From an optimization exercise on the open Yosys and OpenROAD flow, aimed at small area and a short achievable clock period; shortcuts taken in it are not production practice. In this exercise RTL edits were held to simulation tests only and were not proved equivalent to the original. The series may have gaps, and a smaller design here may also do less where the tests do not look. In every run shown here, the design's own scripts or RTL, not TritonCTS, make the clock network. No driver is modelled on the clock port, so clock power and skew are understated where the tree is cut down; a real chip needs a root buffer or a tree.

==> flow/design.v, too long to show whole: its modules and the start of the top module <==
// module bw_fa: 4 lines
// module bw_ha: 4 lines
// module bw_booth_enc: 12 lines
// module bw_xnor: 3 lines
// module bw_or: 3 lines
// module bw_fa1: 4 lines
// module baughWooleyArrayMultiplier: 2199 lines
// module mul32: 22 lines
module mul32 (
    input             clk,
    input      [31:0] a,
    input      [31:0] b,
    output reg [63:0] product
);
  // ...
==> flow/flow/run.sh <==
#!/bin/bash
export BUFFER_PORTS_ARGS="-buffer_cell sky130_fd_sc_hd__buf_2"
export CTS_ARGS="-sink_clustering_enable -repair_clock_nets -dont_use_dummy_load"
export POST_CTS_TCL="$PWD/flow/clock_inv.tcl"
export SETUP_SLACK_MARGIN=23.30
export POST_GLOBAL_PLACE_TCL="$PWD/flow/keep_outputs.tcl"
export PRE_FINAL_REPORT_TCL="$PWD/flow/release.tcl"
bash standard.sh > standard.log 2>&1
==> flow/flow/clock_inv.tcl <==
# Clock tree rework, run after CTS. CTS builds one root buffer that drives
# every leaf buffer across the die. Here the clock port instead drives up to
# four root inverters, one per quadrant of the leaves, and each leaf buffer
# becomes an inverter: every register's clock still passes through the same
# two stages (now inverting twice), keeping the tree balanced, with about
# half the insertion delay. Leaf clusters and flip-flops are left as CTS
# made them.
set root_cell sky130_fd_sc_hd__clkinv_16
set leaf_cell sky130_fd_sc_hd__clkinv_4
set block [ord::get_db_block]
set port_net [[$block findBTerm clk] getNet]
set roots {}
foreach it [$port_net getITerms] { lappend roots [$it getInst] }
if {[llength $roots] != 1} { error "clock_roots: expected one root buffer, found [llength $roots]" }
set root [lindex $roots 0]
set root_master [[$root getMaster] getName]
set root_out ""
foreach it [$root getITerms] {
  if {[$it isOutputSignal]} { set root_out [$it getNet] }
}
set leaves {}
foreach it [$root_out getITerms] {
  if {[$it isInputSignal]} { lappend leaves $it }
}
# every leaf must be a buffer whose output drives only flip-flop clock pins
foreach it $leaves {
  set li [$it getInst]
  if {![string match "*clkbuf*" [[$li getMaster] getName]]} { error "clock_roots: unexpected leaf [$li getName]" }
  foreach o [$li getITerms] {
    if {[$o isOutputSignal]} {
      foreach s [[$o getNet] getITerms] {
        if {[$s isInputSignal] && ![string match "*dfxtp*" [[[$s getInst] getMaster] getName]]} {
          error "clock_roots: leaf [$li getName] drives [[$s getInst] getName]"
        }
      }
    }
  }
}
puts "clock_roots: root [$root getName] ($root_master) drives [llength $leaves] pins"
# split the leaves at the median x, then each half at its median y
proc loc {it} {
  set b [[$it getInst] getBBox]
  return [list [expr {([$b xMin] + [$b xMax]) / 2}] [expr {([$b yMin] + [$b yMax]) / 2}]]
}
set pts {}
foreach it $leaves { lappend pts [concat [loc $it] [list $it]] }
set pts [lsort -integer -index 0 $pts]
set h [expr {[llength $pts] / 2}]
set groups {}
foreach half [list [lrange $pts 0 [expr {$h - 1}]] [lrange $pts $h end]] {
  set half [lsort -integer -index 1 $half]
  set q [expr {[llength $half] / 2}]
  lappend groups [lrange $half 0 [expr {$q - 1}]] [lrange $half $q end]
}
set n 0
foreach g $groups {
  if {[llength $g] == 0} continue
  set sx 0; set sy 0
  foreach p $g { incr sx [lindex $p 0]; incr sy [lindex $p 1] }
  set cx [expr {$sx / [llength $g]}]
  set cy [expr {$sy / [llength $g]}]
  set bname "clkroot_$n"
  set nname "clkroot_net_$n"
  set inst [odb::dbInst_create $block [[ord::get_db] findMaster $root_cell] $bname]
  set net [odb::dbNet_create $block $nname]
  $inst setLocation $cx $cy
  $inst setPlacementStatus PLACED
  $net setSigType CLOCK
  foreach p $g {
    set it [lindex $p 2]
    $it disconnect
    $it connect $net
  }
  foreach it [$inst getITerms] {
    if {[$it isOutputSignal]} { $it connect $net }
    if {[$it isInputSignal]} { $it connect $port_net }
  }
  puts "clock_roots: $bname at $cx $cy drives [llength $g] pins"
  incr n
}
# replace each leaf buffer by an inverter at the same place
set k 0
foreach it $leaves {
  set li [$it getInst]
  set in_net ""
  set out_net ""
  foreach t [$li getITerms] {
    if {[$t isInputSignal]} { set in_net [$t getNet] }
    if {[$t isOutputSignal]} { set out_net [$t getNet] }
  }
  set loc [$li getLocation]
  set ni [odb::dbInst_create $block [[ord::get_db] findMaster $leaf_cell] "clkleaf_$k"]
  $ni setLocation [lindex $loc 0] [lindex $loc 1]
  $ni setPlacementStatus PLACED
  odb::dbInst_destroy $li
  foreach t [$ni getITerms] {
    if {[$t isInputSignal]} { $t connect $in_net }
    if {[$t isOutputSignal]} { $t connect $out_net }
  }
  incr k
}
odb::dbInst_destroy $root
odb::dbNet_destroy $root_out
detailed_placement
check_placement
estimate_parasitics -placement
==> flow/flow/keep_outputs.tcl <==
set block [ord::get_db_block]
set n 0
foreach bt [$block getBTerms] {
  if {[$bt getIoType] != "OUTPUT"} continue
  foreach it [[$bt getNet] getITerms] {
    if {[$it isOutputSignal]} {
      [$it getInst] setDoNotTouch 1
      incr n
    }
  }
}
puts "keep_outputs: $n output buffers marked dont_touch"
==> flow/flow/release.tcl <==
# Run at the start of the final report step, before its global_connect: drop
# the dont_touch marks that flow/keep_outputs.tcl set on the output port
# buffers, so that global_connect ties their supply pins to VDD and VSS.
set n 0
foreach inst [[ord::get_db_block] getInsts] {
  if {[$inst isDoNotTouch]} {
    $inst setDoNotTouch 0
    incr n
  }
}
puts "release: cleared dont_touch on $n cells"
==> flow/standard.sh <==
#!/bin/bash
# synth_recipe.tcl (not shown) runs the flow's synth.tcl, then flattens the netlist and writes it again
# the make line also repeats each setting of config.mk as NAME=value (left out here)
make -C /OpenROAD-flow-scripts/flow DESIGN_CONFIG=/design/flow/config.mk WORK_HOME=/design/flow/orfs CLKGATE_MAP_FILE= SYNTH_SCRIPT=/design/flow/synth_recipe.tcl "${@:-finish}"
==> flow/config.mk <==
export PLATFORM = sky130hd
export DESIGN_NAME = mul32
export DESIGN_NICKNAME = mul32
export VERILOG_FILES = /design/flow/design.v
export SDC_FILE = /design/flow/constraint.sdc
export NUM_CORES = 4
export LEC_CHECK = 0
export ABC_AREA = 1
export CAP_MARGIN = 20
export CORE_MARGIN = 2
export CORE_UTILIZATION = 40
export SLEW_MARGIN = 20
export SYNTH_HIERARCHICAL = 1
export SYNTH_MINIMUM_KEEP_SIZE = 0
==> flow/constraint.sdc <==
create_clock -name core_clock -period 30.0 [get_ports {clk}]
set_input_delay 6.0000 -clock core_clock [delete_from_list [all_inputs] [get_ports {clk}]]
set_output_delay 6.0000 -clock core_clock [all_outputs]
set_load 0.01 [all_outputs]
run_1/sizes.png
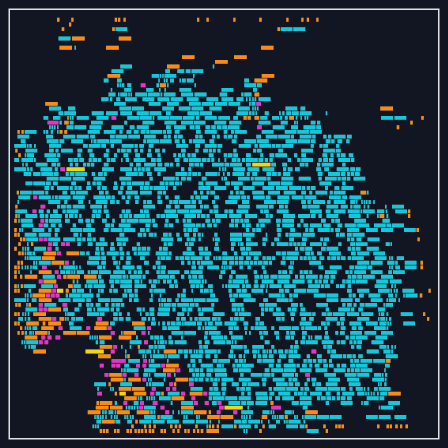
legend:
  orange:
    size: _2 cells
    cells: 220
    share: 9.4%
    most_used: buf_2
  magenta:
    size: _3 and _4 cells
    cells: 87
    share: 3.7%
    most_used: buf_4
  cyan:
    size: _0 and _1 cells
    cells: 2038
    share: 87%
    most_used: xor2_1
  yellow:
    size: _6 and larger
    cells: 6
    share: 0.26%
    most_used: clkinv_16
cell area after layout: 0.0253 sq mm
Synth-to-Final Area Change: 5.41%
Worst Slack Setup Final: 23.37 ns

run_1/layer_met2.png
Cells faint in the background.
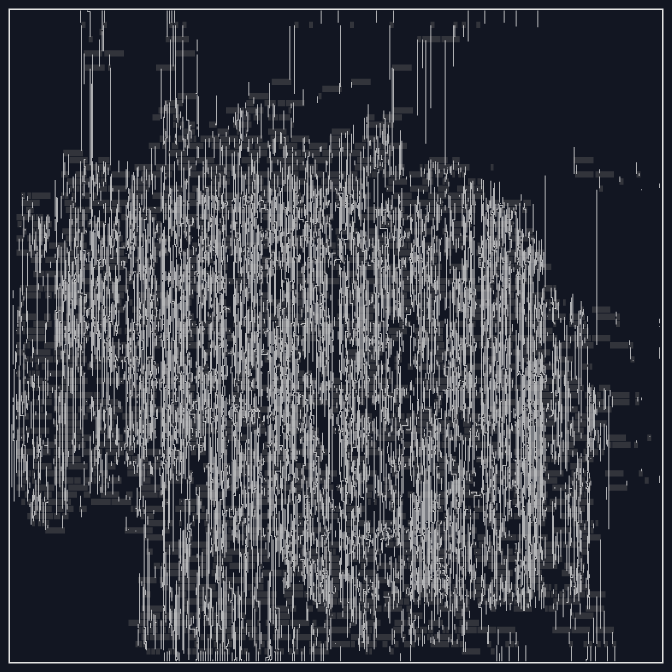
main direction: vertical
share of all routed wire: 45%
wire length on this layer: 38.2 mm
via count: 19700
M2 GR Usage: 42.4%
final wirelength: 85700 um

run_1/logic_types.png
The bar under the picture is 50 um long.
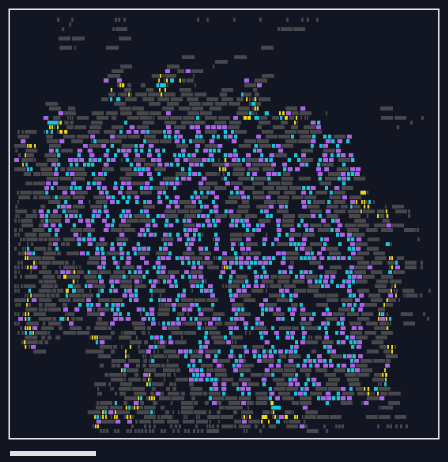
legend:
  purple:
    family: XOR/XNOR gates
    cells: 553
    most_used: xor2_1
  yellow:
    family: NAND gates
    cells: 134
    most_used: nand2_1
    where: widely spread
  cyan:
    family: inverting AOI/OAI gates
    cells: 558
    most_used: o22ai_1
most common cell after layout, fill and taps aside: xor2_1
multi-input gate share of total cell area: 76.6%
Final Instance Count excl. Fillers: 3124

==> flow_metrics.tcl, run 1 <==
set metrics [dict create \
    min_period_ns 6.63 \
    crit_buf_inv 1 \
    ys_seq_elements 144 \
    finalHoldViolCount 0 \
    largest_register_ffs 64 \
    ios 129 \
    cp_data_required_time_ns 24.00 \
    setup_violations 0 \
    worstMarginPinSlew_ns 1.08 \
    r2r_cells 20 \
    overflow 0 \
    max_freq_ghz 0.151 \
    syn_inst 2419 \
    finClkSkew_ns 0.0421 \
    die_w_um 249 \
    yosys_warnings 7 \
    syn-mean-instance-area_sq_um 9.94 \
    synth_edf_count 0 \
    core_area_sq_mm 0.0592 \
    synth_cell_types 34 \
    drt-wirelength-per-cell_um 27.4 \
    met1_usage_pct 33.3 \
    synth_simple_gate_area_share_pct 3.03 \
    synth.area.mux_share_pct 0 \
    die_area_sq_mm 0.0621 \
    dr.pass1.iters 6 \
    antenna_found_initial 2 \
    fin_crit_sh_pct 22.1 \
    final-max-slew-violation-count 0 \
    dp_cells 3104 \
    grt_pass1_wl_um 130000 \
    syn-cell-area_sq_mm 0.0240 \
    clkLatencyLatePin_ns 0.17 \
    vias_per_cell 6.32 \
    synth_nets 3024 \
    relSlewSlack_pct 27.9 \
    grt_max_degree 34 \
    final_nets 2958 \
    drc 0 \
    synth_fa_ha_area_share_pct 42.8 \
    drtIter0Drc 2344 \
    synth_xor_area_share_pct 20.2 \
    fin_tns_setup_ns 0 \
    cts.sinks 144 \
    post-dp-hpwl_um 53400 \
    crit_path_max_incr_delay_ns 0.36 \
    min_path_cells 2 \
    drive_above_1_share_pct 13.3 \
    antenna_cells 0 \
    synthFlopType "dfxtp_1" \
    reg2reg_slack_ns 23.47 \
    cp_top_family "flip-flops" \
    ys_seq_area_share_pct 12.0 \
    synth-async-reset-ratio_pct 0 \
    track_usage_pct 27.3 \
    portBuffers 128 \
    grt_use_met3_pct 8.14 \
    worstSetupStartpointType "flop" \
    clk_pin_slew_ns 0.08 \
    arrival_ns 0.63 \
    synth_compound_area_share_pct 14.8 \
    path_class "reg2out" \
    dp_slack_ns 23.48 \
    status "no timing/DRC/antenna violations" \
    setup.worst_path.end_class "output port" \
    ant_nets 0 \
    synth_top_family_by_area "adder cells" \
    grt_pass1_vias 21500 \
    row_count 89 \
    maxCapViolCount 0 \
    crit_cells 1 \
    die_h_um 249 \
    grt_setup_unrepaired "no" \
    top_usage_layer "met2" \
    path_max_fanout 1 \
    initial_core_util_pct 40.6 \
    crit_chain "buf_2" \
    slowest_stage "dfxtp_2" \
    hold_path_class "reg2reg" \
]
-- run 1: synthesized netlist by cell type, drive strengths merged (5+ instances only) --
cell type	number	share of area, %
a21o	5	0.16
a21oi	33	0.77
a31o	5	0.18
buf	67	1.5
clkbuf	219	3.4
dfxtp	144	12
fa	469	39
ha	71	3.7
inv	146	2.3
nand2	126	2.1
nand3	7	0.19
nor2	46	0.72
o21ai	17	0.37
o21bai	8	0.31
o22ai	496	13
xnor2	23	0.84
xor2	530	19
-- run 1: layout by cell type (no fill, tap or decap), types with 2 or more instances in the layout --
cell type  count
o22ai_1      496
o21ai_0       16
a21o_1         5
nand3_2        2
nor2_1        46
fa_1         469
inv_1        145
ha_1          71
dfxtp_2       72
buf_2        128
a21oi_2        2
xnor2_1       23
o21bai_1       6
clkinv_16      4
buf_6          2
a21oi_1       30
a31o_2         5
xor2_1       530
buf_4         68
clkinv_4      16
dfxtp_1       71
nand2_1      118
nand3_1        5
nand2_2        8
-- run 1: worst register-to-register path, delay by kind of cell, from the launching register on --
kind | cells | cell delay, ns
compound gates | 5 | 0.82
simple gates | 4 | 0.45
flops | 1 | 1.04
buf+inv | 1 | 0.13
fa+ha+maj | 8 | 3.58
xor+xnor | 2 | 0.39
-- run 1: routing by layer --
| layer | vias to the layer above | part of all wire [%] | wire length, um |
|---|---|---|---|
| li1 | 7907 | - | - |
| met1 | 9867 | 37 | 31300 |
| met2 | 1575 | 45 | 38200 |
| met3 | 397 | 12 | 10200 |
| met4 | 0 | 6.9 | 5900 |
| met5 | - | 0 | 0 |
-- run 1: cell type report --
| class | instances | area, sq um |
|---|---|---|
| multi-input cells | 1843 | 19400 |
| well taps | 773 | 967 |
| flip-flops and latches | 144 | 2980 |
| fillers | 5634 | 33900 |
| repair buffers | 198 | 1170 |
| inverters | 166 | 808 |
-- run 1: metrics by stage --
step	util, %	instance area, sq um	hold WS, ns
final	42.8	25300	0.833
after detailed placement	42.3	25000	0.825
after global routing	42.8	25300	0.842
after floorplan	-	24000	0.778
after global placement	42.3	25000	0.819
run_1/io_placement.png
The bar under the picture is 50 um long. Pins as bars across the die edge, other pins in grey.
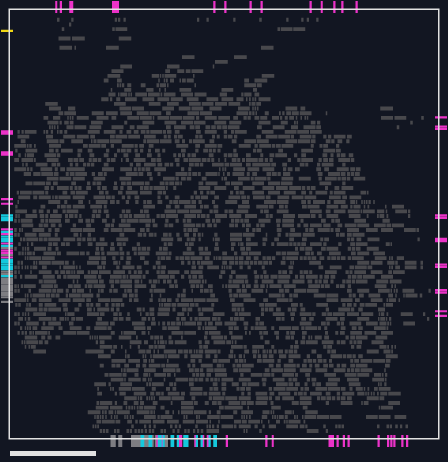

## Run 2: large edit since run 1, in outline
flow/design.v: 2251 -> 2246 lines; modules unchanged: 7
  baughWooleyArrayMultiplier: edited, 2199 -> 2194 lines
--- a/flow/config.mk
+++ b/flow/config.mk
@@ -6,5 +6,5 @@
 export NUM_CORES = 4
 export LEC_CHECK = 0
-export ABC_AREA = 1
+export ABC_AREA = 0
 export CAP_MARGIN = 20
 export CORE_MARGIN = 2
run_2/io_placement.png
The bar under the picture is 50 um long. Pins as bars across the die edge, other pins in grey.
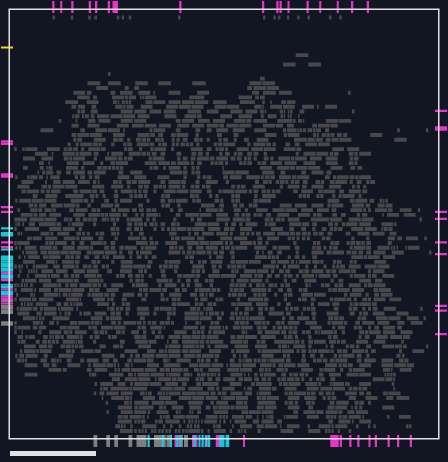
legend:
  cyan:
    port: a
    pins: 32
    direction: input
    edge: 17 left, 15 bottom
  magenta:
    port: product
    pins: 64
    direction: output
    edge: 21 bottom, 19 top, 14 left, 10 right
  yellow:
    port: clk
    pins: 1
    direction: input
    edge: left
die width: 248 um
Die Ht: 248 um

==> flow_metrics.tcl, run 2 <==
set metrics [dict create \
    grt_use_met3_pct 6.16 \
    num_vias 19800 \
    die_area_sq_mm 0.0614 \
    met1_usage_pct 33.0 \
    setup_violations 0 \
    synth_xor_area_share_pct 20.4 \
    cp_top_family "flip-flops" \
    drive_above_1_share_pct 16.9 \
    cp_data_required_time_ns 24.00 \
    synth-async-reset-ratio_pct 0 \
    worstSetupStartpointType "flop" \
    crit_buf_inv 1 \
    final_cells 3050 \
    post-dp-hpwl_um 51100 \
    area_growth_pct 11.8 \
    synth_top_area_share_pct 39.5 \
    vias_per_cell 6.49 \
    setup.worst_path.end_class "output port" \
    fillCellCount 5404 \
    clk_pin_slew_ns 0.08 \
    routed_wl_um 87000 \
    syn-cell-area_sq_mm 0.0238 \
    path_max_fanout 1 \
    finClkSkew_ns 0.0526 \
    drtIter0Drc 2329 \
    layout_commonest_cell "xor2_1" \
    relSlewSlack_pct 54.5 \
    synth_compound_area_share_pct 15.6 \
    finalHoldViolCount 0 \
    crit_path_max_incr_delay_ns 0.35 \
    synth_simple_gate_area_share_pct 2.58 \
    maxCapViolCount 0 \
    grt_pass1_wl_um 127000 \
    status "no timing/DRC/antenna violations" \
    ys_seq_area_share_pct 12.1 \
    dp_cells 2994 \
    worstMarginPinSlew_ns 0.683 \
    drc 0 \
    synth_area_leaders "fa_1 (39%), xor2_1 (19%), o22ai_1 (13%)" \
    synth_top_area_cell "fa_1" \
    min_period_ns 6.64 \
    grt_setup_unrepaired "yes" \
    r2r_cells 27 \
    syn-mean-instance-area_sq_um 10.3 \
    grt_pass1_vias 21000 \
    crit_cells 1 \
    drt-wirelength-per-cell_um 28.5 \
    antenna_found_initial 1 \
    largest_register_ffs 64 \
    synth_edf_count 0 \
    min_path_cells 2 \
    hold_path_class "reg2reg" \
    grt_max_degree 34 \
    met2_usage_pct 44.1 \
    syn_inst 2316 \
    ios 129 \
    core_area_sq_mm 0.0589 \
    synthFlopType "dfxtp_1" \
    slowest_stage "dfxtp_2" \
    initial_core_util_pct 40.4 \
    ys_seq_elements 144 \
]
run_2/sizes.png
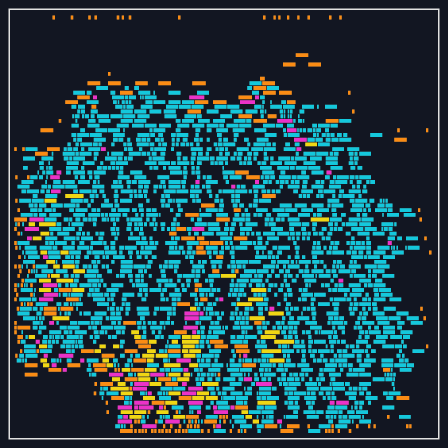
legend:
  cyan:
    size: _0 and _1 cells
    cells: 1892
    share: 83%
    most_used: xor2_1
  orange:
    size: _2 cells
    cells: 228
    share: 10%
    most_used: buf_2
  yellow:
    size: _6 and larger
    cells: 86
    share: 3.8%
    most_used: buf_12
  magenta:
    size: _3 and _4 cells
    cells: 71
    share: 3.1%
    most_used: dfxtp_4
Worst Slack Setup Final: 23.36 ns
cell area after layout: 0.0266 sq mm

-- run 2: cells by family after synthesis --
kind of cell,after synthesis
simple gates,112
buf+inv,377
fa+ha+maj,537
flops,144
compound gates,592
xor+xnor,554
-- run 2: layer usage --
| layer | part of all wire, % | up-vias | routed length, um |
|---|---|---|---|
| met3 | 12 | 430 | 10200 |
| met4 | 7.3 | 0 | 6390 |
| met1 | 35 | 9984 | 30100 |
| met5 | 0 | - | 0 |
| met2 | 46 | 1604 | 40400 |
| li1 | - | 7781 | - |
-- run 2: final cells by class --
class	count	area, sq um	area share, %
inverter	108	591	2.22
timing repair buffer	230	2290	8.62
sequential	144	3050	11.5
tap	773	967	3.64
multi-input combinational	1795	19700	74.1
-- run 2: metrics by stage --
stage	utilization (%)	cell area, sq um	setup slack [ns]	hold slack, ns
5_1_grt	45.1	26600	23.23	0.782
2_1_floorplan	-	23800	23.66	0.676
6_report	45.1	26600	23.36	0.786
3_5_place_dp	42.1	24800	22.21	0.786
3_3_place_gp	42.1	24800	22.37	0.755
run_2/layout.png
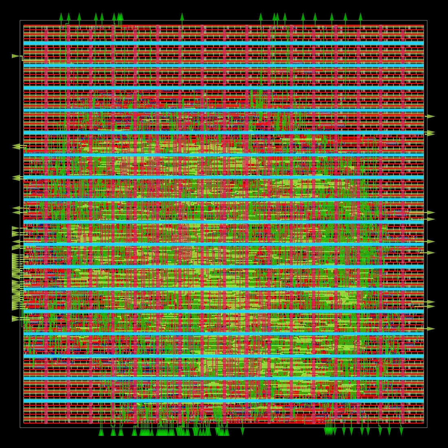

## Run 3: what changed since run 2
--- a/flow/config.mk
+++ b/flow/config.mk
@@ -7,3 +7,3 @@
 export LEC_CHECK = 0
-export ABC_AREA = 0
+export ABC_AREA = 1
 export CAP_MARGIN = 20
run_3/layout.png
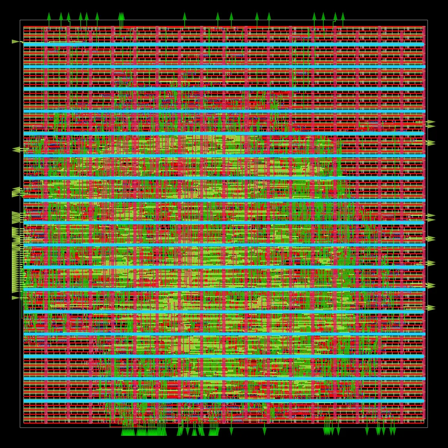
Final Instance Count excl. Fillers: 3115
Top-Level Pins: 129
cell area after layout: 0.0253 sq mm

==> flow_metrics.tcl, run 3 <==
set metrics [dict create \
    synth_area_leaders "fa_1 (39%), xor2_1 (19%), o22ai_1 (13%)" \
    ys_seq_elements 144 \
    fillCellCount 5656 \
    fin_tns_setup_ns 0 \
    post-dp-hpwl_um 53800 \
    cp_top_family "flip-flops" \
    synth_edf_count 0 \
    r2r_cells 21 \
    relSlewSlack_pct 28.4 \
    vias_per_cell 6.28 \
    largest_register_ffs 64 \
    grt_max_degree 34 \
    syn-mean-instance-area_sq_um 9.94 \
    synth_nets 3014 \
    status "no timing/DRC/antenna violations" \
    antenna_found_initial 0 \
    finClkSkew_ns 0.0280 \
    hold_ws_ns 0.755 \
    initial_core_util_pct 40.5 \
    cp_data_required_time_ns 24.00 \
    crit_buf_inv 1 \
    syn_inst 2412 \
    synth_top_area_cell "fa_1" \
    final-max-slew-violation-count 0 \
    cts.sinks 144 \
    overflow 0 \
    synth-async-reset-ratio_pct 0 \
    grt_pass1_vias 21100 \
    maxCapViolCount 0 \
    num_vias 19600 \
    crit_cells 1 \
    synth_cell_types 34 \
    hold_path_class "reg2reg" \
    layout_common_cells "xor2_1 (530), o22ai_1 (496), fa_1 (469)" \
    drtIter0Drc 2615 \
    synth_top_area_share_pct 39.2 \
    worstMarginPinSlew_ns 1.07 \
    max_freq_ghz 0.151 \
    min_period_ns 6.63 \
    crit_path_max_incr_delay_ns 0.36 \
    drc 0 \
    row_count 89 \
    layout_commonest_cell "xor2_1" \
]
run_3/logic_types.png
The bar under the picture is 50 um long.
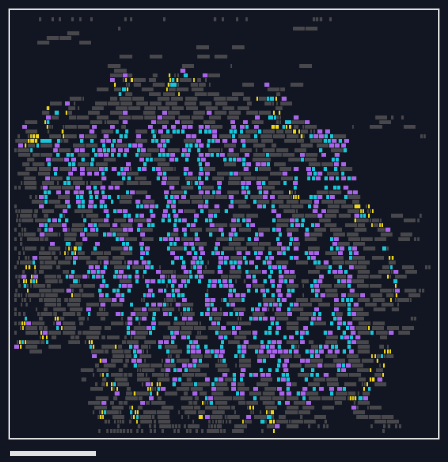
legend:
  purple:
    family: XOR/XNOR gates
    cells: 553
    most_used: xor2_1
  yellow:
    family: NAND gates
    cells: 133
    most_used: nand2_1
    where: widely spread
  cyan:
    family: inverting AOI/OAI gates
    cells: 559
    most_used: o22ai_1
multi-input gate share of total cell area: 76.6%

-- run 3: cell types whose count changed after synthesis, sizes merged, moves of 13 or more --
cell / previous run / this run
nor2b: 18 / 0
xnor2: 41 / 23
a21o: 18 / 5
nand2: 13 / 122
clkbuf: 238 / 221
inv: 88 / 146
xor2: 513 / 530
and3b: 15 / 0
-- run 3: routing by layer --
layer,up-vias,wire (um),track usage (%)
met5,-,0,0
met2,1565,38000,42.3
met3,312,10400,7.22
met4,0,4650,14.1
li1,7873,-,-
met1,9815,30600,33.8
-- run 3: layout make-up --
cell class	count	area (sq um)	area share, %
inverter	166	808	3.20
multi-input combinational	1838	19400	76.6
sequential	144	2970	11.8
tap	773	967	3.83
timing repair buffer	194	1160	4.60
-- run 3: per-stage QoR --
step	instance area, sq um	std cells	setup slack (ns)	utilization, %
finish	25300	3115	23.37	42.7
detailed placement	24900	3095	23.47	42.2
global placement	24900	3095	23.48	42.2
global route	25300	3115	23.32	42.7
floorplan	24000	2412	23.67	-
-- run 3: kinds of logic after synthesis --
family | after synthesis | synth area share [%]
AO/OA/AOI/OAI | 568 | 14.8
XOR/XNOR | 553 | 20.2
adder cells (fa/ha/maj) | 537 | 42.7
buffers and inverters | 430 | 7.22
AND/OR/NAND/NOR | 180 | 3.00
flip-flops | 144 | 12.0
run_3/sizes.png
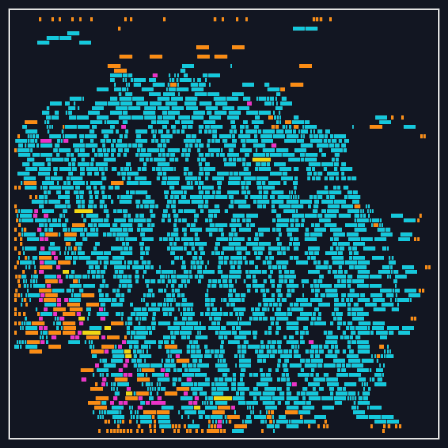

## Run 4: what changed since run 3
==> flow/flow/keep_outputs.tcl (replaced) <==
set block [ord::get_db_block]
set die [$block getDieArea]
set cx [expr {([$die xMin] + [$die xMax]) / 2}]
set cy [expr {([$die yMin] + [$die yMax]) / 2}]
set n 0
set moved 0
foreach bt [$block getBTerms] {
  if {[$bt getIoType] != "OUTPUT"} continue
  foreach it [[$bt getNet] getITerms] {
    if {![$it isOutputSignal]} continue
    set buf [$it getInst]
    $buf setDoNotTouch 1
    incr n
    set bb [$buf getBBox]
    set bx [expr {([$bb xMin] + [$bb xMax]) / 2}]
    set by [expr {([$bb yMin] + [$bb yMax]) / 2}]
    foreach bi [$buf getITerms] {
      if {![$bi isInputSignal]} continue
      foreach d [[$bi getNet] getITerms] {
        if {![$d isOutputSignal]} continue
        set ff [$d getInst]
        if {![[$ff getMaster] isSequential]} continue
        # 4 um from the buffer towards the die centre
        set dx [expr {$cx - $bx}]
        set dy [expr {$cy - $by}]
        set len [expr {sqrt(double($dx) * $dx + double($dy) * $dy)}]
        if {$len < 1} { set len 1 }
        set step [expr {4.0 * [$block getDbUnitsPerMicron]}]
        set x [expr {int($bx + $dx / $len * $step)}]
        set y [expr {int($by + $dy / $len * $step)}]
        $ff setLocation $x $y
        incr moved
      }
    }
  }
}
puts "keep_outputs: $n output buffers marked dont_touch, $moved flip-flops moved next to them"
run_4/sizes.png
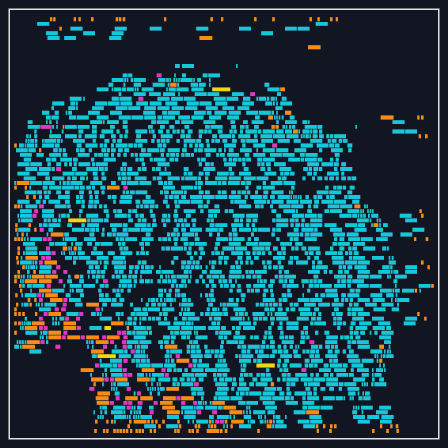
legend:
  cyan:
    size: _0 and _1 cells
    cells: 2051
    share: 87%
    most_used: xor2_1
  yellow:
    size: _6 and larger
    cells: 5
    share: 0.21%
    most_used: clkinv_16
  orange:
    size: _2 cells
    cells: 203
    share: 8.7%
    most_used: buf_2
  magenta:
    size: _3 and _4 cells
    cells: 86
    share: 3.7%
    most_used: buf_4
Worst Slack Setup Final: 23.40 ns
cell area after layout: 0.0253 sq mm
Synth-to-Final Area Change: 5.34%

run_4/layout.png
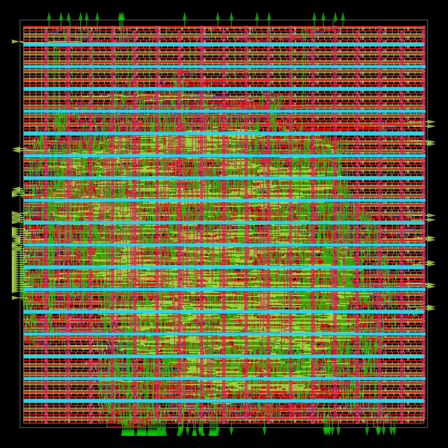
final wirelength: 84000 um
Die Ht: 249 um

==> flow_metrics.tcl, run 4 <==
set metrics [dict create \
    crit_cells 1 \
    cp_data_required_time_ns 24.00 \
    crit_buf_inv 1 \
    grt_pass1_vias 21000 \
    drtIter0Drc 2599 \
    final_cells 3118 \
    initial_core_util_pct 40.5 \
    yosys_warnings 7 \
    largest_register_ffs 64 \
    row_count 89 \
    syn-mean-instance-area_sq_um 9.94 \
    clkLatencyLatePin_ns 0.15 \
    synthFlopType "dfxtp_1" \
    drt-wirelength-per-cell_um 26.9 \
    path_class "reg2out" \
    worstMarginPinSlew_ns 1.05 \
    ys_top_cells_by_count "xor2_1 (530), o22ai_1 (496), fa_1 (469)" \
    final-max-slew-violation-count 0 \
    grt_setup_unrepaired "no" \
    clk_pin_slew_ns 0.08 \
    grt_max_degree 34 \
    grt_pass1_wl_um 127000 \
    synth_area_leaders "fa_1 (39%), xor2_1 (19%), o22ai_1 (13%)" \
    max_freq_ghz 0.152 \
    core_area_sq_mm 0.0591 \
    layout_commonest_cell "xor2_1" \
    drive_above_1_share_pct 12.5 \
    antenna_found_initial 0 \
    layout_common_cells "xor2_1 (530), o22ai_1 (496), fa_1 (469)" \
    ios 129 \
    status "no timing/DRC/antenna violations" \
    crit_path_max_incr_delay_ns 0.33 \
    maxCapViolCount 0 \
    relSlewSlack_pct 29.7 \
    synth_nets 3014 \
    num_vias 19600 \
    top_layer_used "met4" \
    ant_nets 0 \
    post-dp-hpwl_um 53800 \
    finClkSkew_ns 0.0284 \
    fin_tns_setup_ns 0 \
    fillCellCount 5665 \
    ys_seq_elements 144 \
    slowest_stage "dfxtp_2" \
    crit_chain "buf_2" \
    arrival_ns 0.60 \
    hold_path_class "reg2reg" \
    final_nets 2949 \
    r2r_cells 21 \
    hold_ws_ns 0.838 \
    dpl_cell_area_sq_mm 0.0249 \
    drc 0 \
    reg2reg_slack_ns 23.49 \
    dr.pass1.iters 5 \
    dp_cells 3095 \
    fin_crit_sh_pct 22.0 \
    post-synth-top-count-cell "xor2_1" \
    cts.sinks 144 \
    overflow 0 \
    min_path_cells 2 \
    dr_wl_met2_um 37700 \
    vias_per_cell 6.29 \
    syn-cell-area_sq_mm 0.0240 \
    synth_top_area_cell "fa_1" \
    portBuffers 128 \
    die_w_um 249 \
    die_area_sq_mm 0.0619 \
    path_max_fanout 1 \
    finalHoldViolCount 0 \
    track_usage_pct 26.8 \
    antenna_cells 0 \
    synth_edf_count 0 \
    synth_cell_types 34 \
    ys_seq_area_share_pct 12.0 \
    synth_top_area_share_pct 39.2 \
    cp_top_family "flip-flops" \
    wl_met1_um 31100 \
    setup.worst_path.end_class "output port" \
    synth-async-reset-ratio_pct 0 \
    setup_violations 0 \
]
[run 4: per-layer routing]
| layer | track usage [%] | vias up |
|---|---|---|
| li1 | - | 7880 |
| met2 | 41.8 | 1563 |
| met1 | 34.3 | 9829 |
| met4 | 13.8 | 0 |
| met5 | 0 | - |
| met3 | 7.14 | 329 |
[run 4: worst reg2reg max path, delay by kind of cell (launching register included)]
family | cells | cell delay, ns
compound gates | 5 | 0.95
xor+xnor | 1 | 0.20
fa+ha+maj | 8 | 3.68
buf+inv | 1 | 0.07
flops | 1 | 0.90
simple gates | 6 | 0.65
[run 4: through the flow]
stage	utilization [%]	setup WS, ns
final	42.7	23.40
after global routing	42.7	23.31
after detailed placement	42.2	23.48
after global placement	42.2	23.48
after floorplan	-	23.67
[run 4: cell type report]
class / instances / area, sq um / share of cell area, %
Tap cell: 773 / 967 / 3.83
Timing Repair Buffer: 197 / 1160 / 4.60
Inverter: 166 / 812 / 3.22
Sequential cell: 144 / 2950 / 11.7
Multi-Input combinational cell: 1838 / 19400 / 76.7
[run 4: cells by family (layout without fill, tap and decap cells)]
group	after synthesis	after routing	share of synthesized area [%]
compound gates	568	568	14.8
xor+xnor	553	553	20.2
fa+ha+maj	537	537	42.7
buf+inv	430	363	7.22
simple gates	180	180	3.00
flops	144	144	12.0
run_4/logic_types.png
The bar under the picture is 50 um long.
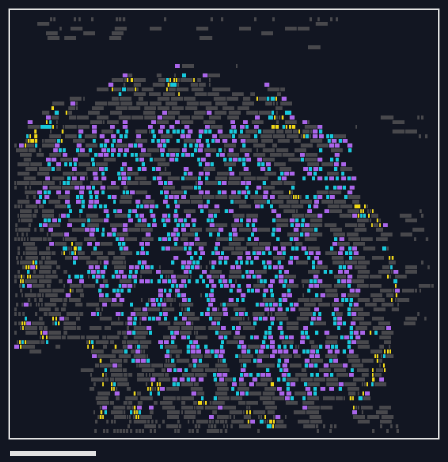

## Run 5: what changed since run 4
--- a/flow/flow/run.sh
+++ b/flow/flow/run.sh
@@ -4,3 +4,3 @@
 export POST_CTS_TCL="$PWD/flow/clock_inv.tcl"
-export SETUP_SLACK_MARGIN=23.30
+export SETUP_SLACK_MARGIN=23.40
 export POST_GLOBAL_PLACE_TCL="$PWD/flow/keep_outputs.tcl"
run_5/logic_types.png
The bar under the picture is 50 um long.
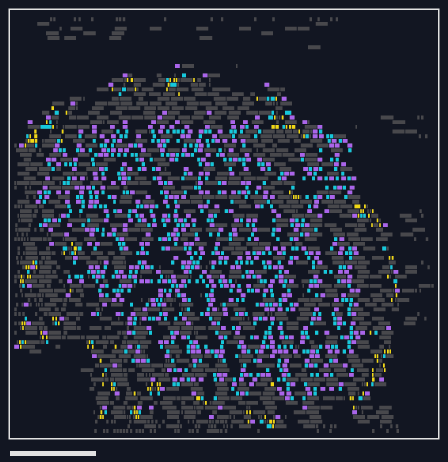
legend:
  yellow:
    family: NAND gates
    cells: 133
    most_used: nand2_1
    where: widely spread
  cyan:
    family: inverting AOI/OAI gates
    cells: 559
    most_used: o22ai_1
  purple:
    family: XOR/XNOR gates
    cells: 553
    most_used: xor2_1
Final Instance Count excl. Fillers: 3118
multi-input gate share of total cell area: 76.5%

==> flow_metrics.tcl, run 5 <==
set metrics [dict create \
    syn_inst 2412 \
    setup.worst_path.end_class "output port" \
    grt_pass1_wl_um 127000 \
    hold_path_class "reg2reg" \
    synth_top_family_by_area "adder cells" \
    synth_top_area_cell "fa_1" \
    ios 129 \
    crit_buf_inv 1 \
    core_area_sq_mm 0.0591 \
    path_max_fanout 1 \
    synth_nets 3014 \
    track_usage_pct 26.8 \
    setup_violations 0 \
    synth_cell_types 34 \
    drt-wirelength-per-cell_um 26.9 \
    synth_fa_ha_area_share_pct 42.7 \
    dr.pass1.iters 8 \
    area_growth_pct 5.53 \
    synth-async-reset-ratio_pct 0 \
    grt_pass1_vias 21000 \
    die_area_sq_mm 0.0619 \
    syn-cell-area_sq_mm 0.0240 \
    min_path_cells 2 \
    path_class "reg2out" \
    synth_compound_area_share_pct 14.8 \
    drc 0 \
    initial_core_util_pct 40.5 \
    portBuffers 128 \
    ys_top_cells_by_count "xor2_1 (530), o22ai_1 (496), fa_1 (469)" \
    layout_commonest_cell "xor2_1" \
    min_period_ns 6.60 \
    crit_cells 1 \
    reg2reg_slack_ns 23.54 \
    drtIter0Drc 2706 \
    max_freq_ghz 0.152 \
    synth.area.mux_share_pct 0 \
    synth_simple_gate_area_share_pct 3.00 \
    final-max-slew-violation-count 0 \
    cp_data_required_time_ns 24.00 \
    synth_area_leaders "fa_1 (39%), xor2_1 (19%), o22ai_1 (13%)" \
    worstSetupStartpointType "flop" \
    syn-mean-instance-area_sq_um 9.94 \
    fillCellCount 5664 \
    relSlewSlack_pct 29.3 \
    post-synth-top-count-cell "xor2_1" \
    cts.sinks 144 \
    antenna_cells 0 \
    yosys_warnings 7 \
    synth_edf_count 0 \
    slowest_stage "dfxtp_2" \
    crit_path_max_incr_delay_ns 0.33 \
    clk_pin_slew_ns 0.08 \
    status "no timing/DRC/antenna violations" \
    ant_nets 0 \
    maxCapViolCount 0 \
    worstMarginPinSlew_ns 1.06 \
    num_vias 19500 \
    largest_register_ffs 64 \
    antenna_found_initial 0 \
]
run_5/layout.png
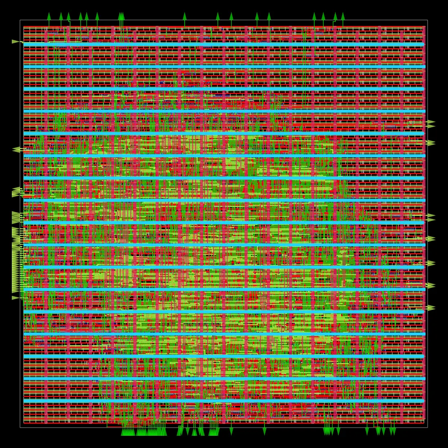
final wirelength: 83800 um
Rows: 89
cell area after layout: 0.0253 sq mm
die width: 249 um
end-of-flow core utilization: 42.8%

==> run 5: layout make-up <==
| cell class | instances | area [sq um] | area share, % |
|---|---|---|---|
| multi-input combinational | 1838 | 19400 | 76.5 |
| sequential | 144 | 2980 | 11.8 |
| timing repair buffer | 197 | 1180 | 4.68 |
| tap | 773 | 967 | 3.82 |
| inverter | 166 | 812 | 3.21 |
==> run 5: kinds of logic after synthesis <==
kind of cell	count (synthesis)
AOI/OAI and AO/OA	568
xor gates and xnor gates	553
adders and majority gates	537
buffers and inverters	430
DFF	144
and+or+nand+nor	180
==> run 5: metrics by stage <==
step	hold slack (ns)	utilization, %	setup slack [ns]	cells	instance area [sq um]
floorplan	0.760	-	23.67	2412	24000
global placement	0.825	42.2	23.48	3095	24900
detailed placement	0.817	42.2	23.48	3095	24900
global route	0.798	42.8	23.37	3118	25300
finish	0.761	42.8	23.40	3118	25300
==> run 5: routing by layer <==
metal / vias up / track usage, % / routed length [um]
li1: 7865 / - / -
met1: 9790 / 34.3 / 30800
met2: 1537 / 41.8 / 37800
met3: 311 / 7.14 / 10500
met4: 0 / 13.8 / 4750
met5: - / 0 / 0
run_5/layer_met2.png
Cells faint in the background.
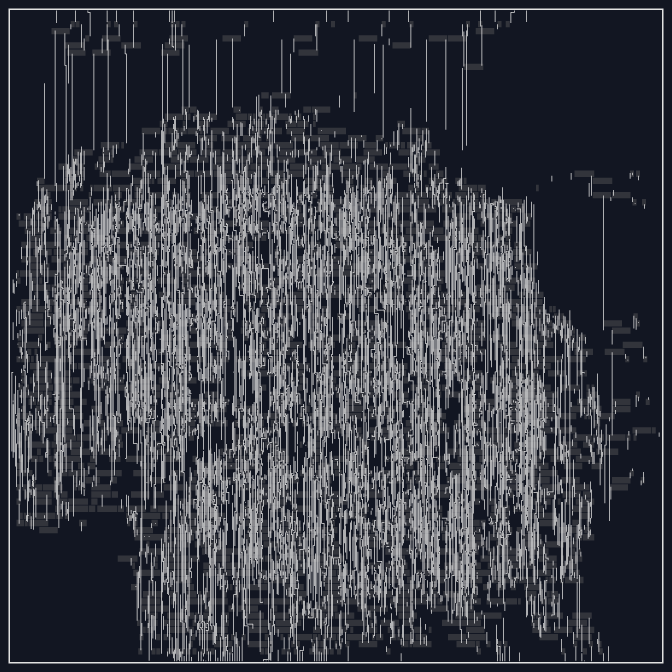

## Run 6: what changed since run 5
--- a/flow/config.mk
+++ b/flow/config.mk
@@ -10,3 +10,3 @@
 export CORE_MARGIN = 2
-export CORE_UTILIZATION = 40
+export CORE_UTILIZATION = 55
 export SLEW_MARGIN = 20
run_6/layer_met2.png
Cells faint in the background.
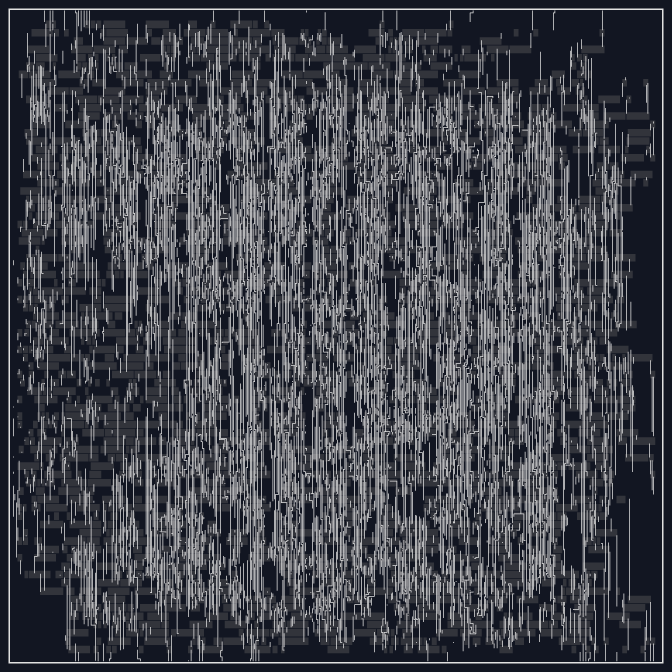
main direction: vertical
wire length on this layer: 34.6 mm
M2 GR Usage: 53.6%
via count: 19400
final wirelength: 80800 um

run_6/io_placement.png
The bar under the picture is 50 um long. Pins as bars across the die edge, other pins in grey.
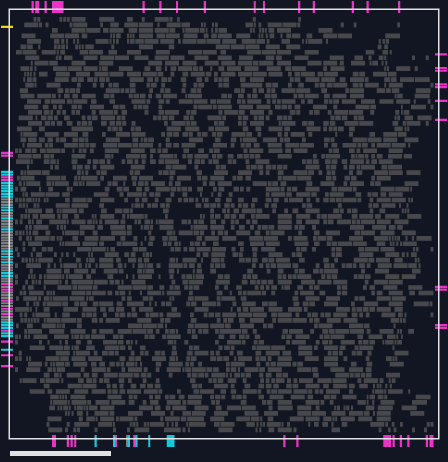
legend:
  cyan:
    port: a
    pins: 32
    direction: input
    edge: 23 left, 9 bottom
  magenta:
    port: product
    pins: 64
    direction: output
    edge: 21 top, 19 bottom, 13 left, 11 right
  yellow:
    port: clk
    pins: 1
    direction: input
    edge: left
all pins by edge: 68 left, 29 bottom, 21 top, 11 right
Die Ht: 213 um
die width: 213 um

==> flow_metrics.tcl, run 6 <==
set metrics [dict create \
    status "no timing/DRC/antenna violations" \
    drt-wirelength-per-cell_um 27.6 \
    synth_top_area_cell "fa_1" \
    crit_buf_inv 1 \
    post-dp-hpwl_um 52200 \
    min_path_cells 2 \
    clk_pin_slew_ns 0.10 \
    post-synth-top-count-cell "xor2_1" \
    clkLatencyLatePin_ns 0.16 \
    ys_seq_elements 144 \
    setup.worst_path.end_class "output port" \
    max_freq_ghz 0.151 \
    syn_inst 2412 \
    arrival_ns 0.61 \
    path_class "reg2out" \
    crit_chain "buf_2" \
    syn-cell-area_sq_mm 0.0240 \
    grt_max_degree 34 \
    worstSetupStartpointType "flop" \
    setup_ws_ns 23.39 \
    setup_violations 0 \
    synth_nets 3014 \
    largest_register_ffs 64 \
    area_growth_pct 4.58 \
    vias_per_cell 6.61 \
    ys_top_cells_by_count "xor2_1 (530), o22ai_1 (496), fa_1 (469)" \
    cts.sinks 144 \
    die_area_sq_mm 0.0453 \
    min_period_ns 6.61 \
    drive_above_1_share_pct 12.7 \
    ys_seq_area_share_pct 12.0 \
    cp_top_family "flip-flops" \
    initial_core_util_pct 55.6 \
    final_nets 2950 \
    crit_path_max_incr_delay_ns 0.32 \
    hold_path_class "reg2reg" \
    r2r_cells 25 \
    final_util_pct 58.2 \
    fillCellCount 3767 \
    slowest_stage "dfxtp_2" \
    row_count 76 \
    synth_area_leaders "fa_1 (39%), xor2_1 (19%), o22ai_1 (13%)" \
    core_area_sq_mm 0.0431 \
    drtIter0Drc 2344 \
    reg2reg_slack_ns 23.63 \
    ant_nets 0 \
    track_usage_pct 36.8 \
]
-- run 6: cell count changes in the layout (fill, tap and decap cells not counted) --
| cell | delta |
|---|---|
| dfxtp_2 | -11 |
| inv_1 | +1 |
| diode_2 | +1 |
| buf_4 | +1 |
| clkinvlp_4 | -1 |
| dfxtp_1 | +7 |
| dfxtp_4 | +4 |
-- run 6: area by class of cell --
class	count	area [sq um]	share of cell area, %
Timing Repair Buffer	198	1190	4.76
Sequential cell	144	2980	11.9
Antenna cell	1	2.50	0.00998
Multi-Input combinational cell	1838	19400	77.2
Tap cell	585	732	2.92
Inverter	166	808	3.22
-- run 6: tightest hold or removal path, stage by stage (launching register included) --
cell and delay [ns]:
dfxtp_1 0.31, buf_4 0.33, nor2_1 0.17
-- run 6: per-layer routing --
layer / part of all wire [%] / global-route usage [%] / wire (um) / up-vias
li1: - / - / - / 7886
met3: 14 / 12.8 / 11000 / 265
met2: 43 / 53.6 / 34600 / 1491
met5: 0.071 / 0 / 57 / -
met4: 4.3 / 15.1 / 3450 / 8
met1: 39 / 50.2 / 31600 / 9739
-- run 6: cell families after synthesis --
| group | synth area share [%] |
|---|---|
| AOI/OAI and AO/OA | 14.8 |
| xor gates and xnor gates | 20.2 |
| adders and majority gates | 42.7 |
| buffers and inverters | 7.22 |
| and+or+nand+nor | 3.00 |
| DFF | 12.0 |
-- run 6: metrics by stage --
step | hold WS [ns] | std cells | instance area [sq um]
floorplan | 0.760 | 2412 | 24000
finish | 0.887 | 2932 | 25100
global route | 0.925 | 2931 | 25100
global placement | 0.879 | 2911 | 24700
detailed placement | 0.842 | 2911 | 24700
run_6/sizes.png
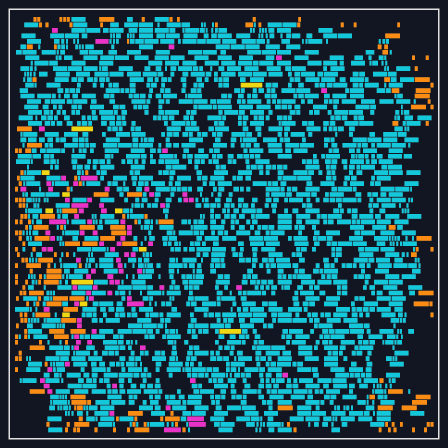

## Run 7: what changed since run 6
--- a/flow/flow/run.sh
+++ b/flow/flow/run.sh
@@ -4,3 +4,3 @@
 export POST_CTS_TCL="$PWD/flow/clock_inv.tcl"
-export SETUP_SLACK_MARGIN=23.40
+export SETUP_SLACK_MARGIN=23.35
 export POST_GLOBAL_PLACE_TCL="$PWD/flow/keep_outputs.tcl"
--- a/flow/config.mk
+++ b/flow/config.mk
@@ -10,3 +10,3 @@
 export CORE_MARGIN = 2
-export CORE_UTILIZATION = 55
+export CORE_UTILIZATION = 40
 export SLEW_MARGIN = 20
run_7/sizes.png
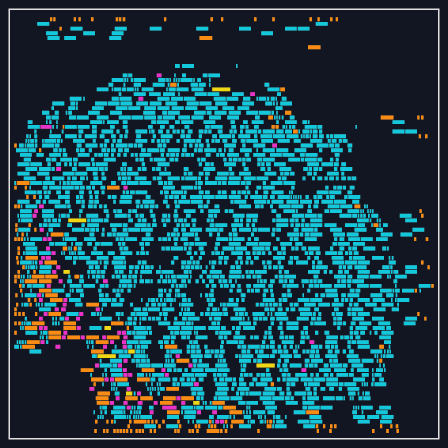
legend:
  cyan:
    size: _0 and _1 cells
    cells: 2051
    share: 87%
    most_used: xor2_1
  orange:
    size: _2 cells
    cells: 202
    share: 8.6%
    most_used: buf_2
  yellow:
    size: _6 and larger
    cells: 9
    share: 0.38%
    most_used: buf_6
  magenta:
    size: _3 and _4 cells
    cells: 83
    share: 3.5%
    most_used: buf_4
Synth-to-Final Area Change: 5.41%
cell area after layout: 0.0253 sq mm
Worst Slack Setup Final: 23.40 ns

==> flow_metrics.tcl, run 7 <==
set metrics [dict create \
    status "no timing/DRC/antenna violations" \
    yosys_warnings 7 \
    track_usage_pct 26.8 \
    synth_area_leaders "fa_1 (39%), xor2_1 (19%), o22ai_1 (13%)" \
    path_max_fanout 1 \
    worstMarginPinSlew_ns 1.04 \
    final_util_pct 42.7 \
    dr_wl_met2_um 37900 \
    grt_pass1_wl_um 127000 \
    antenna_found_initial 0 \
    cts.sinks 144 \
    max_freq_ghz 0.152 \
    synthFlopType "dfxtp_1" \
    ys_seq_elements 144 \
    worstSetupStartpointType "flop" \
    r2r_cells 21 \
    drt-wirelength-per-cell_um 26.9 \
    relSlewSlack_pct 30.9 \
    antenna_cells 0 \
    setup.worst_path.end_class "output port" \
    top_layer_used "met4" \
    fillCellCount 5667 \
    crit_buf_inv 1 \
    maxCapViolCount 0 \
    grt_max_degree 34 \
    post-synth-top-count-cell "xor2_1" \
    ios 129 \
    wl_met3_um 10300 \
    crit_chain "buf_2" \
    fin_crit_sh_pct 22.0 \
    synth_top_area_cell "fa_1" \
    drtIter0Drc 2653 \
    vias_per_cell 6.25 \
    final_nets 2949 \
    cp_top_family "flip-flops" \
    dpl_cell_area_sq_mm 0.0249 \
    arrival_ns 0.60 \
    reg2reg_slack_ns 23.53 \
]
run_7/io_placement.png
The bar under the picture is 50 um long. Pins as bars across the die edge, other pins in grey.
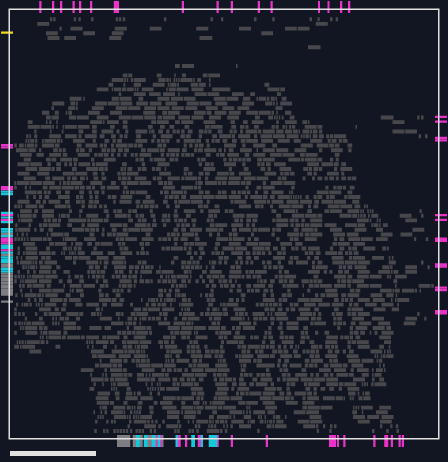
legend:
  yellow:
    port: clk
    pins: 1
    direction: input
    edge: left
  cyan:
    port: a
    pins: 32
    direction: input
    edge: 16 bottom, 16 left
  magenta:
    port: product
    pins: 64
    direction: output
    edge: 22 bottom, 18 top, 14 right, 10 left
port bufs: 128
Die Ht: 249 um
die width: 249 um

## run 7: cell counts after synthesis
No cell type changed its count.
## run 7: area by class of cell
class / instances / area (sq um) / area share, %
Inverter: 166 / 812 / 3.21
Multi-Input combinational cell: 1838 / 19400 / 76.6
Sequential cell: 144 / 2960 / 11.7
Tap cell: 773 / 967 / 3.83
Timing Repair Buffer: 197 / 1180 / 4.66
## run 7: cells by family (layout without fill, tap and decap cells)
family                   Yosys count  in the layout  synth area share (%)
XOR/XNOR                         553            553                  20.2
buffers and inverters            430            363                  7.22
adder cells (fa/ha/maj)          537            537                  42.7
AND/OR/NAND/NOR                  180            180                  3.00
flip-flops                       144            144                  12.0
AO/OA/AOI/OAI                    568            568                  14.8
## run 7: layer usage
layer	track usage, %	vias to the layer above
met5	0	-
met4	13.8	0
met3	7.14	298
met2	41.8	1500
met1	34.3	9832
li1	-	7872
## run 7: through the flow
stage	instances	hold slack (ns)	worst slack [ns]
finish	3118	0.766	23.40
global route	3118	0.798	23.35
detailed placement	3095	0.817	23.48
global placement	3095	0.825	23.48
floorplan	2412	0.760	23.67
## run 7: worst reg2reg max path, cell delays in order, from the launching register on
cell and delay (ns):
dfxtp_2 0.87, o22ai_1 0.27, xor2_1 0.21, fa_1 0.46, fa_1 0.57, fa_1 0.45
fa_1 0.45, fa_1 0.52, fa_1 0.42, ha_1 0.34, a21o_1 0.21, a21boi_1 0.14
nand2_1 0.09, a21oi_1 0.19, nand2_2 0.15, nand2_1 0.09, nand2_1 0.13, nand2_1 0.11
nand2_2 0.07, a21oi_2 0.15, fa_1 0.44, inv_1 0.07
run_7/logic_types.png
The bar under the picture is 50 um long.
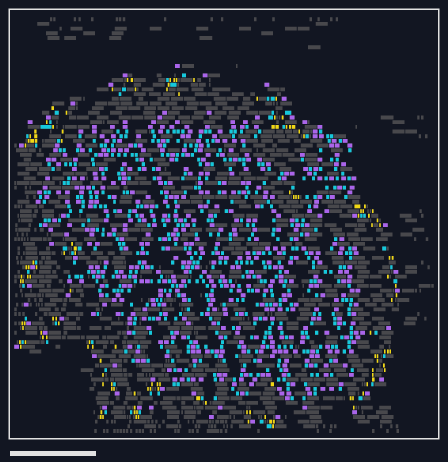

## Run 8: what changed since run 7
--- a/flow/flow/run.sh
+++ b/flow/flow/run.sh
@@ -5,2 +5,3 @@
 export SETUP_SLACK_MARGIN=23.35
+export SETUP_MOVE_SEQUENCE="unbuffer,sizeup,swap"
 export POST_GLOBAL_PLACE_TCL="$PWD/flow/keep_outputs.tcl"
run_8/logic_types.png
The bar under the picture is 50 um long.
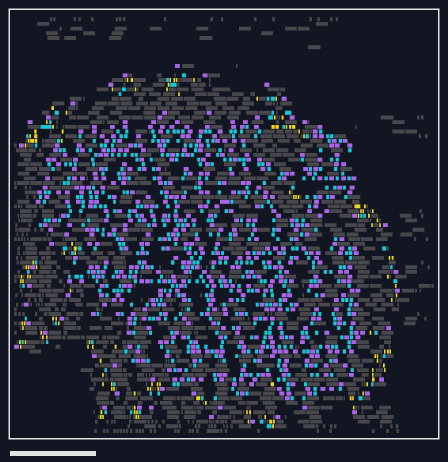
legend:
  cyan:
    family: inverting AOI/OAI gates
    cells: 559
    most_used: o22ai_1
  yellow:
    family: NAND gates
    cells: 133
    most_used: nand2_1
    where: widely spread
  purple:
    family: XOR/XNOR gates
    cells: 553
    most_used: xor2_1
multi-input gate share of total cell area: 76.7%
Final Instance Count excl. Fillers: 3115

==> flow_metrics.tcl, run 8 <==
set metrics [dict create \
    drt-wirelength-per-cell_um 26.9 \
    dr.pass1.iters 7 \
    worstMarginPinSlew_ns 1.05 \
    relSlewSlack_pct 30.0 \
    path_class "reg2out" \
    synthFlopType "dfxtp_1" \
    hold_path_class "reg2reg" \
    setup_violations 0 \
    track_usage_pct 26.8 \
    yosys_warnings 7 \
    die_w_um 249 \
    synth_top_area_cell "fa_1" \
    ys_seq_area_share_pct 12.0 \
    syn_inst 2412 \
    synth_cell_types 34 \
    fin_tns_setup_ns 0 \
    cts.sinks 144 \
    portBuffers 128 \
    synth_fa_ha_area_share_pct 42.7 \
    synth_top_area_share_pct 39.2 \
    synth_edf_count 0 \
    min_period_ns 6.60 \
    fin_crit_sh_pct 22.0 \
    grt_pass1_vias 21000 \
    synth_compound_area_share_pct 14.8 \
    num_vias 19600 \
    synth.area.mux_share_pct 0 \
    layout_commonest_cell "xor2_1" \
    max_freq_ghz 0.152 \
    status "no timing/DRC/antenna violations" \
    finalHoldViolCount 0 \
    final_nets 2946 \
    ys_top_cells_by_count "xor2_1 (530), o22ai_1 (496), fa_1 (469)" \
    routed_wl_um 83700 \
    grt_pass1_wl_um 127000 \
    antenna_found_initial 0 \
    reg2reg_slack_ns 23.52 \
    crit_chain "buf_2" \
    antenna_cells 0 \
    drc 0 \
    overflow 0 \
    crit_path_max_incr_delay_ns 0.33 \
    clkLatencyLatePin_ns 0.15 \
    cp_top_family "flip-flops" \
    final-max-slew-violation-count 0 \
    die_h_um 249 \
    synth-async-reset-ratio_pct 0 \
    hold_ws_ns 0.773 \
    synth_simple_gate_area_share_pct 3.00 \
    area_growth_pct 5.36 \
    slowest_stage "dfxtp_2" \
    die_area_sq_mm 0.0619 \
    min_path_cells 2 \
    synth_nets 3014 \
    row_count 89 \
]
run_8/io_placement.png
The bar under the picture is 50 um long. Pins as bars across the die edge, other pins in grey.
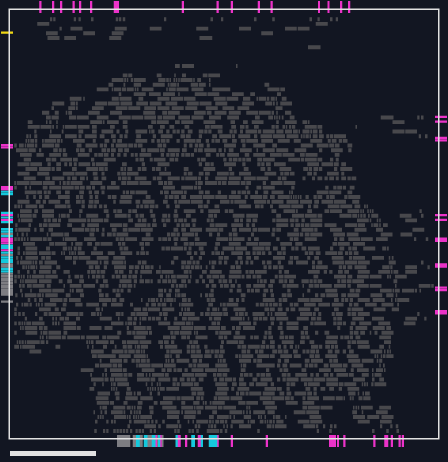
legend:
  magenta:
    port: product
    pins: 64
    direction: output
    edge: 22 bottom, 18 top, 14 right, 10 left
  cyan:
    port: a
    pins: 32
    direction: input
    edge: 16 bottom, 16 left
  yellow:
    port: clk
    pins: 1
    direction: input
    edge: left
all pins by edge: 55 bottom, 42 left, 18 top, 14 right

run 8: logic make-up after synthesis:
family	after synthesis
AO/OA/AOI/OAI	568
XOR/XNOR	553
adder cells (fa/ha/maj)	537
buffers and inverters	430
flip-flops	144
AND/OR/NAND/NOR	180
run 8: through the flow:
step	instances
floorplan	2412
global placement	3095
detailed placement	3095
global route	3115
finish	3115
run 8: area by class of cell:
cell class,instances,area [sq um],share of cell area (%)
timing repair buffer,194,1160,4.58
inverter,166,812,3.22
multi-input combinational,1838,19400,76.7
sequential,144,2960,11.7
tap,773,967,3.83
run 8: per-layer routing:
metal	vias up	track usage (%)	wire length, um	share of wire [%]
li1	7861	-	-	-
met1	9840	34.3	30700	37
met2	1536	41.8	37700	45
met3	326	7.14	10300	12
met4	0	13.8	4950	5.9
met5	-	0	0	0
## Run 9: what changed since run 8
--- a/flow/flow/run.sh
+++ b/flow/flow/run.sh
@@ -8,2 +8,4 @@
 export PRE_FINAL_REPORT_TCL="$PWD/flow/release.tcl"
+# ORFS writes each step's full log under orfs/logs/; the make and DEF export
+# output goes to standard.log.
 bash standard.sh > standard.log 2>&1
run_9/layer_met2.png
Cells faint in the background.
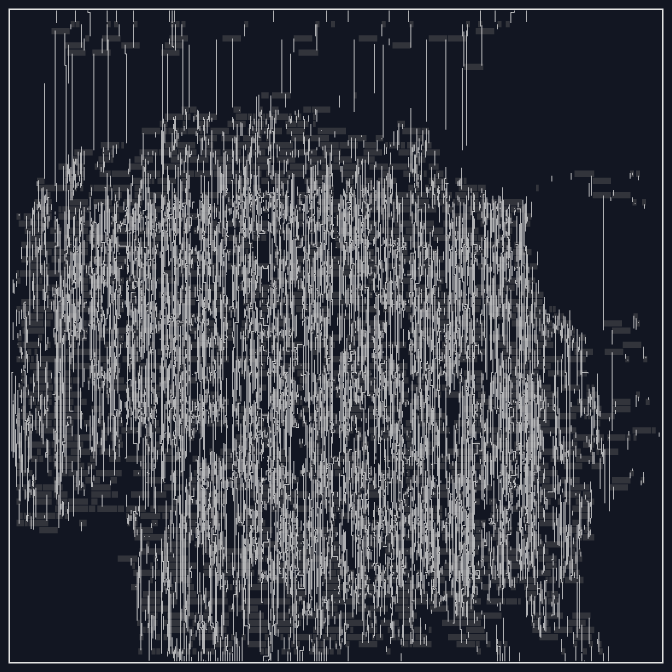
wire length on this layer: 37.7 mm
share of all routed wire: 45%
longest straight run: 86.0 um
M2 GR Usage: 41.8%
via count: 19600
final wirelength: 83700 um

==> flow_metrics.tcl, run 9 <==
set metrics [dict create \
    relSlewSlack_pct 30.0 \
    final-max-slew-violation-count 0 \
    synth.area.mux_share_pct 0 \
    finalHoldViolCount 0 \
    layout_common_cells "xor2_1 (529), o22ai_1 (496), fa_1 (469)" \
    reg2reg_slack_ns 23.52 \
    drive_above_1_share_pct 12.5 \
    post-synth-top-count-cell "xor2_1" \
    arrival_ns 0.60 \
    slowest_stage "dfxtp_2" \
    synth_compound_area_share_pct 14.8 \
    area_growth_pct 5.36 \
    synth_edf_count 0 \
    die_w_um 249 \
    synth_top_area_share_pct 39.2 \
    fin_tns_setup_ns 0 \
    grt_max_degree 34 \
    track_usage_pct 26.8 \
    ys_top_cells_by_count "xor2_1 (530), o22ai_1 (496), fa_1 (469)" \
    crit_chain "buf_2" \
    initial_core_util_pct 40.5 \
    grt_pass1_wl_um 127000 \
    ant_nets 0 \
    row_count 89 \
    synth_top_area_cell "fa_1" \
    clkLatencyLatePin_ns 0.15 \
    path_max_fanout 1 \
    cts.sinks 144 \
    setup_violations 0 \
    vias_per_cell 6.28 \
    syn_inst 2412 \
    drc 0 \
    ios 129 \
    portBuffers 128 \
    ys_seq_elements 144 \
    clk_pin_slew_ns 0.08 \
    synth_top_family_by_area "adder cells" \
    final_nets 2946 \
    antenna_cells 0 \
    ys_seq_area_share_pct 12.0 \
    layout_commonest_cell "xor2_1" \
    min_period_ns 6.60 \
    overflow 0 \
    crit_buf_inv 1 \
    largest_register_ffs 64 \
    synth_xor_area_share_pct 20.2 \
    min_path_cells 2 \
    synth_area_leaders "fa_1 (39%), xor2_1 (19%), o22ai_1 (13%)" \
    r2r_cells 21 \
    setup.worst_path.end_class "output port" \
    synth-async-reset-ratio_pct 0 \
    crit_path_max_incr_delay_ns 0.33 \
    syn-cell-area_sq_mm 0.0240 \
    worstSetupStartpointType "flop" \
    synthFlopType "dfxtp_1" \
    synth_simple_gate_area_share_pct 3.00 \
    drt-wirelength-per-cell_um 26.9 \
    yosys_warnings 7 \
    dr.pass1.iters 7 \
    worstMarginPinSlew_ns 1.05 \
    synth_fa_ha_area_share_pct 42.7 \
    grt_setup_unrepaired "no" \
    antenna_found_initial 0 \
    core_area_sq_mm 0.0591 \
    post-dp-hpwl_um 53800 \
    die_h_um 249 \
    hold_path_class "reg2reg" \
    status "no timing/DRC/antenna violations" \
    max_freq_ghz 0.152 \
    fin_crit_sh_pct 22.0 \
    maxCapViolCount 0 \
    syn-mean-instance-area_sq_um 9.94 \
    cp_data_required_time_ns 24.00 \
    synth_nets 3014 \
    grt_pass1_vias 21000 \
    path_class "reg2out" \
    finClkSkew_ns 0.0291 \
]
run_9/layout.png
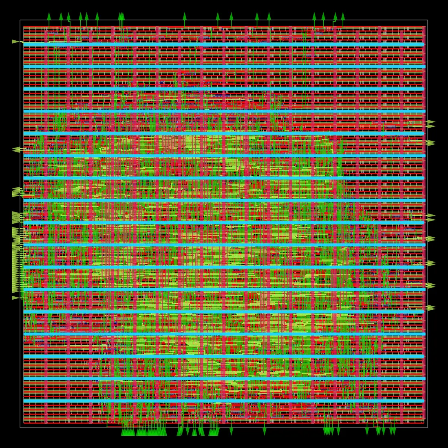
cell area after layout: 0.0253 sq mm
full die area: 0.0619 sq mm
end-of-flow core utilization: 42.7%

==> run 9: cell families after synthesis <==
| family | count (synthesis) |
|---|---|
| compound gates | 568 |
| xor+xnor | 553 |
| fa+ha+maj | 537 |
| buf+inv | 430 |
| simple gates | 180 |
| flops | 144 |
==> run 9: layout make-up <==
type	count	area, sq um
Sequential cell	144	2960
Fill cell	5664	33900
Multi-Input combinational cell	1838	19400
Timing Repair Buffer	194	1160
Inverter	166	812
Tap cell	773	967
==> run 9: per-layer routing <==
layer  vias up  global-route usage, %  part of all wire, %
li1       7861                      -                    -
met1      9840                   34.3                   37
met2      1536                   41.8                   45
met3       326                   7.14                   12
met4         0                   13.8                  5.9
met5         -                      0                    0
==> run 9: stage by stage <==
step / cell area (sq um) / worst slack (ns) / std cells / utilization, % / hold slack [ns]
after global routing: 25300 / 23.35 / 3115 / 42.7 / 0.797
after global placement: 24900 / 23.48 / 3095 / 42.2 / 0.825
final: 25300 / 23.40 / 3115 / 42.7 / 0.773
after floorplan: 24000 / 23.67 / 2412 / - / 0.760
after detailed placement: 24900 / 23.48 / 3095 / 42.2 / 0.817
run_9/sizes.png
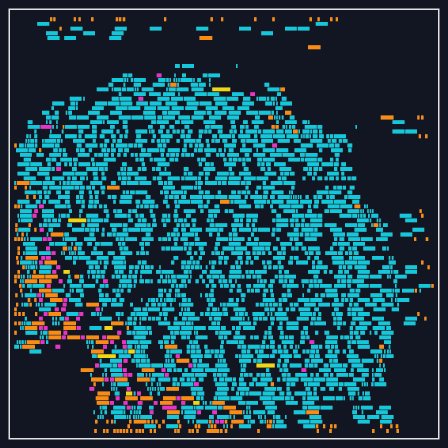

## Run 10: what changed since run 9
==> flow/flow/run.sh (replaced) <==
#!/bin/bash
export BUFFER_PORTS_ARGS="-buffer_cell sky130_fd_sc_hd__buf_2"
export CTS_ARGS="-sink_clustering_enable -repair_clock_nets -dont_use_dummy_load"
export POST_CTS_TCL="$PWD/flow/clock_inv.tcl"
export SETUP_SLACK_MARGIN=23.35
export POST_GLOBAL_PLACE_TCL="$PWD/flow/keep_outputs.tcl"
export PRE_FINAL_REPORT_TCL="$PWD/flow/release.tcl"
bash standard.sh > standard.log 2>&1
--- a/flow/flow/keep_outputs.tcl
+++ b/flow/flow/keep_outputs.tcl
@@ -36,2 +36,16 @@
 }
+# input port buffers: the input paths have slack to spare, so the smallest
+# buffer does
+set nin 0
+foreach bt [$block getBTerms] {
+  if {[$bt getIoType] != "INPUT" || [$bt getSigType] == "CLOCK"} continue
+  foreach it [[$bt getNet] getITerms] {
+    set inst [$it getInst]
+    if {[$it isInputSignal] && [[$inst getMaster] getName] == "sky130_fd_sc_hd__buf_2"} {
+      replace_cell [$inst getName] sky130_fd_sc_hd__buf_1
+      incr nin
+    }
+  }
+}
+puts "keep_outputs: $nin input port buffers set to buf_1"
 puts "keep_outputs: $n output buffers marked dont_touch, $moved flip-flops moved next to them"
run_10/sizes.png
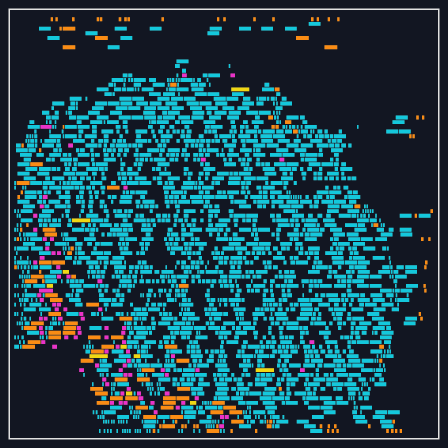
legend:
  magenta:
    size: _3 and _4 cells
    cells: 82
    share: 3.5%
    most_used: buf_4
  yellow:
    size: _6 and larger
    cells: 10
    share: 0.43%
    most_used: buf_6
  cyan:
    size: _0 and _1 cells
    cells: 2111
    share: 90%
    most_used: xor2_1
  orange:
    size: _2 cells
    cells: 142
    share: 6.1%
    most_used: buf_2
cell area after layout: 0.0252 sq mm
Worst Slack Setup Final: 23.37 ns

run_10/layer_met2.png
Cells faint in the background.
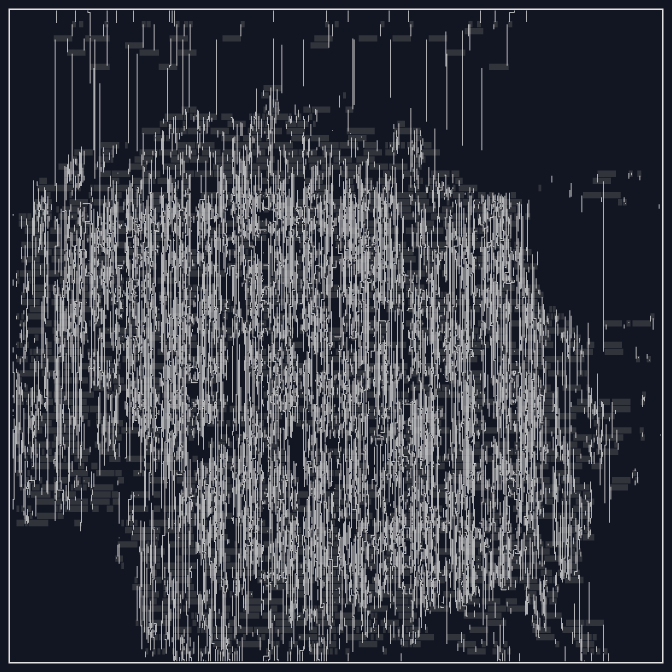
wire length on this layer: 37.9 mm
main direction: vertical
via count: 19600
M2 GR Usage: 41.4%
final wirelength: 84200 um

==> flow_metrics.tcl, run 10 <==
set metrics [dict create \
    status "no timing/DRC/antenna violations" \
    synth_cell_types 34 \
    reg2reg_slack_ns 23.53 \
    ant_nets 0 \
    grt_pass1_wl_um 127000 \
    path_max_fanout 1 \
    largest_register_ffs 64 \
    clkLatencyLatePin_ns 0.17 \
    cp_data_required_time_ns 24.00 \
    ys_seq_elements 144 \
    vias_per_cell 6.30 \
    drtIter0Drc 2769 \
    hold_path_class "reg2reg" \
    synth_fa_ha_area_share_pct 42.7 \
    syn-cell-area_sq_mm 0.0240 \
    yosys_warnings 7 \
    clk_pin_slew_ns 0.12 \
    die_h_um 249 \
    worstMarginPinSlew_ns 1.06 \
    row_count 89 \
    overflow 0 \
    synth_top_family_by_area "adder cells" \
    hold_ws_ns 0.748 \
    finalHoldViolCount 0 \
    syn_inst 2412 \
    setup_violations 0 \
    relSlewSlack_pct 29.6 \
    die_area_sq_mm 0.0619 \
    cts.sinks 144 \
    synthFlopType "dfxtp_1" \
    drc 0 \
    final_util_pct 42.6 \
    grt_setup_unrepaired "yes" \
    track_usage_pct 26.9 \
    worstSetupStartpointType "flop" \
    dp_slack_ns 23.43 \
    synth_nets 3014 \
    dr.pass1.iters 6 \
    die_w_um 249 \
    min_period_ns 6.63 \
    synth_compound_area_share_pct 14.8 \
    min_path_cells 2 \
    drt-wirelength-per-cell_um 27.0 \
    max_freq_ghz 0.151 \
    path_class "reg2out" \
    syn-mean-instance-area_sq_um 9.94 \
    core_area_sq_mm 0.0591 \
    crit_buf_inv 1 \
    crit_chain "buf_2" \
    setup.worst_path.end_class "output port" \
    synth_area_leaders "fa_1 (39%), xor2_1 (19%), o22ai_1 (13%)" \
    final-max-slew-violation-count 0 \
    post-synth-top-count-cell "xor2_1" \
    synth_simple_gate_area_share_pct 3.00 \
    grt_pass1_vias 21000 \
    crit_cells 1 \
    initial_core_util_pct 40.5 \
    slowest_stage "dfxtp_2" \
    drive_above_1_share_pct 9.98 \
    fin_tns_setup_ns 0 \
    dp_cells 3095 \
    crit_path_max_incr_delay_ns 0.33 \
    ios 129 \
    final_cells 3118 \
    fin_crit_sh_pct 22.1 \
    synth-async-reset-ratio_pct 0 \
    synth_top_area_cell "fa_1" \
    portBuffers 128 \
    synth_edf_count 0 \
    antenna_found_initial 2 \
    final_nets 2949 \
    post-dp-hpwl_um 53900 \
    synth.area.mux_share_pct 0 \
    synth_xor_area_share_pct 20.2 \
]
[run 10: cell type report]
cell class | instances | area, sq um
fillers | 5609 | 33900
multi-input cells | 1838 | 19400
flip-flops and latches | 144 | 2960
repair buffers | 197 | 1100
well taps | 773 | 967
inverters | 166 | 812
[run 10: cells by family after synthesis]
family                   count (synthesis)
AO/OA/AOI/OAI                          568
buffers and inverters                  430
adder cells (fa/ha/maj)                537
flip-flops                             144
AND/OR/NAND/NOR                        180
XOR/XNOR                               553
[run 10: routing by layer]
layer	share of wire, %	track usage, %	vias to the layer above
li1	-	-	7873
met1	37	33.8	9930
met2	45	41.4	1503
met3	12	8.50	337
met4	5.5	14.1	4
met5	0.034	0	-
run_10/logic_types.png
The bar under the picture is 50 um long.
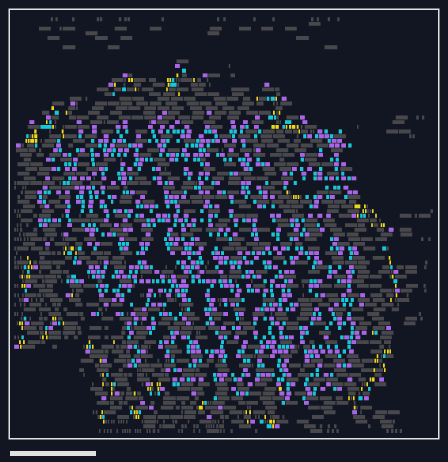

## Run 11: what changed since run 10
--- a/flow/flow/run.sh
+++ b/flow/flow/run.sh
@@ -5,2 +5,3 @@
 export SETUP_SLACK_MARGIN=23.35
+export SETUP_MOVE_SEQUENCE="unbuffer,sizeup,swap"
 export POST_GLOBAL_PLACE_TCL="$PWD/flow/keep_outputs.tcl"
--- a/flow/flow/clock_inv.tcl
+++ b/flow/flow/clock_inv.tcl
@@ -9,2 +9,4 @@
 set leaf_cell sky130_fd_sc_hd__clkinv_4
+set big_leaf_cell sky130_fd_sc_hd__clkinv_8
+set big_leaf_load 0.04
 set block [ord::get_db_block]
@@ -91,3 +93,21 @@
   set loc [$li getLocation]
-  set ni [odb::dbInst_create $block [[ord::get_db] findMaster $leaf_cell] "clkleaf_$k"]
+  # a leaf with a large load (many sinks or long wires) gets the stronger
+  # inverter: estimated load = pins + wire over the half perimeter of the
+  # sinks' bounding box
+  set xs [list [lindex $loc 0]]
+  set ys [list [lindex $loc 1]]
+  set nsink 0
+  foreach t [$out_net getITerms] {
+    if {![$t isInputSignal]} continue
+    set b [[$t getInst] getBBox]
+    lappend xs [$b xMin]
+    lappend ys [$b yMin]
+    incr nsink
+  }
+  set um [$block getDbUnitsPerMicron]
+  set hpwl [expr {double([tcl::mathfunc::max {*}$xs] - [tcl::mathfunc::min {*}$xs] + [tcl::mathfunc::max {*}$ys] - [tcl::mathfunc::min {*}$ys]) / $um}]
+  set load [expr {$nsink * 0.0018 + $hpwl * 0.00019}]
+  set cell $leaf_cell
+  if {$load > $big_leaf_load} { set cell $big_leaf_cell }
+  set ni [odb::dbInst_create $block [[ord::get_db] findMaster $cell] "clkleaf_$k"]
   $ni setLocation [lindex $loc 0] [lindex $loc 1]
@@ -99,2 +119,3 @@
   }
+  puts "clock_roots: clkleaf_$k [[$ni getMaster] getName] for $nsink sinks, [format %.0f $hpwl] um"
   incr k
run_11/logic_types.png
The bar under the picture is 50 um long.
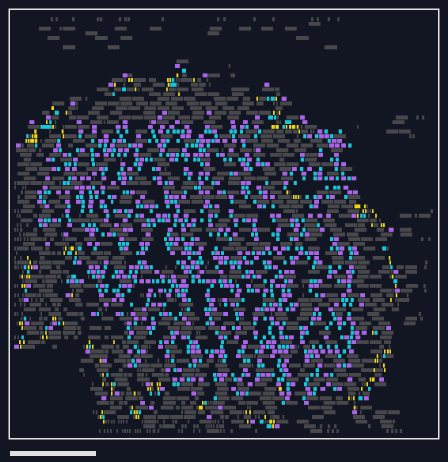
legend:
  cyan:
    family: inverting AOI/OAI gates
    cells: 559
    most_used: o22ai_1
  purple:
    family: XOR/XNOR gates
    cells: 553
    most_used: xor2_1
  yellow:
    family: NAND gates
    cells: 133
    most_used: nand2_1
    where: widely spread
multi-input gate share of total cell area: 76.8%

==> flow_metrics.tcl, run 11 <==
set metrics [dict create \
    status "no timing/DRC/antenna violations" \
    core_area_sq_mm 0.0591 \
    post-dp-hpwl_um 53900 \
    ys_top_cells_by_count "xor2_1 (530), o22ai_1 (496), fa_1 (469)" \
    min_period_ns 6.61 \
    final_nets 2946 \
    finClkSkew_ns 0.0288 \
    portBuffers 128 \
    grt_pass1_wl_um 127000 \
    hold_ws_ns 0.749 \
    synthFlopType "dfxtp_1" \
    path_class "reg2out" \
    vias_per_cell 6.30 \
    area_growth_pct 5.12 \
    final-max-slew-violation-count 0 \
    synth_top_area_cell "fa_1" \
    max_freq_ghz 0.151 \
    antenna_cells 0 \
    finalHoldViolCount 0 \
    worstMarginPinSlew_ns 1.04 \
    ant_nets 0 \
    synth-async-reset-ratio_pct 0 \
    die_area_sq_mm 0.0619 \
    maxCapViolCount 0 \
    clk_pin_slew_ns 0.10 \
    cts.sinks 144 \
    layout_common_cells "xor2_1 (529), o22ai_1 (496), fa_1 (469)" \
    cp_top_family "flip-flops" \
    drtIter0Drc 2619 \
    dp_cells 3095 \
    ys_seq_elements 144 \
    worstSetupStartpointType "flop" \
    crit_chain "buf_2" \
    relSlewSlack_pct 30.9 \
    synth_nets 3014 \
    grt_setup_unrepaired "no" \
    crit_buf_inv 1 \
    syn-cell-area_sq_mm 0.0240 \
    min_path_cells 2 \
    clkLatencyLatePin_ns 0.15 \
    path_max_fanout 1 \
    setup.worst_path.end_class "output port" \
    cp_data_required_time_ns 24.00 \
    fin_crit_sh_pct 22.0 \
    synth_area_leaders "fa_1 (39%), xor2_1 (19%), o22ai_1 (13%)" \
    dr.pass1.iters 6 \
    die_h_um 249 \
    layout_commonest_cell "xor2_1" \
    grt_max_degree 34 \
    synth_cell_types 34 \
    crit_path_max_incr_delay_ns 0.32 \
    grt_pass1_vias 21000 \
    r2r_cells 21 \
    row_count 89 \
    fin_tns_setup_ns 0 \
    ys_seq_area_share_pct 12.0 \
    largest_register_ffs 64 \
    ios 129 \
    hold_path_class "reg2reg" \
    drive_above_1_share_pct 9.82 \
    track_usage_pct 26.9 \
    synth_top_area_share_pct 39.2 \
    initial_core_util_pct 40.5 \
    reg2reg_slack_ns 23.53 \
    syn_inst 2412 \
    overflow 0 \
    yosys_warnings 7 \
    arrival_ns 0.61 \
    post-synth-top-count-cell "xor2_1" \
    slowest_stage "dfxtp_1" \
    crit_cells 1 \
    synth_edf_count 0 \
    drc 0 \
    antenna_found_initial 2 \
    final_cells 3115 \
    syn-mean-instance-area_sq_um 9.94 \
    setup_violations 0 \
    setup_ws_ns 23.39 \
    num_vias 19600 \
    drt-wirelength-per-cell_um 27.0 \
]
run_11/layout.png
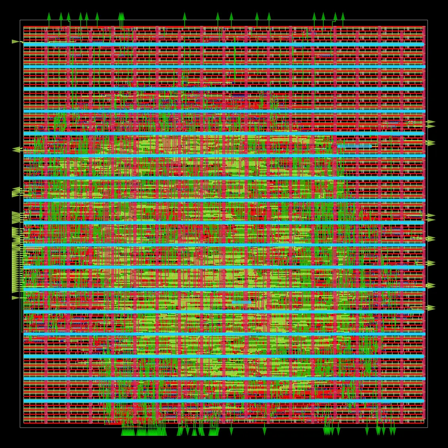
final wirelength: 84100 um
end-of-flow core utilization: 42.6%
cell area after layout: 0.0252 sq mm

==> run 11: cell types whose count changed in the layout (fill, tap and decap cells not counted), sizes merged <==
cell  previous run  this run
buf            197       194
==> run 11: metrics by stage <==
stage                     instance area, sq um
after global placement                   24900
after floorplan                          24000
after detailed placement                 24900
after global routing                     25200
final                                    25200
==> run 11: final cells by class <==
cell class / count / area (sq um)
inverter: 166 / 827
tap: 773 / 967
timing repair buffer: 194 / 1080
multi-input combinational: 1838 / 19400
sequential: 144 / 2960
fill: 5611 / 33900
==> run 11: cells by family after synthesis <==
family                     synth area share [%]
adders and majority gates                  42.7
buffers and inverters                      7.22
xor gates and xnor gates                   20.2
AOI/OAI and AO/OA                          14.8
DFF                                        12.0
and+or+nand+nor                            3.00
==> run 11: layer usage <==
metal | global-route usage (%) | vias to the layer above | share of wire [%]
met5 | 0 | - | 0.035
met2 | 41.4 | 1543 | 45
met3 | 8.50 | 360 | 13
met4 | 14.1 | 4 | 6.0
li1 | - | 7880 | -
met1 | 33.8 | 9847 | 37
run_11/io_placement.png
The bar under the picture is 50 um long. Pins as bars across the die edge, other pins in grey.
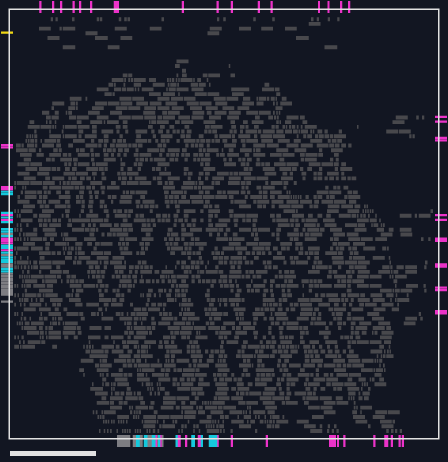

## Run 12: what changed since run 11
--- a/flow/config.mk
+++ b/flow/config.mk
@@ -7,3 +7,3 @@
 export LEC_CHECK = 0
-export ABC_AREA = 1
+export ABC_AREA = 0
 export CAP_MARGIN = 20
run_12/io_placement.png
The bar under the picture is 50 um long. Pins as bars across the die edge, other pins in grey.
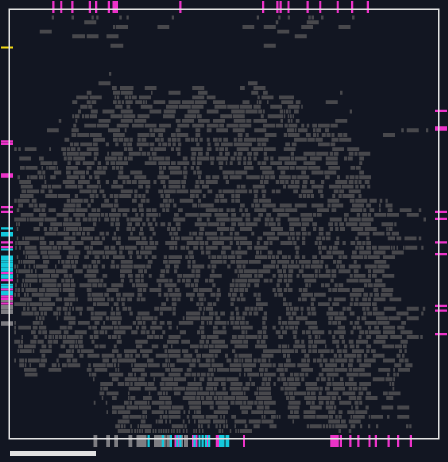
legend:
  yellow:
    port: clk
    pins: 1
    direction: input
    edge: left
  magenta:
    port: product
    pins: 64
    direction: output
    edge: 21 bottom, 19 top, 14 left, 10 right
  cyan:
    port: a
    pins: 32
    direction: input
    edge: 17 left, 15 bottom
die width: 248 um
Die Ht: 248 um

==> flow_metrics.tcl, run 12 <==
set metrics [dict create \
    ys_seq_elements 144 \
    grt_setup_unrepaired "yes" \
    ios 129 \
    cts.sinks 144 \
    syn-mean-instance-area_sq_um 10.3 \
    min_path_cells 2 \
    path_max_fanout 33 \
    portBuffers 128 \
    syn_inst 2316 \
    clkLatencyLatePin_ns 0.16 \
    ant_nets 0 \
    vias_per_cell 6.42 \
    synth_edf_count 0 \
    post-synth-top-count-cell "xor2_1" \
    num_vias 19400 \
    final_nets 2845 \
    ys_seq_area_share_pct 12.1 \
    fin_crit_sh_pct 22.1 \
    synth_top_area_share_pct 39.5 \
    worstMarginPinSlew_ns 0.734 \
    synth_cell_types 45 \
    initial_core_util_pct 40.4 \
    largest_register_ffs 64 \
    routed_wl_um 82300 \
    synth_area_leaders "fa_1 (39%), xor2_1 (19%), o22ai_1 (13%)" \
    synth_top_area_cell "fa_1" \
    crit_chain "o22ai_2, xor2_1, ha_2, fa_2, inv_2, fa_1, inv_2, fa_2, fa_2, fa_2, fa_2, fa_2, inv_2, fa_2, nor2b_4, o2111ai_4, a31oi_4, a2111o_2, a31oi_4, nor3_2, a21o_1, a31o_1, fa_2, xor2_1" \
    antenna_found_initial 2 \
    path_class "reg2reg" \
    finalHoldViolCount 0 \
    hold_path_class "reg2reg" \
    layout_commonest_cell "xor2_1" \
    maxCapViolCount 0 \
    met2_usage_pct 44.0 \
    yosys_warnings 7 \
    syn-cell-area_sq_mm 0.0238 \
    synthFlopType "dfxtp_1" \
    grt_use_met3_pct 6.04 \
    ys_top_cells_by_count "xor2_1 (513), o22ai_1 (496), fa_1 (469)" \
    arrival_ns 6.63 \
    r2r_cells 24 \
    drive_above_1_share_pct 11.5 \
    setup.worst_path.end_class "flop" \
    status "no timing/DRC/antenna violations" \
    fillCellCount 5518 \
    final-max-slew-violation-count 0 \
    overflow 0 \
    post-dp-hpwl_um 51100 \
    row_count 89 \
    finClkSkew_ns 0.0345 \
    hold_ws_ns 0.731 \
    min_period_ns 6.62 \
    track_usage_pct 27.1 \
    core_area_sq_mm 0.0589 \
    max_freq_ghz 0.151 \
    grt_pass1_wl_um 127000 \
    grt_max_degree 34 \
    worstSetupStartpointType "flop" \
    crit_path_max_incr_delay_ns 0.63 \
    dp_slack_ns 22.24 \
    drc 0 \
    fin_tns_setup_ns 0 \
]
run_12/sizes.png
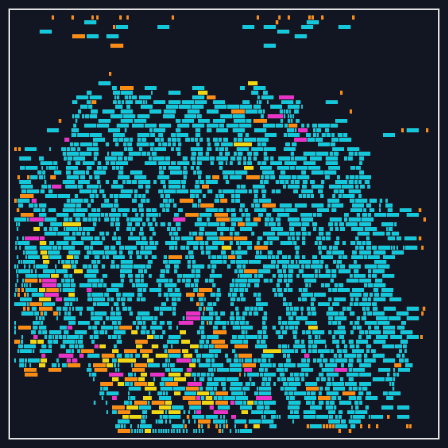
legend:
  yellow:
    size: _6 and larger
    cells: 67
    share: 3.0%
    most_used: buf_6
  orange:
    size: _2 cells
    cells: 148
    share: 6.6%
    most_used: buf_2
  cyan:
    size: _0 and _1 cells
    cells: 1983
    share: 88%
    most_used: xor2_1
  magenta:
    size: _3 and _4 cells
    cells: 43
    share: 1.9%
    most_used: dfxtp_4
Synth-to-Final Area Change: 7.80%
Worst Slack Setup Final: 23.38 ns
cell area after layout: 0.0256 sq mm

-- run 12: kinds of logic (layout without fill, tap and decap cells) --
group | count (synthesis) | after routing | synth area share (%)
adders and majority gates | 537 | 537 | 43.1
xor gates and xnor gates | 554 | 554 | 20.4
other | 0 | 1 | 0
and+or+nand+nor | 112 | 112 | 2.58
DFF | 144 | 144 | 12.1
AOI/OAI and AO/OA | 592 | 592 | 15.6
buffers and inverters | 377 | 302 | 6.22
-- run 12: final cells by class --
| cell class | instances | area, sq um | area share (%) |
|---|---|---|---|
| Multi-Input combinational cell | 1795 | 19600 | 76.6 |
| Inverter | 108 | 628 | 2.45 |
| Tap cell | 773 | 967 | 3.77 |
| Antenna cell | 1 | 2.50 | 0.00976 |
| Timing Repair Buffer | 194 | 1400 | 5.47 |
| Sequential cell | 144 | 2990 | 11.6 |
-- run 12: through the flow --
step / instances / area, sq um / utilization, %
floorplan: 2316 / 23800 / -
global placement: 2994 / 24800 / 42.1
detailed placement: 2994 / 24700 / 41.9
global route: 3014 / 25600 / 43.5
finish: 3015 / 25600 / 43.5
-- run 12: critical path, delay by kind of cell (launching register included) --
family                   cells  cell delay, ns
adder cells (fa/ha/maj)     10            3.17
AO/OA/AOI/OAI                7            2.03
flip-flops                   1            0.57
XOR/XNOR                     2            0.32
buffers and inverters        3            0.18
AND/OR/NAND/NOR              2            0.16
-- run 12: routing by layer --
layer	share of wire, %	routed length (um)
met2	48	39300
met1	36	29400
met5	0	0
met3	10	8280
met4	6.5	5340
run_12/layout.png
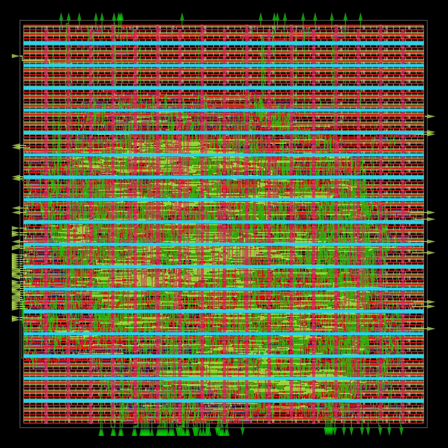

## Run 13: what changed since run 12
--- a/flow/flow/clock_inv.tcl
+++ b/flow/flow/clock_inv.tcl
@@ -10,3 +10,3 @@
 set big_leaf_cell sky130_fd_sc_hd__clkinv_8
-set big_leaf_load 0.04
+set big_leaf_load 0.03
 set block [ord::get_db_block]
--- a/flow/config.mk
+++ b/flow/config.mk
@@ -7,3 +7,3 @@
 export LEC_CHECK = 0
-export ABC_AREA = 0
+export ABC_AREA = 1
 export CAP_MARGIN = 20
run_13/layout.png
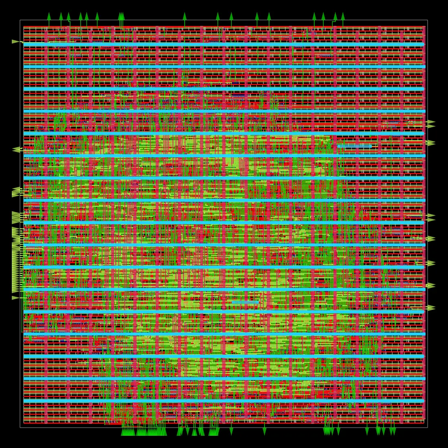
die width: 249 um
cell area after layout: 0.0253 sq mm
final wirelength: 84100 um
end-of-flow core utilization: 42.7%
Die Ht: 249 um

==> flow_metrics.tcl, run 13 <==
set metrics [dict create \
    worstSetupStartpointType "flop" \
    initial_core_util_pct 40.5 \
    worstMarginPinSlew_ns 1.05 \
    syn_inst 2412 \
    syn-mean-instance-area_sq_um 9.94 \
    core_area_sq_mm 0.0591 \
    ios 129 \
    track_usage_pct 26.9 \
    maxCapViolCount 0 \
    path_max_fanout 1 \
    hold_path_class "reg2reg" \
    path_class "reg2out" \
    dr.pass1.iters 6 \
    synthFlopType "dfxtp_1" \
    clk_pin_slew_ns 0.07 \
    max_freq_ghz 0.152 \
    synth-async-reset-ratio_pct 0 \
    synth_top_area_cell "fa_1" \
    cts.sinks 144 \
    crit_buf_inv 1 \
    synth_top_area_share_pct 39.2 \
    grt_pass1_wl_um 127000 \
    grt_setup_unrepaired "no" \
    drt-wirelength-per-cell_um 27.0 \
    portBuffers 128 \
    slowest_stage "dfxtp_1" \
    synth_area_leaders "fa_1 (39%), xor2_1 (19%), o22ai_1 (13%)" \
    fin_tns_setup_ns 0 \
    ys_seq_elements 144 \
    syn-cell-area_sq_mm 0.0240 \
    drive_above_1_share_pct 9.78 \
    synth_top_family_by_area "adder cells" \
    min_path_cells 2 \
    fin_crit_sh_pct 22.0 \
    min_period_ns 6.60 \
    dp_cells 3095 \
    synth_nets 3014 \
    dpl_cell_area_sq_mm 0.0249 \
    row_count 89 \
    area_growth_pct 5.43 \
    multi_input_area_sq_mm 0.0194 \
    setup_violations 0 \
    finClkSkew_ns 0.0261 \
    antenna_cells 0 \
    synth_fa_ha_area_share_pct 42.7 \
    status "no timing/DRC/antenna violations" \
    ys_seq_area_share_pct 12.0 \
    drtIter0Drc 2616 \
    synth.area.mux_share_pct 0 \
    synth_cell_types 34 \
    setup.worst_path.end_class "output port" \
    clkLatencyLatePin_ns 0.16 \
    fillCellCount 5605 \
    final-max-slew-violation-count 0 \
    layout_common_cells "xor2_1 (529), o22ai_1 (496), fa_1 (469)" \
    grt_max_degree 34 \
    die_area_sq_mm 0.0619 \
    grt_pass1_vias 21000 \
    crit_cells 1 \
    synth_edf_count 0 \
    synth_xor_area_share_pct 20.2 \
    ys_top_cells_by_count "xor2_1 (530), o22ai_1 (496), fa_1 (469)" \
    final_cells 3115 \
    vias_per_cell 6.32 \
    yosys_warnings 7 \
    layout_commonest_cell "xor2_1" \
    arrival_ns 0.60 \
    relSlewSlack_pct 30.3 \
    reg2reg_slack_ns 23.59 \
    overflow 0 \
    crit_chain "buf_2" \
    num_vias 19700 \
    synth_simple_gate_area_share_pct 3.00 \
    antenna_found_initial 2 \
    synth_compound_area_share_pct 14.8 \
    cp_data_required_time_ns 24.00 \
    finalHoldViolCount 0 \
    r2r_cells 21 \
    cp_top_family "flip-flops" \
    post-dp-hpwl_um 53900 \
    drc 0 \
    largest_register_ffs 64 \
    crit_path_max_incr_delay_ns 0.31 \
    post-synth-top-count-cell "xor2_1" \
    ant_nets 0 \
    final_nets 2946 \
    seq_area_sq_mm 0.00296 \
]
run_13/logic_types.png
The bar under the picture is 50 um long.
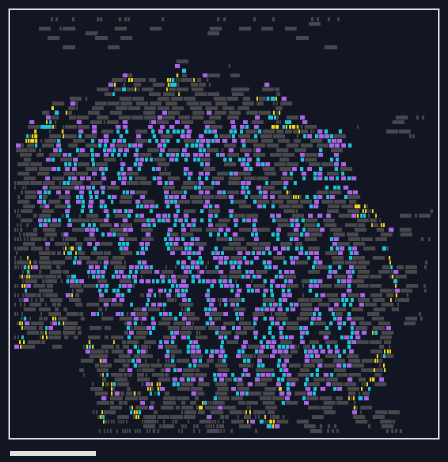
legend:
  cyan:
    family: inverting AOI/OAI gates
    cells: 559
    most_used: o22ai_1
  yellow:
    family: NAND gates
    cells: 133
    most_used: nand2_1
    where: widely spread
  purple:
    family: XOR/XNOR gates
    cells: 553
    most_used: xor2_1
multi-input gate share of total cell area: 76.6%

run 13: cell count changes in the layout (fill, tap and decap cells not counted), moves of 14 or more:
cell / before / now
nand2_1: 13 / 117
xor2_1: 513 / 529
xnor2_1: 41 / 23
and3b_1: 14 / 0
nor2b_1: 17 / 0
buf_6: 39 / 9
buf_4: 8 / 57
inv_1: 85 / 143
fa_2: 24 / 0
dfxtp_2: 40 / 56
fa_1: 445 / 469
a21oi_1: 45 / 31
run 13: area by class of cell:
cell class / instances / share of cell area, %
inverter: 166 / 3.54
sequential: 144 / 11.7
multi-input combinational: 1838 / 76.6
tap: 773 / 3.83
timing repair buffer: 194 / 4.31
run 13: per-layer routing:
metal / wire, um / global-route usage (%) / share of wire [%]
met1: 30700 / 33.8 / 36
met2: 37700 / 41.4 / 45
met3: 11000 / 8.50 / 13
met4: 4700 / 14.1 / 5.6
met5: 34 / 0 / 0.040
run 13: stage by stage:
stage | hold slack (ns) | setup WS (ns) | utilization [%]
after detailed placement | 0.826 | 23.43 | 42.1
after floorplan | 0.760 | 23.67 | -
final | 0.783 | 23.40 | 42.7
after global routing | 0.829 | 23.35 | 42.7
after global placement | 0.825 | 23.48 | 42.2
run 13: logic make-up (layout without fill, tap and decap cells):
group / count (synthesis) / count (layout)
DFF: 144 / 144
AOI/OAI and AO/OA: 568 / 568
and+or+nand+nor: 180 / 180
xor gates and xnor gates: 553 / 553
adders and majority gates: 537 / 537
buffers and inverters: 430 / 360
run_13/sizes.png
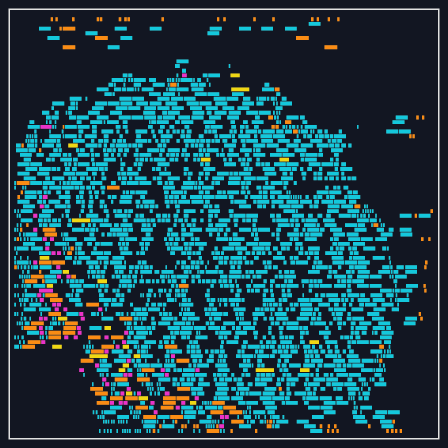

## Run 14: what changed since run 13
--- a/flow/flow/run.sh
+++ b/flow/flow/run.sh
@@ -4,3 +4,3 @@
 export POST_CTS_TCL="$PWD/flow/clock_inv.tcl"
-export SETUP_SLACK_MARGIN=23.35
+export SETUP_SLACK_MARGIN=23.30
 export SETUP_MOVE_SEQUENCE="unbuffer,sizeup,swap"
@@ -8,2 +8,4 @@
 export PRE_FINAL_REPORT_TCL="$PWD/flow/release.tcl"
+# ORFS writes each step's full log under orfs/logs/; the make and DEF export
+# output goes to standard.log.
 bash standard.sh > standard.log 2>&1
run_14/sizes.png
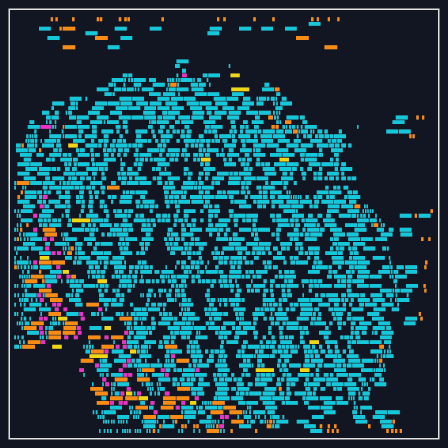
legend:
  magenta:
    size: _3 and _4 cells
    cells: 68
    share: 2.9%
    most_used: buf_4
  orange:
    size: _2 cells
    cells: 140
    share: 6.0%
    most_used: buf_2
  cyan:
    size: _0 and _1 cells
    cells: 2114
    share: 90%
    most_used: xor2_1
  yellow:
    size: _6 and larger
    cells: 20
    share: 0.85%
    most_used: clkinv_8
Worst Slack Setup Final: 23.40 ns
Synth-to-Final Area Change: 5.32%
cell area after layout: 0.0252 sq mm

run_14/layer_met2.png
Cells faint in the background.
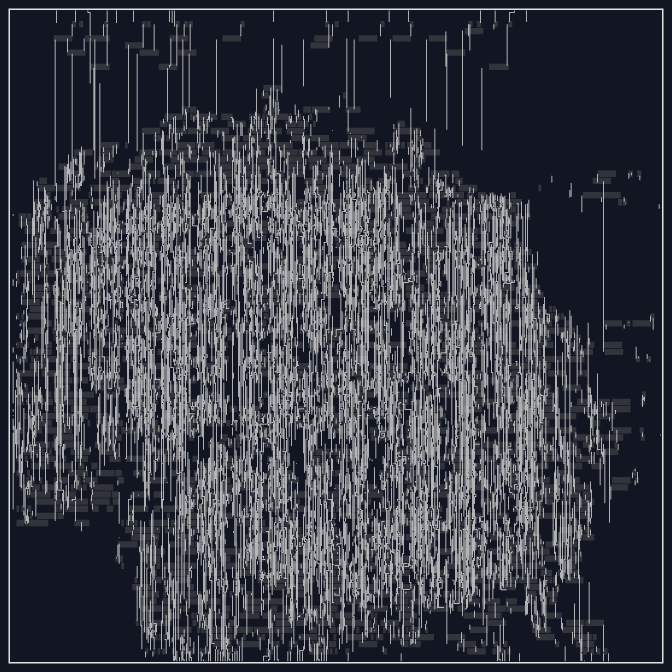
wire length on this layer: 37.6 mm
main direction: vertical
via count: 19700
final wirelength: 84200 um

==> flow_metrics.tcl, run 14 <==
set metrics [dict create \
    synthFlopType "dfxtp_1" \
    r2r_cells 21 \
    arrival_ns 0.60 \
    syn-mean-instance-area_sq_um 9.94 \
    met2_usage_pct 41.4 \
    ys_seq_area_share_pct 12.0 \
    portBuffers 128 \
    hold_path_class "reg2reg" \
    synth-async-reset-ratio_pct 0 \
    fin_tns_setup_ns 0 \
    die_w_um 249 \
    syn-cell-area_sq_mm 0.0240 \
    antenna_cells 0 \
    fin_crit_sh_pct 22.0 \
    drt-wirelength-per-cell_um 27.0 \
    grt_pass1_wl_um 127000 \
    final-max-slew-violation-count 0 \
    crit_path_max_incr_delay_ns 0.31 \
    status "no timing/DRC/antenna violations" \
    setup.worst_path.end_class "output port" \
    worstSetupStartpointType "flop" \
    cp_data_required_time_ns 24.00 \
    worstMarginPinSlew_ns 1.04 \
    dr.pass1.iters 8 \
    min_period_ns 6.60 \
    reg2reg_slack_ns 23.57 \
    clkLatencyLatePin_ns 0.16 \
    ant_nets 0 \
    grt_use_met3_pct 8.50 \
    min_path_cells 2 \
    final_nets 2946 \
    path_class "reg2out" \
    yosys_warnings 7 \
    crit_buf_inv 1 \
    grt_pass1_vias 21000 \
    drtIter0Drc 2568 \
    maxCapViolCount 0 \
    post-dp-hpwl_um 53900 \
    overflow 0 \
    crit_chain "buf_2" \
    layout_common_cells "xor2_1 (530), o22ai_1 (496), fa_1 (469)" \
    finalHoldViolCount 0 \
    largest_register_ffs 64 \
    crit_cells 1 \
    synth_top_area_share_pct 39.2 \
    top_usage_layer "met2" \
    synth_edf_count 0 \
    row_count 89 \
    max_freq_ghz 0.152 \
    drive_above_1_share_pct 9.74 \
    track_usage_pct 26.9 \
    cp_top_family "flip-flops" \
    ys_top_cells_by_count "xor2_1 (530), o22ai_1 (496), fa_1 (469)" \
    setup_violations 0 \
    initial_core_util_pct 40.5 \
    synth_top_area_cell "fa_1" \
    drc 0 \
    relSlewSlack_pct 30.5 \
    clk_pin_slew_ns 0.07 \
    synth_nets 3014 \
    die_h_um 249 \
    grt_setup_unrepaired "no" \
    syn_inst 2412 \
    die_area_sq_mm 0.0619 \
    ios 129 \
    slowest_stage "dfxtp_1" \
    antenna_found_initial 2 \
    vias_per_cell 6.34 \
    cts.sinks 144 \
    finClkSkew_ns 0.0258 \
    hold_ws_ns 0.769 \
    layout_commonest_cell "xor2_1" \
    synth_cell_types 34 \
    met1_usage_pct 33.8 \
    core_area_sq_mm 0.0591 \
    path_max_fanout 1 \
    synth_area_leaders "fa_1 (39%), xor2_1 (19%), o22ai_1 (13%)" \
    ys_seq_elements 144 \
    grt_max_degree 34 \
    post-synth-top-count-cell "xor2_1" \
]
run 14: cell counts after synthesis:
Identical to the previous run, type by type.
run 14: worst reg2reg max path, cell delays in order, from the launching register on:
cell,delay (ns)
dfxtp_2,0.87
o22ai_1,0.28
xor2_1,0.20
fa_1,0.49
fa_1,0.56
fa_1,0.44
fa_1,0.45
fa_1,0.52
fa_1,0.41
ha_1,0.35
a21o_1,0.21
a21boi_1,0.13
nand2_1,0.09
a21oi_1,0.16
nand2_2,0.14
nand2_1,0.09
nand2_1,0.12
nand2_1,0.11
nand2_2,0.07
a21oi_2,0.15
fa_1,0.44
inv_1,0.08
run 14: cell type report:
cell class                 instances  area [sq um]
fill                            5605         33900
multi-input combinational       1838         19400
sequential                       144          2950
timing repair buffer             194          1070
tap                              773           967
inverter                         166           895
run 14: stage by stage:
step	area, sq um	setup slack (ns)	std cells	util, %
finish	25200	23.40	3115	42.7
global route	25200	23.31	3115	42.7
detailed placement	24900	23.43	3095	42.1
global placement	24900	23.48	3095	42.2
floorplan	24000	23.67	2412	-
run 14: kinds of logic after synthesis:
logic type,after synthesis,share of synthesized area (%)
AOI/OAI and AO/OA,568,14.8
xor gates and xnor gates,553,20.2
adders and majority gates,537,42.7
buffers and inverters,430,7.22
and+or+nand+nor,180,3.00
DFF,144,12.0
run 14: per-layer routing:
metal	up-vias	wire length, um
met2	1555	37600
met1	9977	31100
met4	4	4750
li1	7880	-
met5	-	29
met3	333	10800

==> gallery <==
Gate-type map.
The bar under the picture is 50 um long.
picture 1
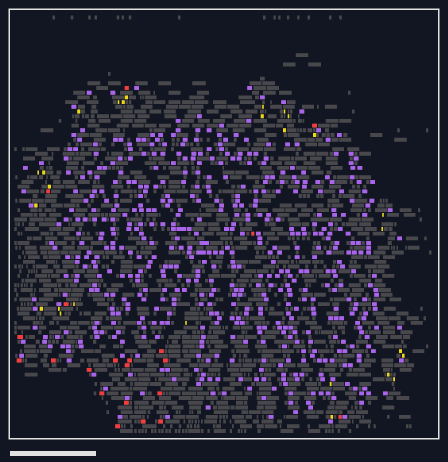
picture 2
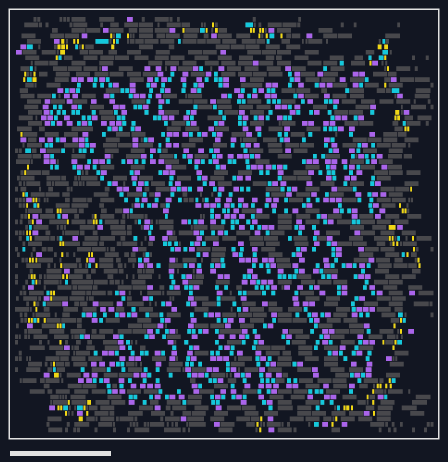
| from | picture |
|---|---|
| run 2 | picture 1 |
| run 6 | picture 2 |
The one with the largest die is picture 1.

-- static timing again, ports no longer ideal --
The flow's constraints put no driver on any port. The routed layouts listed below were extracted and timed again, unchanged, in two steps. Step 1 sets driving cells, clkbuf_16 on the clock port and buf_2 on the other inputs (assumed; they add their load-dependent delay and slew). Step 2 also shifts input and output timing later by t, the mid clock arrival at the registers, as if the neighbouring blocks saw the same clock. a / b / c = no drivers / after step 1 / after step 2; a / b = the first two.
| run | shift t [ns] | setup WS [ns] | pins driven straight from the clock port |
|---|---|---|---|
| run 1 | 0.384 | 23.367 / 23.130 / 23.470 | 4 |
| run 2 | 0.389 | 23.363 / 23.116 / 23.397 | 4 |
| run 3 | 0.383 | 23.368 / 23.128 / 23.468 | 4 |
| run 4 | 0.366 | 23.404 / 23.169 / 23.488 | 4 |
| run 5 | 0.367 | 23.405 / 23.170 / 23.495 | 4 |
| run 6 | 0.374 | 23.389 / 23.155 / 23.463 | 4 |
| run 7 | 0.366 | 23.404 / 23.170 / 23.491 | 4 |
| run 8 | 0.366 | 23.404 / 23.169 / 23.499 | 4 |
| run 9 | 0.366 | 23.404 / 23.169 / 23.499 | 4 |
| run 10 | 0.383 | 23.367 / 23.131 / 23.402 | 4 |
| run 11 | 0.377 | 23.392 / 23.155 / 23.404 | 4 |
| run 12 | 0.392 | 23.383 / 23.148 / 23.314 | 4 |
| run 13 | 0.385 | 23.399 / 23.158 / 23.409 | 4 |
| run 14 | 0.385 | 23.400 / 23.158 / 23.410 | 4 |
After both steps setup and hold are still met in every run listed. The setup slack of run 12, which loses most, moves by -0.235 ns with the drivers and by -0.069 ns with both steps.
